Context: an optimization exercise on an open-source flow, tuned for small area and a short achievable clock period. The choices shown serve that exercise and are no tape-out recipe.
The RTL was checked by simulation tests, not by an equivalence proof against the original design.
Not every run is shown, and edits may drop behaviour that the tests do not exercise.

==> design.v <==
module clock_divider #(parameter BASE_SPEED = 50000000) (input logic clk, input logic[19:0] speed, input logic reset, output logic outClk);
		localparam counterBits = $clog2(BASE_SPEED);
		logic[(counterBits-1):0] counter;
		logic newClk, rstTrigger, counterRst;
		logic[3:0] shiftReg;
		always @(posedge clk)
		begin
			if (shiftReg == 4'b1111) 
			begin 
				rstTrigger <= 1;
				counter <= 0;
			end
			else if (counterRst)
			begin
				rstTrigger <= 0;
				counter <= 0;
			end
			else 
			begin 
				rstTrigger <= 0;
				counter <= counter + 1; 
			end
			shiftReg <= {shiftReg[2:0], reset};
		end
		always_comb
		begin
			if (rstTrigger) 
			begin 
				newClk = 1'b0; 
				counterRst = 1'b0;
			end
			else if (speed == 0) 
			begin 
				newClk = 1'b0; 
				counterRst = 1'b0;
			end
			else if (counter <= ((BASE_SPEED / speed) / 2))
			begin
				newClk = 1'b0;
				counterRst = 1'b0;
			end
			else if (counter <= (BASE_SPEED / speed)) 
			begin 
				newClk = 1'b1; 
				counterRst = 1'b0;
			end
			else 
			begin 
				newClk = 1'b0;
				counterRst = 1'b1;
			end
		end
		assign outClk = newClk;
endmodule
==> run.sh <==
#!/bin/bash
# synth_recipe.tcl (not shown) runs the flow's synth.tcl, then flattens the netlist and writes it again
# the make line also repeats each setting of config.mk as NAME=value (left out here)
make -C /OpenROAD-flow-scripts/flow DESIGN_CONFIG=/design/flow/config.mk WORK_HOME=/design/flow/orfs CLKGATE_MAP_FILE= SYNTH_SCRIPT=/design/flow/synth_recipe.tcl finish
==> config.mk <==
export PLATFORM = sky130hd
export DESIGN_NAME = clock_divider
export DESIGN_NICKNAME = clock_divider
export VERILOG_FILES = /design/flow/design.v
export SDC_FILE = /design/flow/constraint.sdc
export NUM_CORES = 4
export LEC_CHECK = 0
export CAP_MARGIN = 20
export CORE_MARGIN = 2
export CORE_UTILIZATION = 40
export SLEW_MARGIN = 20
==> constraint.sdc <==
create_clock -name core_clock -period 140.0 [get_ports {clk}]
set_input_delay 28.0000 -clock core_clock [delete_from_list [all_inputs] [get_ports {clk}]]
set_output_delay 28.0000 -clock core_clock [all_outputs]
set_load 0.01 [all_outputs]
==> run_1/port_nets.png <==
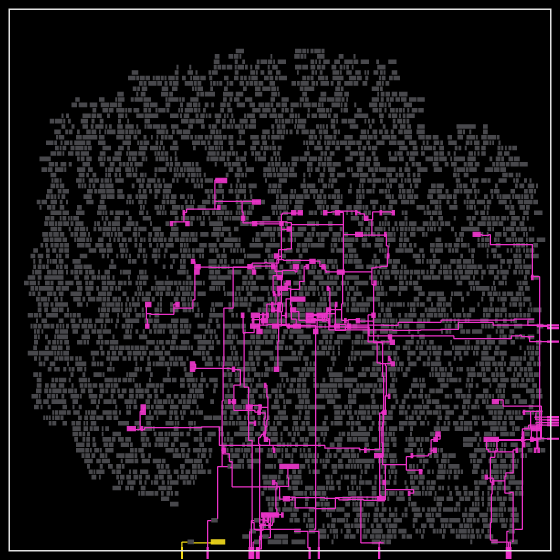
[reset] yellow | bits: 1 | direction: input | end cells: 1 | buffers: 1 | wire: 16.3 um
[speed] magenta | bits: 20 | direction: input | end cells: 139 | buffers: 22 | wire: 3,440 um
I/O Buffers: 22
IO Pins: 23

==> run_1/metal_stack.png <==
Bar = 100 um.
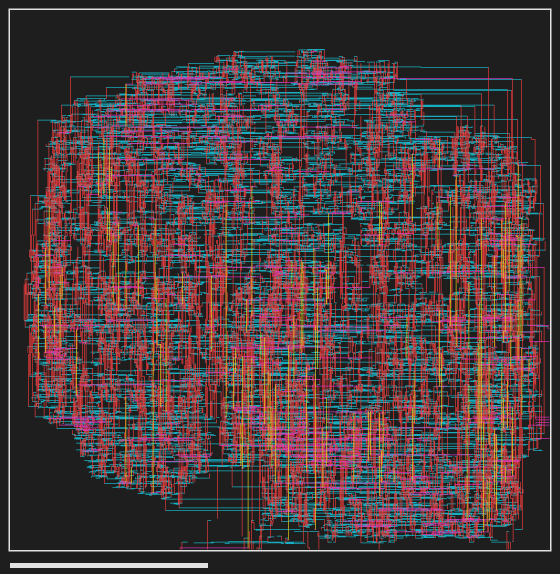
[met2] red | wire length: 47.3 mm
[met4] yellow | wire length: 3,780 um
[met3] magenta | wire length: 4,970 um
[met1] cyan | wire length: 46.5 mm

==> run_1/registers.png <==
Bar = 100 um. Other sequential cells in the stronger gray, the rest of the logic in the fainter gray.
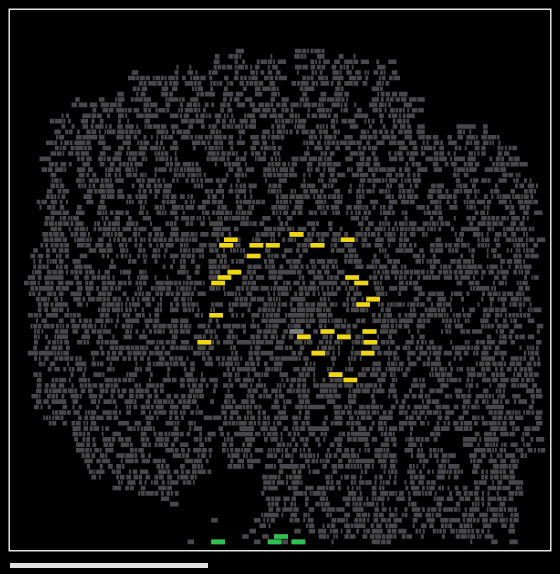
[shiftReg] green | sequential cells: 4 | where: bottom middle
[counter] yellow | sequential cells: 26 | where: middle

==> metrics.cfg, run 1 <==
[clocking]
path_clk_slew_ps = 60
clkSinkCount = 31
hold_buffers = 0
h-tree-depth = 2
clockBufferDepth = 2

[worst_setup_path]
crit_path_end = outClk
worstPathArrival_ps = 107380
critPathTopFamily = compound AO/OA/AOI/OAI gates
path_class = input pin to primary output
worstReg2RegStart = counter[1]$_SDFF_PP0_
ff2ff_setup_slack_ps = 135660
cp.required_ps = 112000
cp_num_buf_inv = 28

[timing]
setup-violations-final = 0
drv_slew = 0
slew_headroom_pct = 41.4
period_share_pct = 96.7
fin_hold_ws_ps = 345
finalHoldViolCount = 0
fin_setup_tns_ps = 0
tightest_slew_ps = 878
fin_crit_ps = 135380
max_clock_freq_mhz = 7.39

[placed_design]
pre_cts_ws_ps = -1040
dp_hpwl_um = 79300

[synth]
synth-adder-area-share_pct = 20.4
synth_compound_area_share_pct = 33.0
synth_edf_count = 0
synth_top_family_by_area = compound AO/OA/AOI/OAI gates
synth.area.mux_share_pct = 5.18
syn_area_per_cell_um2 = 6.88
yosys.area_share.simple_pct = 26.5
synthFlopType = dfxtp_1
synth-xor-area-share_pct = 9.06
postSynth.asyncResetShare_pct = 0
ys_seq_area_share_pct = 2.16

[floorplan]
fp.dieH_um = 272
die_x_um = 272
dieArea_mm2 = 0.0741
well_tap_count = 950
core_mm2 = 0.0714

[detailed_routing]
wirelength_um = 103000
viasPerCell = 6.09
routedWlPerCell_um = 19.5
drt_iter0_drc = 2492
highest_layer = met4
routed-wl-met2_um = 47300
post-route-drc-count = 0
m1WireLength_um = 46500

[cells_and_area]
clock_area_share_pct = 0.539
seq_share_pct = 1.92
regArea_um2 = 621
final_cell_mix = 462 x ha_1, 432 x nor2_1, 430 x nand2_1
final_cell_area_mm2 = 0.0323
clock_buffers = 6
fillers = 7453
area_dominant_class = multi-input gates
final_common_cell = ha_1
area_growth_syn_to_layout_pct = 12.1
seq_cells = 31
utilization_pct = 45.2
reg_top3 = counter x26, shiftReg x4, rstTrigger x1
multiInputCombCellCount = 3897
multi_input_area_share_pct = 86.3
layout-drive-gt1-share_pct = 12.3
fin_cells = 5267
buffer_area_share_pct = 5.58

[global_routing]
antenna_found_initial = 1
use_met2_pct = 44.6
grt_pass1_vias = 29529
grt_start_max_net_pins = 65
grtUsageMet1_pct = 34.5
grtUsageTotal_pct = 26.0
grt_pass1_wl_um = 158000
busiest_layer = met2

[status]
status = timing/DRC/antenna clean

[hold_path]
worstHoldPathCells = 0
hp-class = flip-flop to flip-flop

[run]
maxCapViolCount = 0

run 1: synthesized netlist by cell type (17+ instances only):
| library cell | count |
|---|---|
| nor3_1 | 124 |
| nor4_1 | 21 |
| o21bai_1 | 30 |
| nor2b_1 | 61 |
| and4_1 | 17 |
| mux2_2 | 104 |
| dfxtp_1 | 31 |
| and2_1 | 48 |
| a31oi_1 | 40 |
| nand4_1 | 54 |
| nand2_1 | 435 |
| nand3_1 | 98 |
| nand2b_1 | 116 |
| o31ai_1 | 86 |
| o21ai_0 | 286 |
| o21a_1 | 137 |
| buf_2 | 19 |
| a21boi_0 | 30 |
| clkbuf_1 | 52 |
| a21oi_1 | 327 |
| and3_1 | 45 |
| nor2_1 | 439 |
| xor2_1 | 112 |
| a21o_1 | 133 |
| a211oi_1 | 46 |
| buf_1 | 21 |
| inv_1 | 143 |
| or3_1 | 34 |
| o211ai_1 | 45 |
| xnor2_1 | 184 |
| or2_2 | 20 |
| o22ai_1 | 19 |
| mux2i_1 | 29 |
| ha_1 | 470 |
==> run 2: a larger rewrite; changed files in full <==
==> design.v <==
module clock_divider #(parameter BASE_SPEED = 50000000) (input logic clk, input logic[19:0] speed, input logic reset, output logic outClk);
	logic [25:0] counter;
	logic rstTrigger;
	logic [3:0] shiftReg;
	logic [19:0] speedOr;    
	always_comb begin
		speedOr[19] = speed[19];
		for (int k = 18; k >= 0; k--) speedOr[k] = speedOr[k+1] | speed[k];
	end
	logic big;
	always_comb begin
		big = 1'b0;
		for (int i = 7; i < 26; i++) big = big | (counter[i] & speedOr[26-i]);
	end
	wire [12:0] d1, d2, d3;
	for (genvar j = 0; j < 13; j++) begin : g_dig
		assign d1[j] = counter[2*j] & ~counter[2*j+1];
		assign d2[j] = ~counter[2*j] & counter[2*j+1];
		assign d3[j] = counter[2*j] & counter[2*j+1];
	end
	wire [21:0] s3 = {2'b0, speed} + {1'b0, speed, 1'b0};
	wire [26:0] prod;
	wire pp_0_0;
	wire pp_0_1;
	wire pp_0_2;
	wire pp_0_3;
	wire pp_0_4;
	wire pp_0_5;
	wire pp_0_6;
	wire pp_0_7;
	wire pp_0_8;
	wire pp_0_9;
	wire pp_0_10;
	wire pp_0_11;
	wire pp_0_12;
	wire pp_0_13;
	wire pp_0_14;
	wire pp_0_15;
	wire pp_0_16;
	wire pp_0_17;
	wire pp_0_18;
	wire pp_0_19;
	wire pp_0_20;
	wire pp_0_21;
	wire pp_1_0;
	wire pp_1_1;
	wire pp_1_2;
	wire pp_1_3;
	wire pp_1_4;
	wire pp_1_5;
	wire pp_1_6;
	wire pp_1_7;
	wire pp_1_8;
	wire pp_1_9;
	wire pp_1_10;
	wire pp_1_11;
	wire pp_1_12;
	wire pp_1_13;
	wire pp_1_14;
	wire pp_1_15;
	wire pp_1_16;
	wire pp_1_17;
	wire pp_1_18;
	wire pp_1_19;
	wire pp_1_20;
	wire pp_1_21;
	wire pp_2_0;
	wire pp_2_1;
	wire pp_2_2;
	wire pp_2_3;
	wire pp_2_4;
	wire pp_2_5;
	wire pp_2_6;
	wire pp_2_7;
	wire pp_2_8;
	wire pp_2_9;
	wire pp_2_10;
	wire pp_2_11;
	wire pp_2_12;
	wire pp_2_13;
	wire pp_2_14;
	wire pp_2_15;
	wire pp_2_16;
	wire pp_2_17;
	wire pp_2_18;
	wire pp_2_19;
	wire pp_2_20;
	wire pp_2_21;
	wire pp_3_0;
	wire pp_3_1;
	wire pp_3_2;
	wire pp_3_3;
	wire pp_3_4;
	wire pp_3_5;
	wire pp_3_6;
	wire pp_3_7;
	wire pp_3_8;
	wire pp_3_9;
	wire pp_3_10;
	wire pp_3_11;
	wire pp_3_12;
	wire pp_3_13;
	wire pp_3_14;
	wire pp_3_15;
	wire pp_3_16;
	wire pp_3_17;
	wire pp_3_18;
	wire pp_3_19;
	wire pp_3_20;
	wire pp_4_0;
	wire pp_4_1;
	wire pp_4_2;
	wire pp_4_3;
	wire pp_4_4;
	wire pp_4_5;
	wire pp_4_6;
	wire pp_4_7;
	wire pp_4_8;
	wire pp_4_9;
	wire pp_4_10;
	wire pp_4_11;
	wire pp_4_12;
	wire pp_4_13;
	wire pp_4_14;
	wire pp_4_15;
	wire pp_4_16;
	wire pp_4_17;
	wire pp_4_18;
	wire pp_5_0;
	wire pp_5_1;
	wire pp_5_2;
	wire pp_5_3;
	wire pp_5_4;
	wire pp_5_5;
	wire pp_5_6;
	wire pp_5_7;
	wire pp_5_8;
	wire pp_5_9;
	wire pp_5_10;
	wire pp_5_11;
	wire pp_5_12;
	wire pp_5_13;
	wire pp_5_14;
	wire pp_5_15;
	wire pp_5_16;
	wire pp_6_0;
	wire pp_6_1;
	wire pp_6_2;
	wire pp_6_3;
	wire pp_6_4;
	wire pp_6_5;
	wire pp_6_6;
	wire pp_6_7;
	wire pp_6_8;
	wire pp_6_9;
	wire pp_6_10;
	wire pp_6_11;
	wire pp_6_12;
	wire pp_6_13;
	wire pp_6_14;
	wire pp_7_0;
	wire pp_7_1;
	wire pp_7_2;
	wire pp_7_3;
	wire pp_7_4;
	wire pp_7_5;
	wire pp_7_6;
	wire pp_7_7;
	wire pp_7_8;
	wire pp_7_9;
	wire pp_7_10;
	wire pp_7_11;
	wire pp_7_12;
	wire pp_8_0;
	wire pp_8_1;
	wire pp_8_2;
	wire pp_8_3;
	wire pp_8_4;
	wire pp_8_5;
	wire pp_8_6;
	wire pp_8_7;
	wire pp_8_8;
	wire pp_8_9;
	wire pp_8_10;
	wire pp_9_0;
	wire pp_9_1;
	wire pp_9_2;
	wire pp_9_3;
	wire pp_9_4;
	wire pp_9_5;
	wire pp_9_6;
	wire pp_9_7;
	wire pp_9_8;
	wire pp_10_0;
	wire pp_10_1;
	wire pp_10_2;
	wire pp_10_3;
	wire pp_10_4;
	wire pp_10_5;
	wire pp_10_6;
	wire pp_11_0;
	wire pp_11_1;
	wire pp_11_2;
	wire pp_11_3;
	wire pp_11_4;
	wire pp_12_0;
	wire pp_12_1;
	wire pp_12_2;
	wire hs1;
	wire hc2;
	wire fs3;
	wire fc4;
	wire fs5;
	wire fc6;
	wire hs7;
	wire hc8;
	wire fs9;
	wire fc10;
	wire fs11;
	wire fc12;
	wire fs13;
	wire fc14;
	wire fs15;
	wire fc16;
	wire fs17;
	wire fc18;
	wire fs19;
	wire fc20;
	wire fs21;
	wire fc22;
	wire fs23;
	wire fc24;
	wire fs25;
	wire fc26;
	wire fs27;
	wire fc28;
	wire fs29;
	wire fc30;
	wire hs31;
	wire hc32;
	wire hs33;
	wire hc34;
	wire fs35;
	wire fc36;
	wire fs37;
	wire fc38;
	wire hs39;
	wire hc40;
	wire fs41;
	wire fc42;
	wire fs43;
	wire fc44;
	wire fs45;
	wire fc46;
	wire fs47;
	wire fc48;
	wire hs49;
	wire hc50;
	wire fs51;
	wire fc52;
	wire fs53;
	wire fc54;
	wire fs55;
	wire fc56;
	wire fs57;
	wire fc58;
	wire fs59;
	wire fc60;
	wire fs61;
	wire fc62;
	wire fs63;
	wire fc64;
	wire fs65;
	wire fc66;
	wire fs67;
	wire fc68;
	wire fs69;
	wire fc70;
	wire fs71;
	wire fc72;
	wire fs73;
	wire fc74;
	wire fs75;
	wire fc76;
	wire fs77;
	wire fc78;
	wire fs79;
	wire fc80;
	wire fs81;
	wire fc82;
	wire fs83;
	wire fc84;
	wire fs85;
	wire fc86;
	wire fs87;
	wire fc88;
	wire fs89;
	wire fc90;
	wire fs91;
	wire fc92;
	wire fs93;
	wire fc94;
	wire fs95;
	wire fc96;
	wire fs97;
	wire fc98;
	wire fs99;
	wire fc100;
	wire fs101;
	wire fc102;
	wire fs103;
	wire fc104;
	wire fs105;
	wire fc106;
	wire fs107;
	wire fc108;
	wire fs109;
	wire fc110;
	wire hs111;
	wire hc112;
	wire fs113;
	wire fc114;
	wire fs115;
	wire fc116;
	wire hs117;
	wire hc118;
	wire fs119;
	wire fc120;
	wire fs121;
	wire fc122;
	wire fs123;
	wire fc124;
	wire fs125;
	wire fc126;
	wire fs127;
	wire fc128;
	wire fs129;
	wire fc130;
	wire fs131;
	wire fc132;
	wire fs133;
	wire fc134;
	wire fs135;
	wire fc136;
	wire fs137;
	wire fc138;
	wire fs139;
	wire fc140;
	wire fs141;
	wire fc142;
	wire fs143;
	wire fc144;
	wire fs145;
	wire fc146;
	wire fs147;
	wire fc148;
	wire fs149;
	wire fc150;
	wire fs151;
	wire fc152;
	wire fs153;
	wire fc154;
	wire fs155;
	wire fc156;
	wire fs157;
	wire fc158;
	wire fs159;
	wire fc160;
	wire fs161;
	wire fc162;
	wire fs163;
	wire fc164;
	wire fs165;
	wire fc166;
	wire fs167;
	wire fc168;
	wire fs169;
	wire fc170;
	wire fs171;
	wire fc172;
	wire fs173;
	wire fc174;
	wire fs175;
	wire fc176;
	wire fs177;
	wire fc178;
	wire fs179;
	wire fc180;
	wire fs181;
	wire fc182;
	wire hs183;
	wire hc184;
	wire fs185;
	wire fc186;
	wire fs187;
	wire fc188;
	wire fs189;
	wire fc190;
	wire fs191;
	wire fc192;
	wire fs193;
	wire fc194;
	wire fs195;
	wire fc196;
	wire fs197;
	wire fc198;
	wire fs199;
	wire fc200;
	wire fs201;
	wire fc202;
	wire fs203;
	wire fc204;
	wire fs205;
	wire fc206;
	wire fs207;
	wire fc208;
	wire fs209;
	wire fc210;
	wire fs211;
	wire fc212;
	wire fs213;
	wire fc214;
	wire fs215;
	wire fc216;
	wire fs217;
	wire fc218;
	wire fs219;
	wire fc220;
	wire fs221;
	wire fc222;
	wire fs223;
	wire fc224;
	wire hs225;
	wire hc226;
	wire fs227;
	wire fc228;
	wire fs229;
	wire fc230;
	wire fs231;
	wire fc232;
	wire fs233;
	wire fc234;
	wire fs235;
	wire fc236;
	wire fs237;
	wire fc238;
	wire fs239;
	wire fc240;
	wire fs241;
	wire fc242;
	wire fs243;
	wire fc244;
	wire fs245;
	wire fc246;
	wire fs247;
	wire fc248;
	wire fs249;
	wire fc250;
	wire fs251;
	wire fc252;
	wire fs253;
	wire fc254;
	wire fs255;
	wire fc256;
	wire fs257;
	wire fc258;
	wire fs259;
	wire fc260;
	wire fs261;
	wire fc262;
	wire fs263;
	wire fc264;
	wire fs265;
	wire fc266;
	wire fs267;
	wire fc268;
	wire fs269;
	wire fc270;
	wire hs271;
	wire hc272;
	wire fs273;
	wire fc274;
	wire fs275;
	wire fc276;
	wire fs277;
	wire fc278;
	wire fs279;
	wire fc280;
	wire fs281;
	wire fc282;
	wire fs283;
	wire fc284;
	wire fs285;
	wire fc286;
	wire fs287;
	wire fc288;
	wire fs289;
	wire fc290;
	wire fs291;
	wire fc292;
	wire fs293;
	wire fc294;
	wire fs295;
	wire fc296;
	wire fs297;
	wire fc298;
	wire fs299;
	wire fc300;
	wire fs301;
	wire fc302;
	wire fs303;
	wire fc304;
	wire fs305;
	wire fc306;
	wire fs307;
	wire fc308;
	wire fs309;
	wire fc310;
	wire fs311;
	wire fc312;
	wire fs313;
	wire fc314;
	wire fs315;
	wire fc316;
	wire fs317;
	wire fc318;
	wire ls319;
	assign pp_0_0 = ((d1[0] & speed[0]) | (d3[0] & s3[0]));
	assign pp_0_1 = ((d1[0] & speed[1]) | (d2[0] & speed[0]) | (d3[0] & s3[1]));
	assign pp_0_2 = ((d1[0] & speed[2]) | (d2[0] & speed[1]) | (d3[0] & s3[2]));
	assign pp_0_3 = ((d1[0] & speed[3]) | (d2[0] & speed[2]) | (d3[0] & s3[3]));
	assign pp_0_4 = ((d1[0] & speed[4]) | (d2[0] & speed[3]) | (d3[0] & s3[4]));
	assign pp_0_5 = ((d1[0] & speed[5]) | (d2[0] & speed[4]) | (d3[0] & s3[5]));
	assign pp_0_6 = ((d1[0] & speed[6]) | (d2[0] & speed[5]) | (d3[0] & s3[6]));
	assign pp_0_7 = ((d1[0] & speed[7]) | (d2[0] & speed[6]) | (d3[0] & s3[7]));
	assign pp_0_8 = ((d1[0] & speed[8]) | (d2[0] & speed[7]) | (d3[0] & s3[8]));
	assign pp_0_9 = ((d1[0] & speed[9]) | (d2[0] & speed[8]) | (d3[0] & s3[9]));
	assign pp_0_10 = ((d1[0] & speed[10]) | (d2[0] & speed[9]) | (d3[0] & s3[10]));
	assign pp_0_11 = ((d1[0] & speed[11]) | (d2[0] & speed[10]) | (d3[0] & s3[11]));
	assign pp_0_12 = ((d1[0] & speed[12]) | (d2[0] & speed[11]) | (d3[0] & s3[12]));
	assign pp_0_13 = ((d1[0] & speed[13]) | (d2[0] & speed[12]) | (d3[0] & s3[13]));
	assign pp_0_14 = ((d1[0] & speed[14]) | (d2[0] & speed[13]) | (d3[0] & s3[14]));
	assign pp_0_15 = ((d1[0] & speed[15]) | (d2[0] & speed[14]) | (d3[0] & s3[15]));
	assign pp_0_16 = ((d1[0] & speed[16]) | (d2[0] & speed[15]) | (d3[0] & s3[16]));
	assign pp_0_17 = ((d1[0] & speed[17]) | (d2[0] & speed[16]) | (d3[0] & s3[17]));
	assign pp_0_18 = ((d1[0] & speed[18]) | (d2[0] & speed[17]) | (d3[0] & s3[18]));
	assign pp_0_19 = ((d1[0] & speed[19]) | (d2[0] & speed[18]) | (d3[0] & s3[19]));
	assign pp_0_20 = ((d2[0] & speed[19]) | (d3[0] & s3[20]));
	assign pp_0_21 = ((d3[0] & s3[21]));
	assign pp_1_0 = ((d1[1] & speed[0]) | (d3[1] & s3[0]));
	assign pp_1_1 = ((d1[1] & speed[1]) | (d2[1] & speed[0]) | (d3[1] & s3[1]));
	assign pp_1_2 = ((d1[1] & speed[2]) | (d2[1] & speed[1]) | (d3[1] & s3[2]));
	assign pp_1_3 = ((d1[1] & speed[3]) | (d2[1] & speed[2]) | (d3[1] & s3[3]));
	assign pp_1_4 = ((d1[1] & speed[4]) | (d2[1] & speed[3]) | (d3[1] & s3[4]));
	assign pp_1_5 = ((d1[1] & speed[5]) | (d2[1] & speed[4]) | (d3[1] & s3[5]));
	assign pp_1_6 = ((d1[1] & speed[6]) | (d2[1] & speed[5]) | (d3[1] & s3[6]));
	assign pp_1_7 = ((d1[1] & speed[7]) | (d2[1] & speed[6]) | (d3[1] & s3[7]));
	assign pp_1_8 = ((d1[1] & speed[8]) | (d2[1] & speed[7]) | (d3[1] & s3[8]));
	assign pp_1_9 = ((d1[1] & speed[9]) | (d2[1] & speed[8]) | (d3[1] & s3[9]));
	assign pp_1_10 = ((d1[1] & speed[10]) | (d2[1] & speed[9]) | (d3[1] & s3[10]));
	assign pp_1_11 = ((d1[1] & speed[11]) | (d2[1] & speed[10]) | (d3[1] & s3[11]));
	assign pp_1_12 = ((d1[1] & speed[12]) | (d2[1] & speed[11]) | (d3[1] & s3[12]));
	assign pp_1_13 = ((d1[1] & speed[13]) | (d2[1] & speed[12]) | (d3[1] & s3[13]));
	assign pp_1_14 = ((d1[1] & speed[14]) | (d2[1] & speed[13]) | (d3[1] & s3[14]));
	assign pp_1_15 = ((d1[1] & speed[15]) | (d2[1] & speed[14]) | (d3[1] & s3[15]));
	assign pp_1_16 = ((d1[1] & speed[16]) | (d2[1] & speed[15]) | (d3[1] & s3[16]));
	assign pp_1_17 = ((d1[1] & speed[17]) | (d2[1] & speed[16]) | (d3[1] & s3[17]));
	assign pp_1_18 = ((d1[1] & speed[18]) | (d2[1] & speed[17]) | (d3[1] & s3[18]));
	assign pp_1_19 = ((d1[1] & speed[19]) | (d2[1] & speed[18]) | (d3[1] & s3[19]));
	assign pp_1_20 = ((d2[1] & speed[19]) | (d3[1] & s3[20]));
	assign pp_1_21 = ((d3[1] & s3[21]));
	assign pp_2_0 = ((d1[2] & speed[0]) | (d3[2] & s3[0]));
	assign pp_2_1 = ((d1[2] & speed[1]) | (d2[2] & speed[0]) | (d3[2] & s3[1]));
	assign pp_2_2 = ((d1[2] & speed[2]) | (d2[2] & speed[1]) | (d3[2] & s3[2]));
	assign pp_2_3 = ((d1[2] & speed[3]) | (d2[2] & speed[2]) | (d3[2] & s3[3]));
	assign pp_2_4 = ((d1[2] & speed[4]) | (d2[2] & speed[3]) | (d3[2] & s3[4]));
	assign pp_2_5 = ((d1[2] & speed[5]) | (d2[2] & speed[4]) | (d3[2] & s3[5]));
	assign pp_2_6 = ((d1[2] & speed[6]) | (d2[2] & speed[5]) | (d3[2] & s3[6]));
	assign pp_2_7 = ((d1[2] & speed[7]) | (d2[2] & speed[6]) | (d3[2] & s3[7]));
	assign pp_2_8 = ((d1[2] & speed[8]) | (d2[2] & speed[7]) | (d3[2] & s3[8]));
	assign pp_2_9 = ((d1[2] & speed[9]) | (d2[2] & speed[8]) | (d3[2] & s3[9]));
	assign pp_2_10 = ((d1[2] & speed[10]) | (d2[2] & speed[9]) | (d3[2] & s3[10]));
	assign pp_2_11 = ((d1[2] & speed[11]) | (d2[2] & speed[10]) | (d3[2] & s3[11]));
	assign pp_2_12 = ((d1[2] & speed[12]) | (d2[2] & speed[11]) | (d3[2] & s3[12]));
	assign pp_2_13 = ((d1[2] & speed[13]) | (d2[2] & speed[12]) | (d3[2] & s3[13]));
	assign pp_2_14 = ((d1[2] & speed[14]) | (d2[2] & speed[13]) | (d3[2] & s3[14]));
	assign pp_2_15 = ((d1[2] & speed[15]) | (d2[2] & speed[14]) | (d3[2] & s3[15]));
	assign pp_2_16 = ((d1[2] & speed[16]) | (d2[2] & speed[15]) | (d3[2] & s3[16]));
	assign pp_2_17 = ((d1[2] & speed[17]) | (d2[2] & speed[16]) | (d3[2] & s3[17]));
	assign pp_2_18 = ((d1[2] & speed[18]) | (d2[2] & speed[17]) | (d3[2] & s3[18]));
	assign pp_2_19 = ((d1[2] & speed[19]) | (d2[2] & speed[18]) | (d3[2] & s3[19]));
	assign pp_2_20 = ((d2[2] & speed[19]) | (d3[2] & s3[20]));
	assign pp_2_21 = ((d3[2] & s3[21]));
	assign pp_3_0 = ((d1[3] & speed[0]) | (d3[3] & s3[0]));
	assign pp_3_1 = ((d1[3] & speed[1]) | (d2[3] & speed[0]) | (d3[3] & s3[1]));
	assign pp_3_2 = ((d1[3] & speed[2]) | (d2[3] & speed[1]) | (d3[3] & s3[2]));
	assign pp_3_3 = ((d1[3] & speed[3]) | (d2[3] & speed[2]) | (d3[3] & s3[3]));
	assign pp_3_4 = ((d1[3] & speed[4]) | (d2[3] & speed[3]) | (d3[3] & s3[4]));
	assign pp_3_5 = ((d1[3] & speed[5]) | (d2[3] & speed[4]) | (d3[3] & s3[5]));
	assign pp_3_6 = ((d1[3] & speed[6]) | (d2[3] & speed[5]) | (d3[3] & s3[6]));
	assign pp_3_7 = ((d1[3] & speed[7]) | (d2[3] & speed[6]) | (d3[3] & s3[7]));
	assign pp_3_8 = ((d1[3] & speed[8]) | (d2[3] & speed[7]) | (d3[3] & s3[8]));
	assign pp_3_9 = ((d1[3] & speed[9]) | (d2[3] & speed[8]) | (d3[3] & s3[9]));
	assign pp_3_10 = ((d1[3] & speed[10]) | (d2[3] & speed[9]) | (d3[3] & s3[10]));
	assign pp_3_11 = ((d1[3] & speed[11]) | (d2[3] & speed[10]) | (d3[3] & s3[11]));
	assign pp_3_12 = ((d1[3] & speed[12]) | (d2[3] & speed[11]) | (d3[3] & s3[12]));
	assign pp_3_13 = ((d1[3] & speed[13]) | (d2[3] & speed[12]) | (d3[3] & s3[13]));
	assign pp_3_14 = ((d1[3] & speed[14]) | (d2[3] & speed[13]) | (d3[3] & s3[14]));
	assign pp_3_15 = ((d1[3] & speed[15]) | (d2[3] & speed[14]) | (d3[3] & s3[15]));
	assign pp_3_16 = ((d1[3] & speed[16]) | (d2[3] & speed[15]) | (d3[3] & s3[16]));
	assign pp_3_17 = ((d1[3] & speed[17]) | (d2[3] & speed[16]) | (d3[3] & s3[17]));
	assign pp_3_18 = ((d1[3] & speed[18]) | (d2[3] & speed[17]) | (d3[3] & s3[18]));
	assign pp_3_19 = ((d1[3] & speed[19]) | (d2[3] & speed[18]) | (d3[3] & s3[19]));
	assign pp_3_20 = ((d2[3] & speed[19]) | (d3[3] & s3[20]));
	assign pp_4_0 = ((d1[4] & speed[0]) | (d3[4] & s3[0]));
	assign pp_4_1 = ((d1[4] & speed[1]) | (d2[4] & speed[0]) | (d3[4] & s3[1]));
	assign pp_4_2 = ((d1[4] & speed[2]) | (d2[4] & speed[1]) | (d3[4] & s3[2]));
	assign pp_4_3 = ((d1[4] & speed[3]) | (d2[4] & speed[2]) | (d3[4] & s3[3]));
	assign pp_4_4 = ((d1[4] & speed[4]) | (d2[4] & speed[3]) | (d3[4] & s3[4]));
	assign pp_4_5 = ((d1[4] & speed[5]) | (d2[4] & speed[4]) | (d3[4] & s3[5]));
	assign pp_4_6 = ((d1[4] & speed[6]) | (d2[4] & speed[5]) | (d3[4] & s3[6]));
	assign pp_4_7 = ((d1[4] & speed[7]) | (d2[4] & speed[6]) | (d3[4] & s3[7]));
	assign pp_4_8 = ((d1[4] & speed[8]) | (d2[4] & speed[7]) | (d3[4] & s3[8]));
	assign pp_4_9 = ((d1[4] & speed[9]) | (d2[4] & speed[8]) | (d3[4] & s3[9]));
	assign pp_4_10 = ((d1[4] & speed[10]) | (d2[4] & speed[9]) | (d3[4] & s3[10]));
	assign pp_4_11 = ((d1[4] & speed[11]) | (d2[4] & speed[10]) | (d3[4] & s3[11]));
	assign pp_4_12 = ((d1[4] & speed[12]) | (d2[4] & speed[11]) | (d3[4] & s3[12]));
	assign pp_4_13 = ((d1[4] & speed[13]) | (d2[4] & speed[12]) | (d3[4] & s3[13]));
	assign pp_4_14 = ((d1[4] & speed[14]) | (d2[4] & speed[13]) | (d3[4] & s3[14]));
	assign pp_4_15 = ((d1[4] & speed[15]) | (d2[4] & speed[14]) | (d3[4] & s3[15]));
	assign pp_4_16 = ((d1[4] & speed[16]) | (d2[4] & speed[15]) | (d3[4] & s3[16]));
	assign pp_4_17 = ((d1[4] & speed[17]) | (d2[4] & speed[16]) | (d3[4] & s3[17]));
	assign pp_4_18 = ((d1[4] & speed[18]) | (d2[4] & speed[17]) | (d3[4] & s3[18]));
	assign pp_5_0 = ((d1[5] & speed[0]) | (d3[5] & s3[0]));
	assign pp_5_1 = ((d1[5] & speed[1]) | (d2[5] & speed[0]) | (d3[5] & s3[1]));
	assign pp_5_2 = ((d1[5] & speed[2]) | (d2[5] & speed[1]) | (d3[5] & s3[2]));
	assign pp_5_3 = ((d1[5] & speed[3]) | (d2[5] & speed[2]) | (d3[5] & s3[3]));
	assign pp_5_4 = ((d1[5] & speed[4]) | (d2[5] & speed[3]) | (d3[5] & s3[4]));
	assign pp_5_5 = ((d1[5] & speed[5]) | (d2[5] & speed[4]) | (d3[5] & s3[5]));
	assign pp_5_6 = ((d1[5] & speed[6]) | (d2[5] & speed[5]) | (d3[5] & s3[6]));
	assign pp_5_7 = ((d1[5] & speed[7]) | (d2[5] & speed[6]) | (d3[5] & s3[7]));
	assign pp_5_8 = ((d1[5] & speed[8]) | (d2[5] & speed[7]) | (d3[5] & s3[8]));
	assign pp_5_9 = ((d1[5] & speed[9]) | (d2[5] & speed[8]) | (d3[5] & s3[9]));
	assign pp_5_10 = ((d1[5] & speed[10]) | (d2[5] & speed[9]) | (d3[5] & s3[10]));
	assign pp_5_11 = ((d1[5] & speed[11]) | (d2[5] & speed[10]) | (d3[5] & s3[11]));
	assign pp_5_12 = ((d1[5] & speed[12]) | (d2[5] & speed[11]) | (d3[5] & s3[12]));
	assign pp_5_13 = ((d1[5] & speed[13]) | (d2[5] & speed[12]) | (d3[5] & s3[13]));
	assign pp_5_14 = ((d1[5] & speed[14]) | (d2[5] & speed[13]) | (d3[5] & s3[14]));
	assign pp_5_15 = ((d1[5] & speed[15]) | (d2[5] & speed[14]) | (d3[5] & s3[15]));
	assign pp_5_16 = ((d1[5] & speed[16]) | (d2[5] & speed[15]) | (d3[5] & s3[16]));
	assign pp_6_0 = ((d1[6] & speed[0]) | (d3[6] & s3[0]));
	assign pp_6_1 = ((d1[6] & speed[1]) | (d2[6] & speed[0]) | (d3[6] & s3[1]));
	assign pp_6_2 = ((d1[6] & speed[2]) | (d2[6] & speed[1]) | (d3[6] & s3[2]));
	assign pp_6_3 = ((d1[6] & speed[3]) | (d2[6] & speed[2]) | (d3[6] & s3[3]));
	assign pp_6_4 = ((d1[6] & speed[4]) | (d2[6] & speed[3]) | (d3[6] & s3[4]));
	assign pp_6_5 = ((d1[6] & speed[5]) | (d2[6] & speed[4]) | (d3[6] & s3[5]));
	assign pp_6_6 = ((d1[6] & speed[6]) | (d2[6] & speed[5]) | (d3[6] & s3[6]));
	assign pp_6_7 = ((d1[6] & speed[7]) | (d2[6] & speed[6]) | (d3[6] & s3[7]));
	assign pp_6_8 = ((d1[6] & speed[8]) | (d2[6] & speed[7]) | (d3[6] & s3[8]));
	assign pp_6_9 = ((d1[6] & speed[9]) | (d2[6] & speed[8]) | (d3[6] & s3[9]));
	assign pp_6_10 = ((d1[6] & speed[10]) | (d2[6] & speed[9]) | (d3[6] & s3[10]));
	assign pp_6_11 = ((d1[6] & speed[11]) | (d2[6] & speed[10]) | (d3[6] & s3[11]));
	assign pp_6_12 = ((d1[6] & speed[12]) | (d2[6] & speed[11]) | (d3[6] & s3[12]));
	assign pp_6_13 = ((d1[6] & speed[13]) | (d2[6] & speed[12]) | (d3[6] & s3[13]));
	assign pp_6_14 = ((d1[6] & speed[14]) | (d2[6] & speed[13]) | (d3[6] & s3[14]));
	assign pp_7_0 = ((d1[7] & speed[0]) | (d3[7] & s3[0]));
	assign pp_7_1 = ((d1[7] & speed[1]) | (d2[7] & speed[0]) | (d3[7] & s3[1]));
	assign pp_7_2 = ((d1[7] & speed[2]) | (d2[7] & speed[1]) | (d3[7] & s3[2]));
	assign pp_7_3 = ((d1[7] & speed[3]) | (d2[7] & speed[2]) | (d3[7] & s3[3]));
	assign pp_7_4 = ((d1[7] & speed[4]) | (d2[7] & speed[3]) | (d3[7] & s3[4]));
	assign pp_7_5 = ((d1[7] & speed[5]) | (d2[7] & speed[4]) | (d3[7] & s3[5]));
	assign pp_7_6 = ((d1[7] & speed[6]) | (d2[7] & speed[5]) | (d3[7] & s3[6]));
	assign pp_7_7 = ((d1[7] & speed[7]) | (d2[7] & speed[6]) | (d3[7] & s3[7]));
	assign pp_7_8 = ((d1[7] & speed[8]) | (d2[7] & speed[7]) | (d3[7] & s3[8]));
	assign pp_7_9 = ((d1[7] & speed[9]) | (d2[7] & speed[8]) | (d3[7] & s3[9]));
	assign pp_7_10 = ((d1[7] & speed[10]) | (d2[7] & speed[9]) | (d3[7] & s3[10]));
	assign pp_7_11 = ((d1[7] & speed[11]) | (d2[7] & speed[10]) | (d3[7] & s3[11]));
	assign pp_7_12 = ((d1[7] & speed[12]) | (d2[7] & speed[11]) | (d3[7] & s3[12]));
	assign pp_8_0 = ((d1[8] & speed[0]) | (d3[8] & s3[0]));
	assign pp_8_1 = ((d1[8] & speed[1]) | (d2[8] & speed[0]) | (d3[8] & s3[1]));
	assign pp_8_2 = ((d1[8] & speed[2]) | (d2[8] & speed[1]) | (d3[8] & s3[2]));
	assign pp_8_3 = ((d1[8] & speed[3]) | (d2[8] & speed[2]) | (d3[8] & s3[3]));
	assign pp_8_4 = ((d1[8] & speed[4]) | (d2[8] & speed[3]) | (d3[8] & s3[4]));
	assign pp_8_5 = ((d1[8] & speed[5]) | (d2[8] & speed[4]) | (d3[8] & s3[5]));
	assign pp_8_6 = ((d1[8] & speed[6]) | (d2[8] & speed[5]) | (d3[8] & s3[6]));
	assign pp_8_7 = ((d1[8] & speed[7]) | (d2[8] & speed[6]) | (d3[8] & s3[7]));
	assign pp_8_8 = ((d1[8] & speed[8]) | (d2[8] & speed[7]) | (d3[8] & s3[8]));
	assign pp_8_9 = ((d1[8] & speed[9]) | (d2[8] & speed[8]) | (d3[8] & s3[9]));
	assign pp_8_10 = ((d1[8] & speed[10]) | (d2[8] & speed[9]) | (d3[8] & s3[10]));
	assign pp_9_0 = ((d1[9] & speed[0]) | (d3[9] & s3[0]));
	assign pp_9_1 = ((d1[9] & speed[1]) | (d2[9] & speed[0]) | (d3[9] & s3[1]));
	assign pp_9_2 = ((d1[9] & speed[2]) | (d2[9] & speed[1]) | (d3[9] & s3[2]));
	assign pp_9_3 = ((d1[9] & speed[3]) | (d2[9] & speed[2]) | (d3[9] & s3[3]));
	assign pp_9_4 = ((d1[9] & speed[4]) | (d2[9] & speed[3]) | (d3[9] & s3[4]));
	assign pp_9_5 = ((d1[9] & speed[5]) | (d2[9] & speed[4]) | (d3[9] & s3[5]));
	assign pp_9_6 = ((d1[9] & speed[6]) | (d2[9] & speed[5]) | (d3[9] & s3[6]));
	assign pp_9_7 = ((d1[9] & speed[7]) | (d2[9] & speed[6]) | (d3[9] & s3[7]));
	assign pp_9_8 = ((d1[9] & speed[8]) | (d2[9] & speed[7]) | (d3[9] & s3[8]));
	assign pp_10_0 = ((d1[10] & speed[0]) | (d3[10] & s3[0]));
	assign pp_10_1 = ((d1[10] & speed[1]) | (d2[10] & speed[0]) | (d3[10] & s3[1]));
	assign pp_10_2 = ((d1[10] & speed[2]) | (d2[10] & speed[1]) | (d3[10] & s3[2]));
	assign pp_10_3 = ((d1[10] & speed[3]) | (d2[10] & speed[2]) | (d3[10] & s3[3]));
	assign pp_10_4 = ((d1[10] & speed[4]) | (d2[10] & speed[3]) | (d3[10] & s3[4]));
	assign pp_10_5 = ((d1[10] & speed[5]) | (d2[10] & speed[4]) | (d3[10] & s3[5]));
	assign pp_10_6 = ((d1[10] & speed[6]) | (d2[10] & speed[5]) | (d3[10] & s3[6]));
	assign pp_11_0 = ((d1[11] & speed[0]) | (d3[11] & s3[0]));
	assign pp_11_1 = ((d1[11] & speed[1]) | (d2[11] & speed[0]) | (d3[11] & s3[1]));
	assign pp_11_2 = ((d1[11] & speed[2]) | (d2[11] & speed[1]) | (d3[11] & s3[2]));
	assign pp_11_3 = ((d1[11] & speed[3]) | (d2[11] & speed[2]) | (d3[11] & s3[3]));
	assign pp_11_4 = ((d1[11] & speed[4]) | (d2[11] & speed[3]) | (d3[11] & s3[4]));
	assign pp_12_0 = ((d1[12] & speed[0]) | (d3[12] & s3[0]));
	assign pp_12_1 = ((d1[12] & speed[1]) | (d2[12] & speed[0]) | (d3[12] & s3[1]));
	assign pp_12_2 = ((d1[12] & speed[2]) | (d2[12] & speed[1]) | (d3[12] & s3[2]));
	assign hs1 = pp_0_18 ^ pp_1_16;
	assign hc2 = pp_0_18 & pp_1_16;
	assign fs3 = pp_0_19 ^ pp_1_17 ^ pp_2_15;
	assign fc4 = (pp_0_19 & pp_1_17) | (pp_0_19 & pp_2_15) | (pp_1_17 & pp_2_15);
	assign fs5 = pp_0_20 ^ pp_1_18 ^ pp_2_16;
	assign fc6 = (pp_0_20 & pp_1_18) | (pp_0_20 & pp_2_16) | (pp_1_18 & pp_2_16);
	assign hs7 = pp_3_14 ^ pp_4_12;
	assign hc8 = pp_3_14 & pp_4_12;
	assign fs9 = pp_0_21 ^ pp_1_19 ^ pp_2_17;
	assign fc10 = (pp_0_21 & pp_1_19) | (pp_0_21 & pp_2_17) | (pp_1_19 & pp_2_17);
	assign fs11 = pp_3_15 ^ pp_4_13 ^ pp_5_11;
	assign fc12 = (pp_3_15 & pp_4_13) | (pp_3_15 & pp_5_11) | (pp_4_13 & pp_5_11);
	assign fs13 = pp_1_20 ^ pp_2_18 ^ pp_3_16;
	assign fc14 = (pp_1_20 & pp_2_18) | (pp_1_20 & pp_3_16) | (pp_2_18 & pp_3_16);
	assign fs15 = pp_4_14 ^ pp_5_12 ^ pp_6_10;
	assign fc16 = (pp_4_14 & pp_5_12) | (pp_4_14 & pp_6_10) | (pp_5_12 & pp_6_10);
	assign fs17 = pp_1_21 ^ pp_2_19 ^ pp_3_17;
	assign fc18 = (pp_1_21 & pp_2_19) | (pp_1_21 & pp_3_17) | (pp_2_19 & pp_3_17);
	assign fs19 = pp_4_15 ^ pp_5_13 ^ pp_6_11;
	assign fc20 = (pp_4_15 & pp_5_13) | (pp_4_15 & pp_6_11) | (pp_5_13 & pp_6_11);
	assign fs21 = pp_2_20 ^ pp_3_18 ^ pp_4_16;
	assign fc22 = (pp_2_20 & pp_3_18) | (pp_2_20 & pp_4_16) | (pp_3_18 & pp_4_16);
	assign fs23 = pp_5_14 ^ pp_6_12 ^ pp_7_10;
	assign fc24 = (pp_5_14 & pp_6_12) | (pp_5_14 & pp_7_10) | (pp_6_12 & pp_7_10);
	assign fs25 = pp_2_21 ^ pp_3_19 ^ pp_4_17;
	assign fc26 = (pp_2_21 & pp_3_19) | (pp_2_21 & pp_4_17) | (pp_3_19 & pp_4_17);
	assign fs27 = pp_5_15 ^ pp_6_13 ^ pp_7_11;
	assign fc28 = (pp_5_15 & pp_6_13) | (pp_5_15 & pp_7_11) | (pp_6_13 & pp_7_11);
	assign fs29 = pp_3_20 ^ pp_4_18 ^ pp_5_16;
	assign fc30 = (pp_3_20 & pp_4_18) | (pp_3_20 & pp_5_16) | (pp_4_18 & pp_5_16);
	assign hs31 = pp_6_14 ^ pp_7_12;
	assign hc32 = pp_6_14 & pp_7_12;
	assign hs33 = pp_0_12 ^ pp_1_10;
	assign hc34 = pp_0_12 & pp_1_10;
	assign fs35 = pp_0_13 ^ pp_1_11 ^ pp_2_9;
	assign fc36 = (pp_0_13 & pp_1_11) | (pp_0_13 & pp_2_9) | (pp_1_11 & pp_2_9);
	assign fs37 = pp_0_14 ^ pp_1_12 ^ pp_2_10;
	assign fc38 = (pp_0_14 & pp_1_12) | (pp_0_14 & pp_2_10) | (pp_1_12 & pp_2_10);
	assign hs39 = pp_3_8 ^ pp_4_6;
	assign hc40 = pp_3_8 & pp_4_6;
	assign fs41 = pp_0_15 ^ pp_1_13 ^ pp_2_11;
	assign fc42 = (pp_0_15 & pp_1_13) | (pp_0_15 & pp_2_11) | (pp_1_13 & pp_2_11);
	assign fs43 = pp_3_9 ^ pp_4_7 ^ pp_5_5;
	assign fc44 = (pp_3_9 & pp_4_7) | (pp_3_9 & pp_5_5) | (pp_4_7 & pp_5_5);
	assign fs45 = pp_0_16 ^ pp_1_14 ^ pp_2_12;
	assign fc46 = (pp_0_16 & pp_1_14) | (pp_0_16 & pp_2_12) | (pp_1_14 & pp_2_12);
	assign fs47 = pp_3_10 ^ pp_4_8 ^ pp_5_6;
	assign fc48 = (pp_3_10 & pp_4_8) | (pp_3_10 & pp_5_6) | (pp_4_8 & pp_5_6);
	assign hs49 = pp_6_4 ^ pp_7_2;
	assign hc50 = pp_6_4 & pp_7_2;
	assign fs51 = pp_0_17 ^ pp_1_15 ^ pp_2_13;
	assign fc52 = (pp_0_17 & pp_1_15) | (pp_0_17 & pp_2_13) | (pp_1_15 & pp_2_13);
	assign fs53 = pp_3_11 ^ pp_4_9 ^ pp_5_7;
	assign fc54 = (pp_3_11 & pp_4_9) | (pp_3_11 & pp_5_7) | (pp_4_9 & pp_5_7);
	assign fs55 = pp_6_5 ^ pp_7_3 ^ pp_8_1;
	assign fc56 = (pp_6_5 & pp_7_3) | (pp_6_5 & pp_8_1) | (pp_7_3 & pp_8_1);
	assign fs57 = pp_2_14 ^ pp_3_12 ^ pp_4_10;
	assign fc58 = (pp_2_14 & pp_3_12) | (pp_2_14 & pp_4_10) | (pp_3_12 & pp_4_10);
	assign fs59 = pp_5_8 ^ pp_6_6 ^ pp_7_4;
	assign fc60 = (pp_5_8 & pp_6_6) | (pp_5_8 & pp_7_4) | (pp_6_6 & pp_7_4);
	assign fs61 = pp_8_2 ^ pp_9_0 ^ hs1;
	assign fc62 = (pp_8_2 & pp_9_0) | (pp_8_2 & hs1) | (pp_9_0 & hs1);
	assign fs63 = pp_3_13 ^ pp_4_11 ^ pp_5_9;
	assign fc64 = (pp_3_13 & pp_4_11) | (pp_3_13 & pp_5_9) | (pp_4_11 & pp_5_9);
	assign fs65 = pp_6_7 ^ pp_7_5 ^ pp_8_3;
	assign fc66 = (pp_6_7 & pp_7_5) | (pp_6_7 & pp_8_3) | (pp_7_5 & pp_8_3);
	assign fs67 = pp_9_1 ^ hc2 ^ fs3;
	assign fc68 = (pp_9_1 & hc2) | (pp_9_1 & fs3) | (hc2 & fs3);
	assign fs69 = pp_5_10 ^ pp_6_8 ^ pp_7_6;
	assign fc70 = (pp_5_10 & pp_6_8) | (pp_5_10 & pp_7_6) | (pp_6_8 & pp_7_6);
	assign fs71 = pp_8_4 ^ pp_9_2 ^ pp_10_0;
	assign fc72 = (pp_8_4 & pp_9_2) | (pp_8_4 & pp_10_0) | (pp_9_2 & pp_10_0);
	assign fs73 = fc4 ^ fs5 ^ hs7;
	assign fc74 = (fc4 & fs5) | (fc4 & hs7) | (fs5 & hs7);
	assign fs75 = pp_6_9 ^ pp_7_7 ^ pp_8_5;
	assign fc76 = (pp_6_9 & pp_7_7) | (pp_6_9 & pp_8_5) | (pp_7_7 & pp_8_5);
	assign fs77 = pp_9_3 ^ pp_10_1 ^ fc6;
	assign fc78 = (pp_9_3 & pp_10_1) | (pp_9_3 & fc6) | (pp_10_1 & fc6);
	assign fs79 = hc8 ^ fs9 ^ fs11;
	assign fc80 = (hc8 & fs9) | (hc8 & fs11) | (fs9 & fs11);
	assign fs81 = pp_7_8 ^ pp_8_6 ^ pp_9_4;
	assign fc82 = (pp_7_8 & pp_8_6) | (pp_7_8 & pp_9_4) | (pp_8_6 & pp_9_4);
	assign fs83 = pp_10_2 ^ pp_11_0 ^ fc10;
	assign fc84 = (pp_10_2 & pp_11_0) | (pp_10_2 & fc10) | (pp_11_0 & fc10);
	assign fs85 = fc12 ^ fs13 ^ fs15;
	assign fc86 = (fc12 & fs13) | (fc12 & fs15) | (fs13 & fs15);
	assign fs87 = pp_7_9 ^ pp_8_7 ^ pp_9_5;
	assign fc88 = (pp_7_9 & pp_8_7) | (pp_7_9 & pp_9_5) | (pp_8_7 & pp_9_5);
	assign fs89 = pp_10_3 ^ pp_11_1 ^ fc14;
	assign fc90 = (pp_10_3 & pp_11_1) | (pp_10_3 & fc14) | (pp_11_1 & fc14);
	assign fs91 = fc16 ^ fs17 ^ fs19;
	assign fc92 = (fc16 & fs17) | (fc16 & fs19) | (fs17 & fs19);
	assign fs93 = pp_8_8 ^ pp_9_6 ^ pp_10_4;
	assign fc94 = (pp_8_8 & pp_9_6) | (pp_8_8 & pp_10_4) | (pp_9_6 & pp_10_4);
	assign fs95 = pp_11_2 ^ pp_12_0 ^ fc18;
	assign fc96 = (pp_11_2 & pp_12_0) | (pp_11_2 & fc18) | (pp_12_0 & fc18);
	assign fs97 = fc20 ^ fs21 ^ fs23;
	assign fc98 = (fc20 & fs21) | (fc20 & fs23) | (fs21 & fs23);
	assign fs99 = pp_8_9 ^ pp_9_7 ^ pp_10_5;
	assign fc100 = (pp_8_9 & pp_9_7) | (pp_8_9 & pp_10_5) | (pp_9_7 & pp_10_5);
	assign fs101 = pp_11_3 ^ pp_12_1 ^ fc22;
	assign fc102 = (pp_11_3 & pp_12_1) | (pp_11_3 & fc22) | (pp_12_1 & fc22);
	assign fs103 = fc24 ^ fs25 ^ fs27;
	assign fc104 = (fc24 & fs25) | (fc24 & fs27) | (fs25 & fs27);
	assign fs105 = pp_8_10 ^ pp_9_8 ^ pp_10_6;
	assign fc106 = (pp_8_10 & pp_9_8) | (pp_8_10 & pp_10_6) | (pp_9_8 & pp_10_6);
	assign fs107 = pp_11_4 ^ pp_12_2 ^ fc26;
	assign fc108 = (pp_11_4 & pp_12_2) | (pp_11_4 & fc26) | (pp_12_2 & fc26);
	assign fs109 = fc28 ^ fs29 ^ hs31;
	assign fc110 = (fc28 & fs29) | (fc28 & hs31) | (fs29 & hs31);
	assign hs111 = pp_0_8 ^ pp_1_6;
	assign hc112 = pp_0_8 & pp_1_6;
	assign fs113 = pp_0_9 ^ pp_1_7 ^ pp_2_5;
	assign fc114 = (pp_0_9 & pp_1_7) | (pp_0_9 & pp_2_5) | (pp_1_7 & pp_2_5);
	assign fs115 = pp_0_10 ^ pp_1_8 ^ pp_2_6;
	assign fc116 = (pp_0_10 & pp_1_8) | (pp_0_10 & pp_2_6) | (pp_1_8 & pp_2_6);
	assign hs117 = pp_3_4 ^ pp_4_2;
	assign hc118 = pp_3_4 & pp_4_2;
	assign fs119 = pp_0_11 ^ pp_1_9 ^ pp_2_7;
	assign fc120 = (pp_0_11 & pp_1_9) | (pp_0_11 & pp_2_7) | (pp_1_9 & pp_2_7);
	assign fs121 = pp_3_5 ^ pp_4_3 ^ pp_5_1;
	assign fc122 = (pp_3_5 & pp_4_3) | (pp_3_5 & pp_5_1) | (pp_4_3 & pp_5_1);
	assign fs123 = pp_2_8 ^ pp_3_6 ^ pp_4_4;
	assign fc124 = (pp_2_8 & pp_3_6) | (pp_2_8 & pp_4_4) | (pp_3_6 & pp_4_4);
	assign fs125 = pp_5_2 ^ pp_6_0 ^ hs33;
	assign fc126 = (pp_5_2 & pp_6_0) | (pp_5_2 & hs33) | (pp_6_0 & hs33);
	assign fs127 = pp_3_7 ^ pp_4_5 ^ pp_5_3;
	assign fc128 = (pp_3_7 & pp_4_5) | (pp_3_7 & pp_5_3) | (pp_4_5 & pp_5_3);
	assign fs129 = pp_6_1 ^ hc34 ^ fs35;
	assign fc130 = (pp_6_1 & hc34) | (pp_6_1 & fs35) | (hc34 & fs35);
	assign fs131 = pp_5_4 ^ pp_6_2 ^ pp_7_0;
	assign fc132 = (pp_5_4 & pp_6_2) | (pp_5_4 & pp_7_0) | (pp_6_2 & pp_7_0);
	assign fs133 = fc36 ^ fs37 ^ hs39;
	assign fc134 = (fc36 & fs37) | (fc36 & hs39) | (fs37 & hs39);
	assign fs135 = pp_6_3 ^ pp_7_1 ^ fc38;
	assign fc136 = (pp_6_3 & pp_7_1) | (pp_6_3 & fc38) | (pp_7_1 & fc38);
	assign fs137 = hc40 ^ fs41 ^ fs43;
	assign fc138 = (hc40 & fs41) | (hc40 & fs43) | (fs41 & fs43);
	assign fs139 = pp_8_0 ^ fc42 ^ fc44;
	assign fc140 = (pp_8_0 & fc42) | (pp_8_0 & fc44) | (fc42 & fc44);
	assign fs141 = fs45 ^ fs47 ^ hs49;
	assign fc142 = (fs45 & fs47) | (fs45 & hs49) | (fs47 & hs49);
	assign fs143 = fc46 ^ fc48 ^ hc50;
	assign fc144 = (fc46 & fc48) | (fc46 & hc50) | (fc48 & hc50);
	assign fs145 = fs51 ^ fs53 ^ fs55;
	assign fc146 = (fs51 & fs53) | (fs51 & fs55) | (fs53 & fs55);
	assign fs147 = fc52 ^ fc54 ^ fc56;
	assign fc148 = (fc52 & fc54) | (fc52 & fc56) | (fc54 & fc56);
	assign fs149 = fs57 ^ fs59 ^ fs61;
	assign fc150 = (fs57 & fs59) | (fs57 & fs61) | (fs59 & fs61);
	assign fs151 = fc58 ^ fc60 ^ fc62;
	assign fc152 = (fc58 & fc60) | (fc58 & fc62) | (fc60 & fc62);
	assign fs153 = fs63 ^ fs65 ^ fs67;
	assign fc154 = (fs63 & fs65) | (fs63 & fs67) | (fs65 & fs67);
	assign fs155 = fc64 ^ fc66 ^ fc68;
	assign fc156 = (fc64 & fc66) | (fc64 & fc68) | (fc66 & fc68);
	assign fs157 = fs69 ^ fs71 ^ fs73;
	assign fc158 = (fs69 & fs71) | (fs69 & fs73) | (fs71 & fs73);
	assign fs159 = fc70 ^ fc72 ^ fc74;
	assign fc160 = (fc70 & fc72) | (fc70 & fc74) | (fc72 & fc74);
	assign fs161 = fs75 ^ fs77 ^ fs79;
	assign fc162 = (fs75 & fs77) | (fs75 & fs79) | (fs77 & fs79);
	assign fs163 = fc76 ^ fc78 ^ fc80;
	assign fc164 = (fc76 & fc78) | (fc76 & fc80) | (fc78 & fc80);
	assign fs165 = fs81 ^ fs83 ^ fs85;
	assign fc166 = (fs81 & fs83) | (fs81 & fs85) | (fs83 & fs85);
	assign fs167 = fc82 ^ fc84 ^ fc86;
	assign fc168 = (fc82 & fc84) | (fc82 & fc86) | (fc84 & fc86);
	assign fs169 = fs87 ^ fs89 ^ fs91;
	assign fc170 = (fs87 & fs89) | (fs87 & fs91) | (fs89 & fs91);
	assign fs171 = fc88 ^ fc90 ^ fc92;
	assign fc172 = (fc88 & fc90) | (fc88 & fc92) | (fc90 & fc92);
	assign fs173 = fs93 ^ fs95 ^ fs97;
	assign fc174 = (fs93 & fs95) | (fs93 & fs97) | (fs95 & fs97);
	assign fs175 = fc94 ^ fc96 ^ fc98;
	assign fc176 = (fc94 & fc96) | (fc94 & fc98) | (fc96 & fc98);
	assign fs177 = fs99 ^ fs101 ^ fs103;
	assign fc178 = (fs99 & fs101) | (fs99 & fs103) | (fs101 & fs103);
	assign fs179 = fc100 ^ fc102 ^ fc104;
	assign fc180 = (fc100 & fc102) | (fc100 & fc104) | (fc102 & fc104);
	assign fs181 = fs105 ^ fs107 ^ fs109;
	assign fc182 = (fs105 & fs107) | (fs105 & fs109) | (fs107 & fs109);
	assign hs183 = pp_0_6 ^ pp_1_4;
	assign hc184 = pp_0_6 & pp_1_4;
	assign fs185 = pp_0_7 ^ pp_1_5 ^ pp_2_3;
	assign fc186 = (pp_0_7 & pp_1_5) | (pp_0_7 & pp_2_3) | (pp_1_5 & pp_2_3);
	assign fs187 = pp_2_4 ^ pp_3_2 ^ pp_4_0;
	assign fc188 = (pp_2_4 & pp_3_2) | (pp_2_4 & pp_4_0) | (pp_3_2 & pp_4_0);
	assign fs189 = pp_3_3 ^ pp_4_1 ^ hc112;
	assign fc190 = (pp_3_3 & pp_4_1) | (pp_3_3 & hc112) | (pp_4_1 & hc112);
	assign fs191 = pp_5_0 ^ fc114 ^ fs115;
	assign fc192 = (pp_5_0 & fc114) | (pp_5_0 & fs115) | (fc114 & fs115);
	assign fs193 = fc116 ^ hc118 ^ fs119;
	assign fc194 = (fc116 & hc118) | (fc116 & fs119) | (hc118 & fs119);
	assign fs195 = fc120 ^ fc122 ^ fs123;
	assign fc196 = (fc120 & fc122) | (fc120 & fs123) | (fc122 & fs123);
	assign fs197 = fc124 ^ fc126 ^ fs127;
	assign fc198 = (fc124 & fc126) | (fc124 & fs127) | (fc126 & fs127);
	assign fs199 = fc128 ^ fc130 ^ fs131;
	assign fc200 = (fc128 & fc130) | (fc128 & fs131) | (fc130 & fs131);
	assign fs201 = fc132 ^ fc134 ^ fs135;
	assign fc202 = (fc132 & fc134) | (fc132 & fs135) | (fc134 & fs135);
	assign fs203 = fc136 ^ fc138 ^ fs139;
	assign fc204 = (fc136 & fc138) | (fc136 & fs139) | (fc138 & fs139);
	assign fs205 = fc140 ^ fc142 ^ fs143;
	assign fc206 = (fc140 & fc142) | (fc140 & fs143) | (fc142 & fs143);
	assign fs207 = fc144 ^ fc146 ^ fs147;
	assign fc208 = (fc144 & fc146) | (fc144 & fs147) | (fc146 & fs147);
	assign fs209 = fc148 ^ fc150 ^ fs151;
	assign fc210 = (fc148 & fc150) | (fc148 & fs151) | (fc150 & fs151);
	assign fs211 = fc152 ^ fc154 ^ fs155;
	assign fc212 = (fc152 & fc154) | (fc152 & fs155) | (fc154 & fs155);
	assign fs213 = fc156 ^ fc158 ^ fs159;
	assign fc214 = (fc156 & fc158) | (fc156 & fs159) | (fc158 & fs159);
	assign fs215 = fc160 ^ fc162 ^ fs163;
	assign fc216 = (fc160 & fc162) | (fc160 & fs163) | (fc162 & fs163);
	assign fs217 = fc164 ^ fc166 ^ fs167;
	assign fc218 = (fc164 & fc166) | (fc164 & fs167) | (fc166 & fs167);
	assign fs219 = fc168 ^ fc170 ^ fs171;
	assign fc220 = (fc168 & fc170) | (fc168 & fs171) | (fc170 & fs171);
	assign fs221 = fc172 ^ fc174 ^ fs175;
	assign fc222 = (fc172 & fc174) | (fc172 & fs175) | (fc174 & fs175);
	assign fs223 = fc176 ^ fc178 ^ fs179;
	assign fc224 = (fc176 & fc178) | (fc176 & fs179) | (fc178 & fs179);
	assign hs225 = pp_0_4 ^ pp_1_2;
	assign hc226 = pp_0_4 & pp_1_2;
	assign fs227 = pp_0_5 ^ pp_1_3 ^ pp_2_1;
	assign fc228 = (pp_0_5 & pp_1_3) | (pp_0_5 & pp_2_1) | (pp_1_3 & pp_2_1);
	assign fs229 = pp_2_2 ^ pp_3_0 ^ hs183;
	assign fc230 = (pp_2_2 & pp_3_0) | (pp_2_2 & hs183) | (pp_3_0 & hs183);
	assign fs231 = pp_3_1 ^ hc184 ^ fs185;
	assign fc232 = (pp_3_1 & hc184) | (pp_3_1 & fs185) | (hc184 & fs185);
	assign fs233 = hs111 ^ fc186 ^ fs187;
	assign fc234 = (hs111 & fc186) | (hs111 & fs187) | (fc186 & fs187);
	assign fs235 = fs113 ^ fc188 ^ fs189;
	assign fc236 = (fs113 & fc188) | (fs113 & fs189) | (fc188 & fs189);
	assign fs237 = hs117 ^ fc190 ^ fs191;
	assign fc238 = (hs117 & fc190) | (hs117 & fs191) | (fc190 & fs191);
	assign fs239 = fs121 ^ fc192 ^ fs193;
	assign fc240 = (fs121 & fc192) | (fs121 & fs193) | (fc192 & fs193);
	assign fs241 = fs125 ^ fc194 ^ fs195;
	assign fc242 = (fs125 & fc194) | (fs125 & fs195) | (fc194 & fs195);
	assign fs243 = fs129 ^ fc196 ^ fs197;
	assign fc244 = (fs129 & fc196) | (fs129 & fs197) | (fc196 & fs197);
	assign fs245 = fs133 ^ fc198 ^ fs199;
	assign fc246 = (fs133 & fc198) | (fs133 & fs199) | (fc198 & fs199);
	assign fs247 = fs137 ^ fc200 ^ fs201;
	assign fc248 = (fs137 & fc200) | (fs137 & fs201) | (fc200 & fs201);
	assign fs249 = fs141 ^ fc202 ^ fs203;
	assign fc250 = (fs141 & fc202) | (fs141 & fs203) | (fc202 & fs203);
	assign fs251 = fs145 ^ fc204 ^ fs205;
	assign fc252 = (fs145 & fc204) | (fs145 & fs205) | (fc204 & fs205);
	assign fs253 = fs149 ^ fc206 ^ fs207;
	assign fc254 = (fs149 & fc206) | (fs149 & fs207) | (fc206 & fs207);
	assign fs255 = fs153 ^ fc208 ^ fs209;
	assign fc256 = (fs153 & fc208) | (fs153 & fs209) | (fc208 & fs209);
	assign fs257 = fs157 ^ fc210 ^ fs211;
	assign fc258 = (fs157 & fc210) | (fs157 & fs211) | (fc210 & fs211);
	assign fs259 = fs161 ^ fc212 ^ fs213;
	assign fc260 = (fs161 & fc212) | (fs161 & fs213) | (fc212 & fs213);
	assign fs261 = fs165 ^ fc214 ^ fs215;
	assign fc262 = (fs165 & fc214) | (fs165 & fs215) | (fc214 & fs215);
	assign fs263 = fs169 ^ fc216 ^ fs217;
	assign fc264 = (fs169 & fc216) | (fs169 & fs217) | (fc216 & fs217);
	assign fs265 = fs173 ^ fc218 ^ fs219;
	assign fc266 = (fs173 & fc218) | (fs173 & fs219) | (fc218 & fs219);
	assign fs267 = fs177 ^ fc220 ^ fs221;
	assign fc268 = (fs177 & fc220) | (fs177 & fs221) | (fc220 & fs221);
	assign fs269 = fs181 ^ fc222 ^ fs223;
	assign fc270 = (fs181 & fc222) | (fs181 & fs223) | (fc222 & fs223);
	assign hs271 = pp_0_2 ^ pp_1_0;
	assign hc272 = pp_0_2 & pp_1_0;
	assign fs273 = pp_0_3 ^ pp_1_1 ^ hc272;
	assign fc274 = (pp_0_3 & pp_1_1) | (pp_0_3 & hc272) | (pp_1_1 & hc272);
	assign fs275 = pp_2_0 ^ hs225 ^ fc274;
	assign fc276 = (pp_2_0 & hs225) | (pp_2_0 & fc274) | (hs225 & fc274);
	assign fs277 = hc226 ^ fs227 ^ fc276;
	assign fc278 = (hc226 & fs227) | (hc226 & fc276) | (fs227 & fc276);
	assign fs279 = fc228 ^ fs229 ^ fc278;
	assign fc280 = (fc228 & fs229) | (fc228 & fc278) | (fs229 & fc278);
	assign fs281 = fc230 ^ fs231 ^ fc280;
	assign fc282 = (fc230 & fs231) | (fc230 & fc280) | (fs231 & fc280);
	assign fs283 = fc232 ^ fs233 ^ fc282;
	assign fc284 = (fc232 & fs233) | (fc232 & fc282) | (fs233 & fc282);
	assign fs285 = fc234 ^ fs235 ^ fc284;
	assign fc286 = (fc234 & fs235) | (fc234 & fc284) | (fs235 & fc284);
	assign fs287 = fc236 ^ fs237 ^ fc286;
	assign fc288 = (fc236 & fs237) | (fc236 & fc286) | (fs237 & fc286);
	assign fs289 = fc238 ^ fs239 ^ fc288;
	assign fc290 = (fc238 & fs239) | (fc238 & fc288) | (fs239 & fc288);
	assign fs291 = fc240 ^ fs241 ^ fc290;
	assign fc292 = (fc240 & fs241) | (fc240 & fc290) | (fs241 & fc290);
	assign fs293 = fc242 ^ fs243 ^ fc292;
	assign fc294 = (fc242 & fs243) | (fc242 & fc292) | (fs243 & fc292);
	assign fs295 = fc244 ^ fs245 ^ fc294;
	assign fc296 = (fc244 & fs245) | (fc244 & fc294) | (fs245 & fc294);
	assign fs297 = fc246 ^ fs247 ^ fc296;
	assign fc298 = (fc246 & fs247) | (fc246 & fc296) | (fs247 & fc296);
	assign fs299 = fc248 ^ fs249 ^ fc298;
	assign fc300 = (fc248 & fs249) | (fc248 & fc298) | (fs249 & fc298);
	assign fs301 = fc250 ^ fs251 ^ fc300;
	assign fc302 = (fc250 & fs251) | (fc250 & fc300) | (fs251 & fc300);
	assign fs303 = fc252 ^ fs253 ^ fc302;
	assign fc304 = (fc252 & fs253) | (fc252 & fc302) | (fs253 & fc302);
	assign fs305 = fc254 ^ fs255 ^ fc304;
	assign fc306 = (fc254 & fs255) | (fc254 & fc304) | (fs255 & fc304);
	assign fs307 = fc256 ^ fs257 ^ fc306;
	assign fc308 = (fc256 & fs257) | (fc256 & fc306) | (fs257 & fc306);
	assign fs309 = fc258 ^ fs259 ^ fc308;
	assign fc310 = (fc258 & fs259) | (fc258 & fc308) | (fs259 & fc308);
	assign fs311 = fc260 ^ fs261 ^ fc310;
	assign fc312 = (fc260 & fs261) | (fc260 & fc310) | (fs261 & fc310);
	assign fs313 = fc262 ^ fs263 ^ fc312;
	assign fc314 = (fc262 & fs263) | (fc262 & fc312) | (fs263 & fc312);
	assign fs315 = fc264 ^ fs265 ^ fc314;
	assign fc316 = (fc264 & fs265) | (fc264 & fc314) | (fs265 & fc314);
	assign fs317 = fc266 ^ fs267 ^ fc316;
	assign fc318 = (fc266 & fs267) | (fc266 & fc316) | (fs267 & fc316);
	assign ls319 = fc268 ^ fs269 ^ fc318;
	assign prod = {ls319, fs317, fs315, fs313, fs311, fs309, fs307, fs305, fs303, fs301, fs299, fs297, fs295, fs293, fs291, fs289, fs287, fs285, fs283, fs281, fs279, fs277, fs275, fs273, hs271, pp_0_1, pp_0_0};
	wire leFull = !big && prod <= 27'(BASE_SPEED);
	wire leHalf = !big && prod <= 27'(BASE_SPEED / 2);
	wire active = !rstTrigger && (speed != 0);
	wire counterRst = active && !leFull;
	assign outClk = active && leFull && !leHalf;
	always @(posedge clk) begin
		if (shiftReg == 4'b1111) begin
			rstTrigger <= 1'b1;
			counter <= '0;
		end else if (counterRst) begin
			rstTrigger <= 1'b0;
			counter <= '0;
		end else begin
			rstTrigger <= 1'b0;
			counter <= counter + 1'b1;
		end
		shiftReg <= {shiftReg[2:0], reset};
	end
endmodule
==> run_2/registers.png <==
Bar = 50 um. Other sequential cells in the stronger gray, the rest of the logic in the fainter gray.
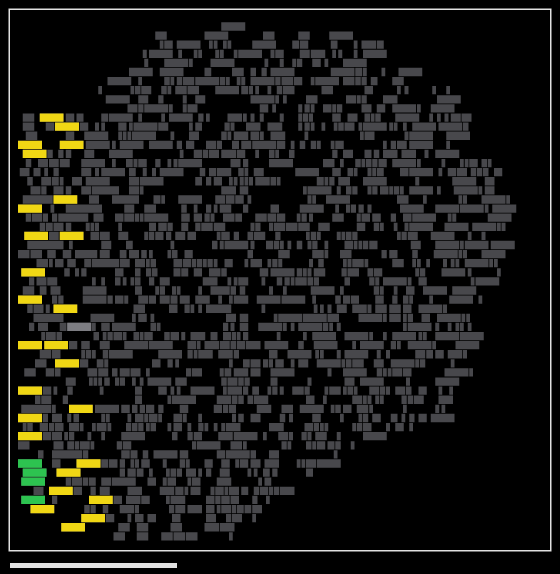
[counter] yellow | sequential cells: 26
[shiftReg] green | sequential cells: 4 | where: bottom left
not colored: 1

==> run_2/final_routing.png <==
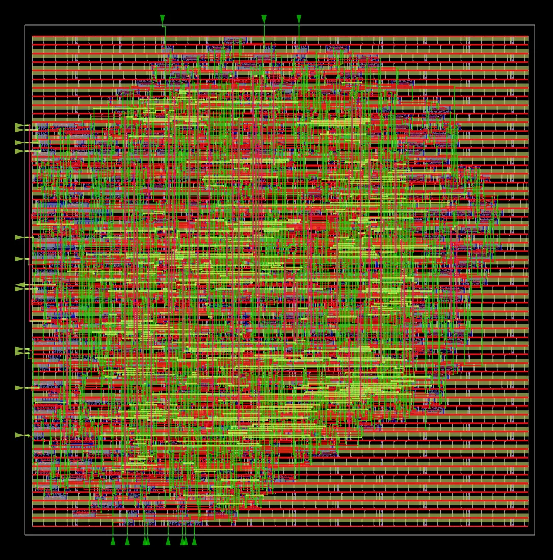
total track usage: 27.6%
routed length on met3: 3310 um
highest metal layer with signal wires: met4
routed len/inst: 22.2 um
routed length on met1: 14,000 um

==> run_2/metal_stack.png <==
Bar = 50 um.
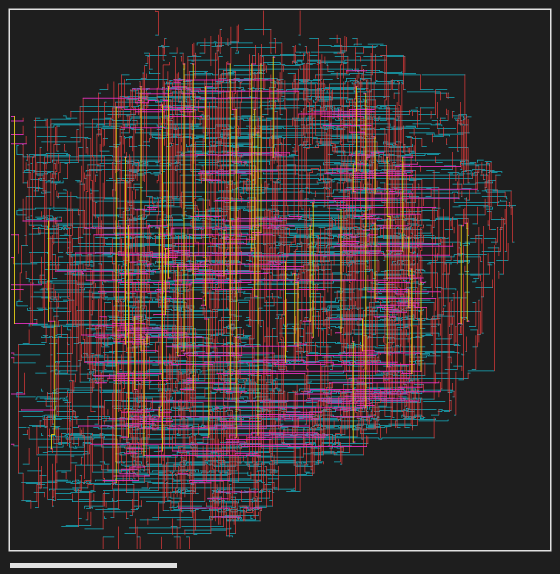
[met4] yellow | wire length: 2,110 um
[met1] cyan | wire length: 14,000 um
[met2] red | wire length: 16,000 um
[met3] magenta | wire length: 3,310 um
final WL: 35,400 um
Vias: 9,513

==> metrics.cfg, run 2 <==
[cells_and_area]
reg_top3 = counter x26, shiftReg x4, rstTrigger x1
final_cell_area_mm2 = 0.0106  ; -67%
fin_cells = 1593  ; -70%
utilization_pct = 43.6  ; -1.6 points
layout-drive-gt1-share_pct = 4.66  ; -7.6 points
final_cell_mix = 192 x inv_1, 165 x nand2_1, 141 x fa_1
area_growth_syn_to_layout_pct = 7.03
final_common_cell = inv_1

[hold_path]
worstHoldPathCells = 0  ; unchanged
min_to = shiftReg[2]$_DFF_P_
hp-class = flip-flop to flip-flop

[synth]
postSynth.asyncResetShare_pct = 0  ; unchanged
yosys.area_share.simple_pct = 15.8  ; -11 points
synth_edf_count = 0  ; unchanged
synth-adder-area-share_pct = 33.9  ; +14 points
synthFlopType = dfxtp_1
ys_seq_area_share_pct = 6.27  ; +4.1 points
yosysMostFrequentCell = inv_1
synth-xor-area-share_pct = 5.64  ; -3.4 points
synth_compound_area_share_pct = 23.2  ; -9.8 points
synth_common_cells = 192 x inv_1, 165 x nand2_1, 141 x fa_1, 124 x o21ai_0, 95 x clkbuf_1
synth_top_family_by_area = adder cells
synth.area.mux_share_pct = 3.24  ; -1.9 points
syn_area_per_cell_um2 = 7.58  ; +10%

[worst_setup_path]
worstReg2RegStart = counter[5]$_SDFF_PP0_
cp.required_ps = 112000  ; about the same
path_class = input pin to primary output
setup.worst_path.start = speed[0]
crit_path_end = outClk

[timing]
fin_crit_ps = 70660  ; -64,720 ps
fin_hold_ws_ps = 346  ; +1.31 ps
slew_headroom_pct = 21.5  ; -20 points
fin_setup_tns_ps = 0  ; unchanged
setup-violations-final = 0  ; unchanged
tightest_slew_ps = 1170  ; +297 ps
max_clock_freq_mhz = 14.2  ; +92%
finalHoldViolCount = 0  ; unchanged
period_share_pct = 50.5  ; -46 points
drv_slew = 0  ; unchanged

[clocking]
numCtsBuffers = 5
clkSinkCount = 31  ; unchanged
h-tree-depth = 2  ; unchanged
path_clk_slew_ps = 50  ; about the same
hold_buffers = 0  ; unchanged
clockBufferDepth = 2  ; unchanged

[placed_design]
dp_hpwl_um = 27300  ; -66%
portBuffers = 22  ; unchanged
pre_cts_ws_ps = 69430  ; +70,480 ps

[floorplan]
dieArea_mm2 = 0.0260  ; -65%
core_mm2 = 0.0243  ; -66%
die_x_um = 161  ; -41%

[detailed_routing]
viasPerCell = 5.97  ; -2.0%
post-route-drc-count = 0  ; unchanged

[global_routing]
grt_pass1_wl_um = 55200  ; -65%
grt_start_max_net_pins = 42  ; -35%
antenna_found_initial = 1  ; unchanged
grt_pass1_vias = 9334  ; -68%

[run]
maxCapViolCount = 0  ; unchanged

[status]
status = timing/DRC/antenna clean

-- run 2: cell types whose count changed in the layout (fill, tap and decap cells not counted), sizes merged, moves of 158 or more --
cell | before | now
buf | 202 | 44
o21ai | 303 | 126
nor2 | 440 | 58
nand2 | 435 | 165
a21oi | 332 | 50
ha | 470 | 43
-- run 2: final cells by class --
cell class                      count  area [um2]
Antenna cell                        2        5.00
Clock buffer                        6         129
Clock inverter                      2        60.1
Fill cell                        2470       13700
Inverter                          194         728
Multi-Input combinational cell    968        8100
Sequential cell                    31         621
Tap cell                          324         405
Timing Repair Buffer               66         551
-- run 2: routing by layer --
| metal | GRT usage (%) | wire length, um | vias up |
|---|---|---|---|
| li1 | - | - | 4280 |
| met1 | 36.8 | 14000 | 4549 |
| met2 | 44.1 | 16000 | 575 |
| met3 | 3.44 | 3310 | 109 |
| met4 | 14.7 | 2110 | 0 |
| met5 | 0 | 0 | - |
-- run 2: worst max-delay path, delay by kind of cell --
kind	cells	cell delay [ps]
AO/OA/AOI/OAI	13	3110
XOR/XNOR	1	690
adder cells (fa/ha/maj)	20	7750
buffers and inverters	10	2110
AND/OR/NAND/NOR	6	990
## Run 3: large edit since run 2, in outline
design.v: 1052 -> 913 lines; modules unchanged: 0
  clock_divider: edited, 1052 -> 902 lines
  cd_fa: new, 4 lines
  cd_ha: new, 4 lines
  cd_pp: new, 3 lines
==> module cd_fa as of run 3 <==
module cd_fa (input logic a, b, c, output logic s, co);
	assign s = a ^ b ^ c;
	assign co = (a & b) | (a & c) | (b & c);
endmodule
==> module cd_ha as of run 3 <==
module cd_ha (input logic a, b, output logic s, co);
	assign s = a ^ b;
	assign co = a & b;
endmodule
==> module cd_pp as of run 3 <==
module cd_pp (input logic d1, d2, d3, a, b, c, output logic y);
	assign y = ~((d1 & a) | (d2 & b) | (d3 & c));
endmodule
--- a/config.mk
+++ b/config.mk
@@ -10,2 +10,3 @@
 export CORE_UTILIZATION = 40
 export SLEW_MARGIN = 20
+export SYNTH_HIERARCHICAL = 1
==> run_3/port_nets.png <==
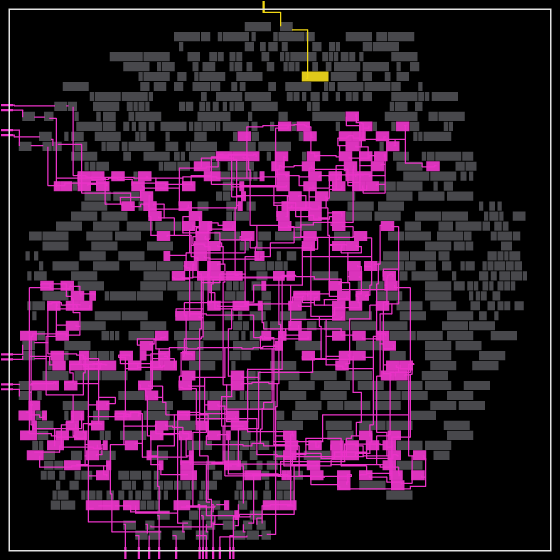
[reset] yellow | bits: 1 | direction: input | end cells: 1 | buffers: 1 | wire: 26.2 um
[speed] magenta | bits: 20 | direction: input | end cells: 238 | buffers: 33 | wire: 4,740 um

==> run_3/metal_stack.png <==
Bar = 50 um.
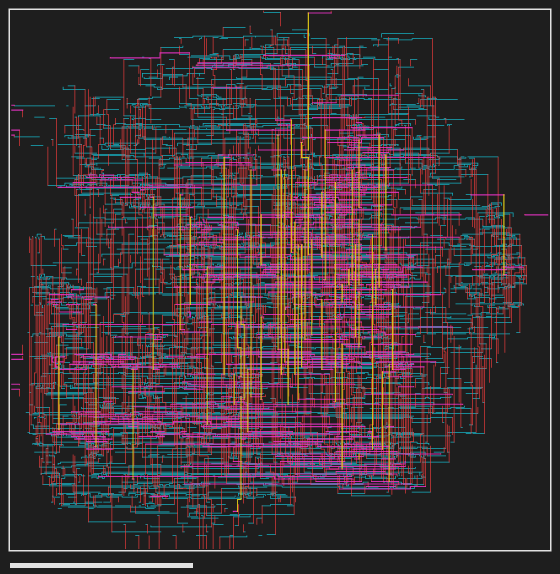
[met3] magenta | wire length: 4,260 um
[met1] cyan | wire length: 12,300 um
[met2] red | wire length: 13,800 um
[met4] yellow | wire length: 1,520 um

==> run_3/final_routing.png <==
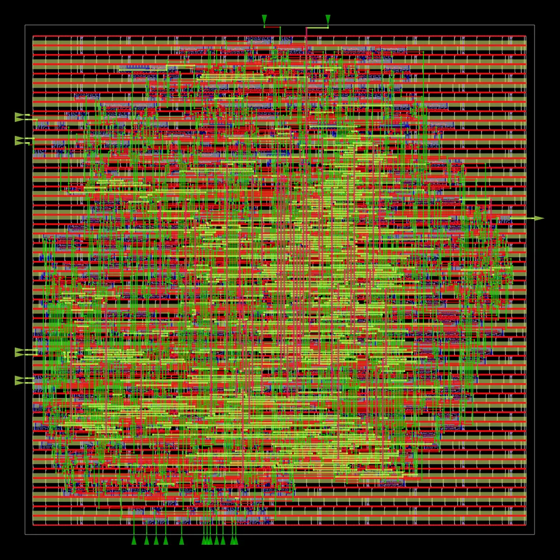
routed length on met1: 12,300 um
routed len/inst: 28.4 um
DR WL met2: 13,800 um

==> metrics.cfg, run 3 <==
[detailed_routing]
highest_layer = met4
dr_wl_met3_um = 4260  ; +29%
wirelength_um = 31900  ; -9.8%
drt_iter0_drc = 2449
ant_nets = 0
drt_pre_antenna_iters = 22
post-route-drc-count = 0  ; unchanged
viasPerCell = 7.47  ; +25%
vias = 8388  ; -12%

[timing]
finalHoldViolCount = 0  ; unchanged
fin_setup_tns_ps = 0  ; unchanged
fin_hold_ws_ps = 344  ; -1.91 ps
fin_skew_ps = 5.76
setup-violations-final = 0  ; unchanged
slew_headroom_pct = 18.4  ; -3.1 points
max_clock_freq_mhz = 14.3  ; +1.4%
drv_slew = 0  ; unchanged
setup_ws_ps = 70310
period_share_pct = 49.8  ; -0.69 points
tightest_slew_ps = 1220  ; +47.0 ps
rsz0062_at_grt = false
fin_crit_ps = 69690  ; -967 ps

[placed_design]
placed_cells = 1115
dp_hpwl_um = 23000  ; -16%
gp_congestion = 1.00
pre_cts_ws_ps = 70500  ; +1060 ps
portBuffers = 22  ; unchanged
placed_area_mm2 = 0.00915

[worst_setup_path]
slowest_stage = xnor2_1
cp_num_buf_inv = 4  ; -6
worstPathArrival_ps = 41690
cp.required_ps = 112000  ; about the same
setup.worst_path.end_class = primary output
critPathTopFamily = adder cells
worstPathMaxFanout = 41
max_stage_delay_ps = 830
startpoint_type = input pin
path_class = input pin to primary output
crit_top_cell = fa_1

[global_routing]
grt_util_met3_pct = 6.65  ; +3.2 points
grt_pass1_wl_um = 49200  ; -11%
busiest_layer = met2
grt_pass1_vias = 7974  ; -15%
grtUsageMet1_pct = 41.8  ; +5.1 points
grtUsageTotal_pct = 29.4  ; +1.7 points
grt_start_max_net_pins = 42  ; unchanged
antenna_found_initial = 0  ; -1
use_met2_pct = 44.1  ; about the same
overflow = 0

[clocking]
cts_root_buf = clkbuf_16
clkSinkCount = 44  ; +42%
insertion_delay_ps = 280
cts-resized-gates = 0
post_cts.repair.setup_buffers = 0
clockBufferDepth = 2  ; unchanged
hold_buffers = 0  ; unchanged
cts_tree = done
numCtsBuffers = 5  ; unchanged
path_clk_slew_ps = 60  ; about the same
h-tree-depth = 2  ; unchanged

[run]
maxCapViolCount = 0  ; unchanged

[synth]
synth.largest_area_cell = fa_1
syn_area_per_cell_um2 = 10.8  ; +42%
synthFlopType = dfxtp_1
yosysMostFrequentCell = a222oi_1
synth_common_cells = 186 x a222oi_1, 149 x fa_1, 59 x nor2_1, 44 x dfxtp_1, 42 x ha_1
synth_cell_type_count = 53
synth_cells = 764
netlist_top_cells_area = fa_1 36%, a222oi_1 23%, dfxtp_1 11%
synth_top_cell_area_share_pct = 36.3
yosysWarnings = 7
ys_seq_area_share_pct = 10.7  ; +4.4 points
postSynth.asyncResetShare_pct = 0  ; unchanged
ys_seq_elements = 44
synth_area_mm2 = 0.00822
synth_edf_count = 0  ; unchanged

[floorplan]
start_util_pct = 40.8
dieArea_mm2 = 0.0217  ; -17%
fp.dieH_um = 147
rows = 52
die_x_um = 147  ; -8.7%
core_mm2 = 0.0202  ; -17%
num_io_pins = 23

[cells_and_area]
num-nets-final = 1065
reg_top3 = d1 x13, d2 x13, d3 x13
final_common_cell = a222oi_1
final_cell_area_mm2 = 0.00930  ; -12%
antenna_cells = 0  ; -2
layout-drive-gt1-share_pct = 6.45  ; +1.8 points
utilization_pct = 46.1  ; +2.5 points
area_growth_syn_to_layout_pct = 13.1
final_cell_mix = 186 x a222oi_1, 149 x fa_1, 59 x nor2_1
fin_cells = 1123  ; -30%
fillers = 1957  ; -21%

[status]
status = timing/DRC/antenna clean

[hold_path]
hp-class = flip-flop to flip-flop

-- run 3: worst paths after layout --
path | slack, ps | cells past startpoint | from | to
worst max-delay path | 70310 | 38 | speed[0] | outClk
worst max register to register | 127440 | 34 | d1[1]$_SDFFE_PP0P_ | d1[0]$_SDFF_PP0_
worst min register to register | 340 | 0 | shiftReg[2]$_DFF_P_ | shiftReg[3]$_DFF_P_
worst min-delay path | 340 | 0 | shiftReg[2]$_DFF_P_ | shiftReg[3]$_DFF_P_
-- run 3: cell families after synthesis --
| kind of cell | synth area share (%) |
|---|---|
| compound gates | 31.1 |
| fa+ha+maj | 42.7 |
| simple gates | 9.65 |
| flops | 10.7 |
| buf+inv | 1.95 |
| xor+xnor | 1.81 |
| mux | 2.07 |
| other cells | 0.0456 |
-- run 3: final cells by class --
type / instances / area, um2 / area share, %
Inverter: 32 / 120 / 1.29
Clock inverter: 2 / 10.0 / 0.108
Timing Repair Buffer: 65 / 543 / 5.84
Multi-Input combinational cell: 704 / 7270 / 78.1
Clock buffer: 6 / 139 / 1.49
Sequential cell: 44 / 882 / 9.49
Tap cell: 270 / 338 / 3.63
## Run 4: large edit since run 3, in outline
design.v: 913 -> 1094 lines; modules unchanged: 2
  clock_divider: edited, 902 -> 1074 lines
  cd_pp: edited, 3 -> 3 lines
  cd_cy: new, 3 lines
  cd_pp2: new, 3 lines
  cd_pp1: new, 3 lines
==> module cd_cy as of run 4 <==
module cd_cy (input logic g, p, c, output logic y);
	assign y = g | (p & c);
endmodule
==> module cd_pp2 as of run 4 <==
module cd_pp2 (input logic d1, a, d3, c, output logic y);
	assign y = ~((d1 & a) | (d3 & c));
endmodule
==> module cd_pp as of run 4 <==
module cd_pp (input logic d1, a, d2, b, d3, c, output logic y);
	assign y = ~((d1 & a) | (d2 & b) | (d3 & c));
endmodule
==> module cd_pp1 as of run 4 <==
module cd_pp1 (input logic d2, b, d3, output logic y);
	assign y = ~((d2 & b) | d3);
endmodule
==> run_4/port_nets.png <==
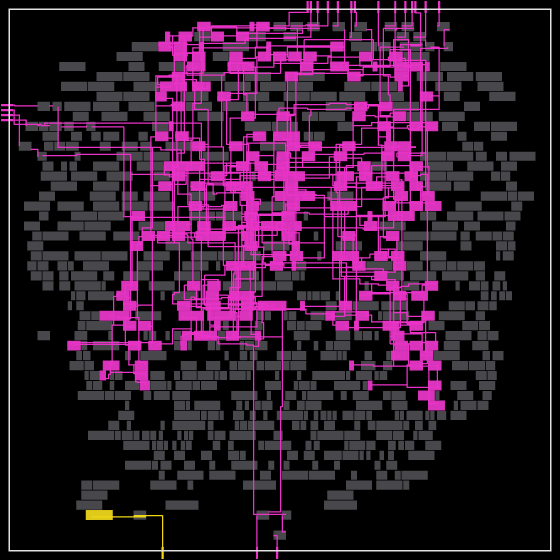
[speed] magenta | bits: 20 | direction: input | end cells: 219 | buffers: 28 | wire: 5,400 um
[reset] yellow | bits: 1 | direction: input | end cells: 1 | buffers: 1 | wire: 31.6 um

==> run_4/pins.png <==
Bar = 50 um. Pins as bars across the die edge, other pins in gray.
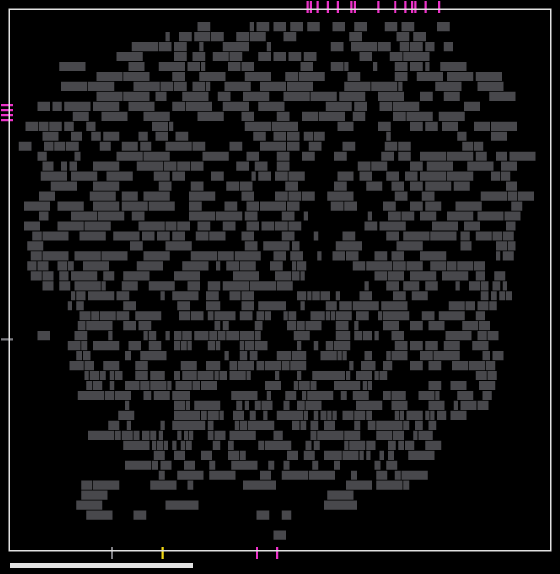
[speed] magenta | pins: 20 | direction: input | edge: 14 top, 4 left, 2 bottom
[reset] yellow | pins: 1 | direction: input | edge: bottom
all pins by edge: 14 top, 5 left, 4 bottom

==> run_4/metal_stack.png <==
Bar = 50 um.
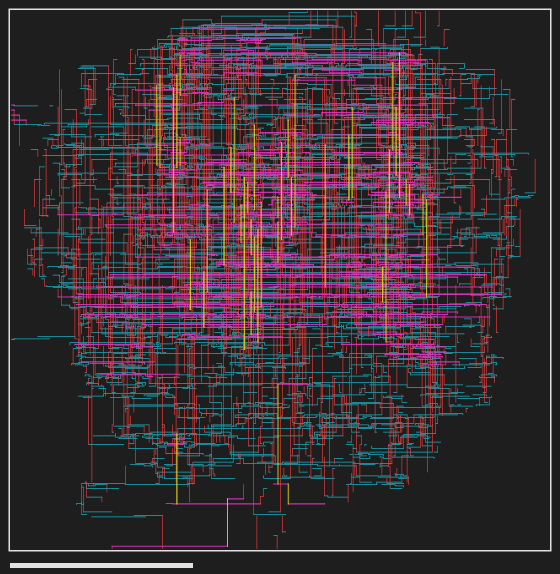
[met1] cyan | wire length: 11,200 um
[met3] magenta | wire length: 4,580 um
[met4] yellow | wire length: 916 um
[met2] red | wire length: 12,800 um

==> metrics.cfg, run 4 <==
[timing]
rsz0062_at_grt = false
fin_skew_ps = 4.95  ; -0.814 ps
period_share_pct = 46.6  ; -3.2 points
setup-violations-final = 0  ; unchanged
drv_slew = 0  ; unchanged
finalHoldViolCount = 0  ; unchanged
fin_crit_ps = 65270  ; -4420 ps
slew_headroom_pct = 26.6  ; +8.1 points
fin_setup_tns_ps = 0  ; unchanged
tightest_slew_ps = 1100  ; -125 ps
max_clock_freq_mhz = 15.3  ; +6.8%
setup_ws_ps = 74730  ; +4420 ps
fin_hold_ws_ps = 345  ; +0.839 ps

[clocking]
post_cts.repair.setup_buffers = 0  ; unchanged
cts_root_buf = clkbuf_16
cts-resized-gates = 0  ; unchanged
numCtsBuffers = 5  ; unchanged
insertion_delay_ps = 280  ; about the same
clockBufferDepth = 2  ; unchanged
h-tree-depth = 2  ; unchanged
path_clk_slew_ps = 50  ; about the same
clkSinkCount = 31  ; -30%
cts_tree = done
hold_buffers = 0  ; unchanged

[synth]
synth_cells = 754  ; -1.3%
synth_area_mm2 = 0.00822  ; about the same
synth.area.mux_share_pct = 1.64  ; -0.43 points
synth_top_cell_area_share_pct = 33.4  ; -2.9 points
synth_compound_area_share_pct = 29.0  ; -2.1 points
synth.largest_area_cell = fa_1
synth-xor-area-share_pct = 5.33  ; +3.5 points
yosysWarnings = 7  ; unchanged
synth_cell_type_count = 51  ; -3.8%
syn_area_per_cell_um2 = 10.9  ; +1.3%
synth_edf_count = 0  ; unchanged
synth-adder-area-share_pct = 44.9  ; +2.3 points
yosys.area_share.simple_pct = 7.99  ; -1.7 points
ys_seq_area_share_pct = 7.55  ; -3.2 points
synthFlopType = dfxtp_1
postSynth.asyncResetShare_pct = 0  ; unchanged
netlist_top_cells_area = fa_1 33%, a222oi_1 20%, ha_1 12%
ys_seq_elements = 31  ; -30%
yosysMostFrequentCell = a222oi_1
synth_common_cells = 167 x a222oi_1, 137 x fa_1, 76 x ha_1, 60 x inv_1, 37 x xnor2_1
synth_top_family_by_area = adder cells

[global_routing]
grtUsageMet1_pct = 36.5  ; -5.3 points
antenna_found_initial = 1  ; +1
busiest_layer = met2
grt_pass1_vias = 7988  ; +0.18%
grt_start_max_net_pins = 30  ; -29%
grt_pass1_wl_um = 46200  ; -6.0%
grtUsageTotal_pct = 27.3  ; -2.1 points
grt_util_met3_pct = 10.1  ; +3.4 points
overflow = 0  ; unchanged
use_met2_pct = 41.1  ; -2.9 points

[detailed_routing]
post-route-drc-count = 0  ; unchanged
drt_iter0_drc = 2077  ; -15%
wirelength_um = 29500  ; -7.7%
m1WireLength_um = 11200  ; -9.0%
routed-wl-met2_um = 12800  ; -7.7%
viasPerCell = 7.29  ; -2.4%
drt_pre_antenna_iters = 20  ; -9.1%
ant_nets = 0  ; unchanged
highest_layer = met4
vias = 7742  ; -7.7%
dr_wl_met3_um = 4580  ; +7.5%
routedWlPerCell_um = 27.8  ; -2.4%

[run]
maxCapViolCount = 0  ; unchanged

[floorplan]
fp.dieH_um = 147  ; about the same
rows = 52  ; unchanged
core_mm2 = 0.0202  ; unchanged
num_io_pins = 23  ; unchanged
start_util_pct = 40.7  ; about the same
dieArea_mm2 = 0.0217  ; about the same
die_x_um = 147  ; about the same

[cells_and_area]
final_common_cell = a222oi_1
reg_top3 = counter x26, shiftReg x4, rstTrigger x1
multi_input_area_mm2 = 0.00731  ; +0.55%
num-nets-final = 1025  ; -3.8%
layout-drive-gt1-share_pct = 8.47  ; +2.0 points
final_cell_mix = 167 x a222oi_1, 137 x fa_1, 76 x ha_1
fillers = 1965  ; +0.41%
regArea_um2 = 621  ; -30%
area_growth_syn_to_layout_pct = 9.65
top_register = counter
largest_reg_flops = 26

[placed_design]
portBuffers = 22  ; unchanged
pre_cts_ws_ps = 74880  ; +4380 ps
gp_congestion = 0.940  ; -6.4%
dp_hpwl_um = 21000  ; -8.4%

[worst_setup_path]
cp_num_buf_inv = 3  ; -1
startpoint_type = input pin
setup.worst_path.end_class = primary output
reg2reg_depth = 42  ; +24%
max_stage_delay_ps = 1020  ; +190 ps
r2r_end = counter[2]$_SDFF_PP0_
worstPathMaxFanout = 21  ; -49%
worstPathArrival_ps = 37270  ; -4420 ps
cp.required_ps = 112000  ; about the same
cp.depth = 33  ; -13%
critPathTopFamily = compound AO/OA/AOI/OAI gates
path_class = input pin to primary output
crit_top_cell = a21o_1
crit_path_end = outClk
ff2ff_setup_slack_ps = 129480  ; +2040 ps
slowest_stage = clkdlybuf4s50_1
worstReg2RegStart = counter[0]$_SDFF_PP0_
setup.worst_path.start = speed[8]

[hold_path]
hp-class = flip-flop to flip-flop

[status]
status = timing/DRC/antenna clean

==> run 4: through the flow <==
step	std cells	util (%)	area, um2
global placement	1053	43.9	8850
floorplan	754	-	8220
global route	1061	44.7	9010
finish	1062	44.7	9010
CTS	1061	44.7	9010
detailed placement	1053	43.9	8850
==> run 4: worst min path at each step <==
stage	startpoint	endpoint	slack, ps	depth (start not counted)
floorplan	shiftReg[0]$_DFF_P_	shiftReg[1]$_DFF_P_	320	0
global route	shiftReg[2]$_DFF_P_	shiftReg[3]$_DFF_P_	350	0
detailed placement	shiftReg[0]$_DFF_P_	shiftReg[1]$_DFF_P_	340	0
global placement	shiftReg[2]$_DFF_P_	shiftReg[3]$_DFF_P_	340	0
finish	shiftReg[2]$_DFF_P_	shiftReg[3]$_DFF_P_	350	0
CTS	shiftReg[2]$_DFF_P_	shiftReg[3]$_DFF_P_	350	0
==> run 4: area by class of cell <==
class | instances | area share, %
Multi-Input combinational cell | 651 | 81.1
Sequential cell | 31 | 6.89
Timing Repair Buffer | 41 | 4.03
Tap cell | 270 | 3.75
Inverter | 60 | 2.50
Clock buffer | 8 | 1.74
Antenna cell | 1 | 0.0278
## Run 5: what changed since run 4
==> flow/run.sh (new file) <==
#!/bin/bash
# The standard layout (standard.sh, the standard flow's own ORFS run, unchanged synthesis),
# with one change: the buffers that placement puts on every input and output
# port are sky130_fd_sc_hd__buf_2 cells instead of the cell buffer_ports picks
# by default (a slow clkdlybuf4s50_1 delay buffer).
set -euo pipefail
printf '\nexport BUFFER_PORTS_ARGS = -buffer_cell sky130_fd_sc_hd__buf_2\n' >> config.mk
bash standard.sh finish > flow_make.log 2>&1
==> standard.sh (new file) <==
#!/bin/bash
# synth_recipe.tcl (not shown) runs the flow's synth.tcl, then flattens the netlist and writes it again
# the make line also repeats each setting of config.mk as NAME=value (left out here)
make -C /OpenROAD-flow-scripts/flow DESIGN_CONFIG=/design/flow/config.mk WORK_HOME=/design/flow/orfs CLKGATE_MAP_FILE= SYNTH_SCRIPT=/design/flow/synth_recipe.tcl "${@:-finish}"
--- a/config.mk
+++ b/config.mk
@@ -7,6 +7,10 @@
 export LEC_CHECK = 0
 export CAP_MARGIN = 20
 export CORE_MARGIN = 2
-export CORE_UTILIZATION = 40
+export CORE_UTILIZATION = 25
+export CTS_BUF_LIST = sky130_fd_sc_hd__clkbuf_2 sky130_fd_sc_hd__clkbuf_4
+export PLACE_DENSITY = 0.3
 export SLEW_MARGIN = 20
 export SYNTH_HIERARCHICAL = 1
+
+export BUFFER_PORTS_ARGS = -buffer_cell sky130_fd_sc_hd__buf_2
removed: run.sh
==> run_5/pins.png <==
Bar = 50 um. Pins as bars across the die edge, other pins in gray.
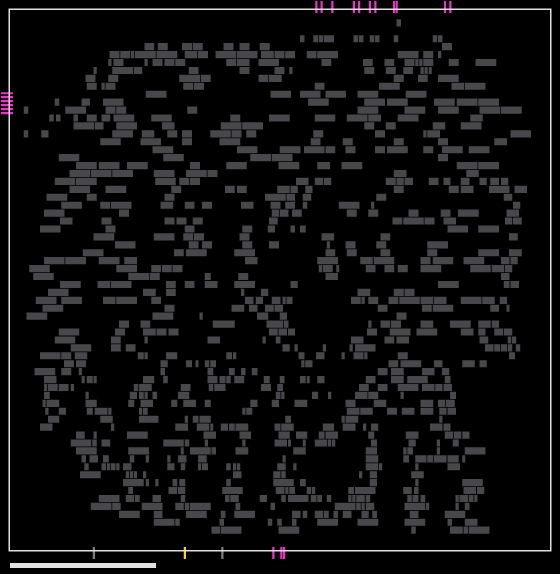
[reset] yellow | pins: 1 | direction: input | edge: bottom
[speed] magenta | pins: 20 | direction: input | edge: 11 top, 6 left, 3 bottom
all pins by edge: 11 top, 6 bottom, 6 left

==> run_5/final_routing.png <==
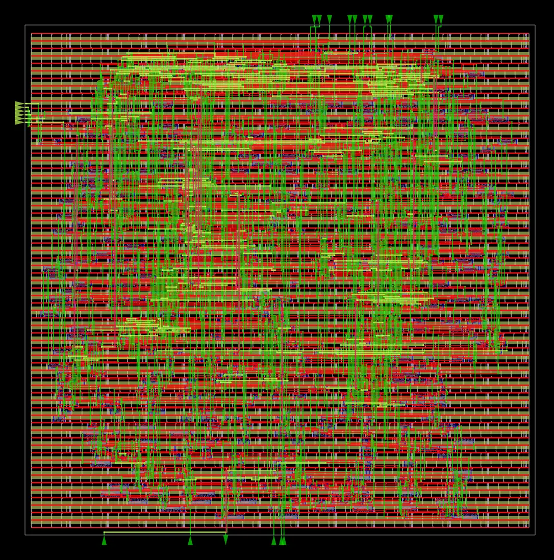
Vias: 7,720
routed len/inst: 30.7 um
final WL: 37,600 um
DR WL met2: 18,100 um
total track usage: 22.1%

==> run_5/registers.png <==
Bar = 50 um. Other sequential cells in the stronger gray, the rest of the logic in the fainter gray.
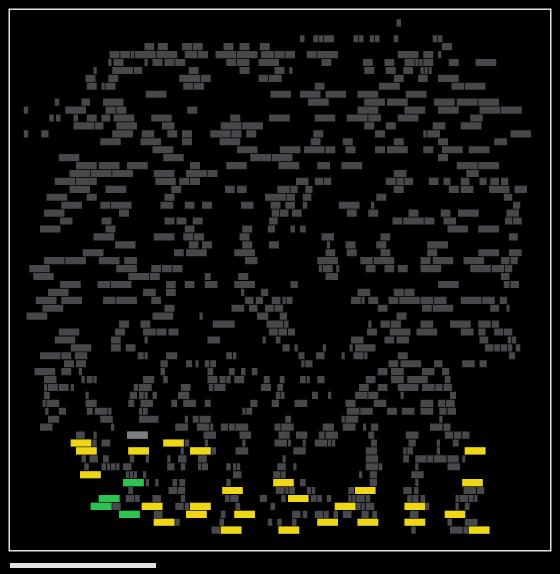
[counter] yellow | sequential cells: 26
[shiftReg] green | sequential cells: 4 | where: bottom left
not colored: 1

==> metrics.cfg, run 5 <==
[clocking]
hold_buffers = 0  ; unchanged
numCtsBuffers = 5  ; unchanged
post_cts.repair.setup_buffers = 0  ; unchanged
clkSinkCount = 31  ; unchanged
cts_root_buf = clkbuf_4
path_clk_slew_ps = 100  ; +50 ps
cts-resized-gates = 0  ; unchanged
insertion_delay_ps = 340  ; +60 ps
cts_tree = done
h-tree-depth = 2  ; unchanged
clockBufferDepth = 2  ; unchanged

[timing]
period_share_pct = 46.1  ; -0.49 points
fin_setup_tns_ps = 0  ; unchanged
slew_headroom_pct = 22.8  ; -3.7 points
rsz0062_at_grt = false
tightest_slew_ps = 1160  ; +60.7 ps
setup_ws_ps = 75410  ; +680 ps
fin_skew_ps = 9.53  ; +4.58 ps
max_clock_freq_mhz = 15.5  ; +1.1%
setup-violations-final = 0  ; unchanged
drv_slew = 0  ; unchanged
fin_hold_ws_ps = 353  ; +8.21 ps
finalHoldViolCount = 0  ; unchanged
fin_crit_ps = 64590  ; -680 ps

[detailed_routing]
post-route-drc-count = 0  ; unchanged
drt_pre_antenna_iters = 10  ; -50%
ant_nets = 0  ; unchanged
highest_layer = met4
drt_iter0_drc = 1686  ; -19%
dr_wl_met3_um = 2960  ; -35%
viasPerCell = 6.30  ; -14%
m1WireLength_um = 15700  ; +40%

[floorplan]
rows = 66  ; +27%
dieArea_mm2 = 0.0343  ; +58%
die_x_um = 185  ; +26%
core_mm2 = 0.0325  ; +61%
fp.dieH_um = 185  ; +26%
num_io_pins = 23  ; unchanged
start_util_pct = 25.3  ; -15 points

[synth]
ys_seq_elements = 31  ; unchanged
synthFlopType = dfxtp_1
syn_area_per_cell_um2 = 10.9  ; unchanged
yosysMostFrequentCell = a222oi_1
postSynth.asyncResetShare_pct = 0  ; unchanged
synth_common_cells = 167 x a222oi_1, 137 x fa_1, 76 x ha_1, 60 x inv_1, 37 x xnor2_1
synth_edf_count = 0  ; unchanged
ys_seq_area_share_pct = 7.55  ; unchanged
synth_top_cell_area_share_pct = 33.4  ; unchanged
synth_cell_type_count = 51  ; unchanged
netlist_top_cells_area = fa_1 33%, a222oi_1 20%, ha_1 12%
synth_area_mm2 = 0.00822  ; unchanged
synth_cells = 754  ; unchanged
yosysWarnings = 7  ; unchanged
synth.largest_area_cell = fa_1

[worst_setup_path]
cp.required_ps = 112000  ; about the same
cp.depth = 36  ; +9.1%
crit_path_end = outClk
slowest_stage = buf_2
startpoint_type = input pin
setup.worst_path.start = speed[2]
worstPathMaxFanout = 27  ; +29%
ff2ff_setup_slack_ps = 129010  ; -470 ps
crit_top_cell = a21o_1
cp_num_buf_inv = 3  ; unchanged
worstReg2RegStart = counter[0]$_SDFF_PP0_
reg2reg_depth = 42  ; unchanged
critPathTopFamily = compound AO/OA/AOI/OAI gates
worstPathArrival_ps = 36590  ; -680 ps
max_stage_delay_ps = 530  ; -490 ps
r2r_end = counter[2]$_SDFF_PP0_
setup.worst_path.end_class = primary output
path_class = input pin to primary output

[run]
maxCapViolCount = 0  ; unchanged

[global_routing]
grt_pass1_vias = 8209  ; +2.8%
grt_util_met3_pct = 3.79  ; -6.3 points
busiest_layer = met2
antenna_found_initial = 0  ; -1
overflow = 0  ; unchanged
grt_start_max_net_pins = 30  ; unchanged
use_met2_pct = 37.0  ; -4.1 points
grtUsageMet1_pct = 29.3  ; -7.3 points
grt_pass1_wl_um = 55600  ; +20%

[cells_and_area]
fin_cells = 1225  ; +15%
reg_top3 = counter x26, shiftReg x4, rstTrigger x1
largest_reg_flops = 26  ; unchanged
final_common_cell = a222oi_1
final_cell_area_mm2 = 0.00896  ; -0.58%
layout-drive-gt1-share_pct = 10.2  ; +1.7 points
num-nets-final = 1017  ; -0.78%
area_growth_syn_to_layout_pct = 9.01
top_register = counter
fillers = 3422  ; +74%
utilization_pct = 27.6  ; -17 points
multi_input_area_mm2 = 0.00731  ; +0.12%
final_cell_mix = 167 x a222oi_1, 137 x fa_1, 76 x ha_1
antenna_cells = 0  ; -1
regArea_um2 = 621  ; unchanged

[placed_design]
portBuffers = 22  ; unchanged
dp_hpwl_um = 27900  ; +33%
placed_area_mm2 = 0.00890  ; +0.52%
pre_cts_ws_ps = 75430  ; +553 ps
gp_congestion = 0.806  ; -14%
placed_cells = 1217  ; +16%

[status]
status = timing/DRC/antenna clean

[hold_path]
hp-class = flip-flop to flip-flop
worstHoldStart = shiftReg[2]$_DFF_P_
worstHoldPathCells = 0  ; unchanged
min_to = shiftReg[3]$_DFF_P_

==> run 5: cell count changes in the layout (fill, tap and decap cells not counted), moves of 2 or more <==
cell and change:
buf_2 +22, clkinv_1 +2, buf_4 -8, clkbuf_16 -5
clkbuf_4 +5, clkbuf_8 -2, clkdlybuf4s50_1 -22
==> run 5: final cells by class <==
type / count / area share [%]
multi-input cells: 651 / 81.6
flip-flops and latches: 31 / 6.93
clock inverters: 3 / 0.168
inverters: 60 / 2.51
well taps: 442 / 6.17
repair buffers: 33 / 2.15
clock buffers: 5 / 0.419
==> run 5: logic make-up after synthesis <==
| group | count (synthesis) | synth area share, % |
|---|---|---|
| AO/OA/AOI/OAI | 262 | 29.0 |
| XOR/XNOR | 50 | 5.33 |
| adder cells (fa/ha/maj) | 213 | 44.9 |
| buffers and inverters | 72 | 3.58 |
| flip-flops | 31 | 7.55 |
| multiplexers | 12 | 1.64 |
| AND/OR/NAND/NOR | 114 | 7.99 |

==> afterwards: timing with drivers on the ports <==
The flow's constraints put no driver on any port. The routed layouts listed below were extracted and timed again, unchanged, in two steps.
Step 1 sets driving cells, clkbuf_16 on the clock port and buf_2 on the other inputs (assumed; they add their load-dependent delay and slew).
Step 2 also shifts input and output timing later by t, the mid clock arrival at the registers, as if the neighbouring blocks saw the same clock.
a / b / c = ideal ports / drivers / drivers and shift; a / b = the first two.
run | shift t [ns] | setup slack, ns | clock arrival spread, ns
run 1 | 0.326 | 4.625 / 4.600 / 4.600 | 0.008 / 0.008
run 2 | 0.307 | 69.342 / 69.318 / 69.318 | 0.005 / 0.005
run 3 | 0.313 | 70.309 / 70.282 / 70.282 | 0.006 / 0.006
run 4 | 0.301 | 74.728 / 74.704 / 74.704 | 0.004 / 0.005
run 5 | 0.359 | 75.408 / 75.367 / 75.367 | 0.010 / 0.009
After both steps every run listed still meets setup and hold. For run 5, which loses most, drivers alone change the setup slack by -0.041 ns; drivers and shift together by -0.041 ns.
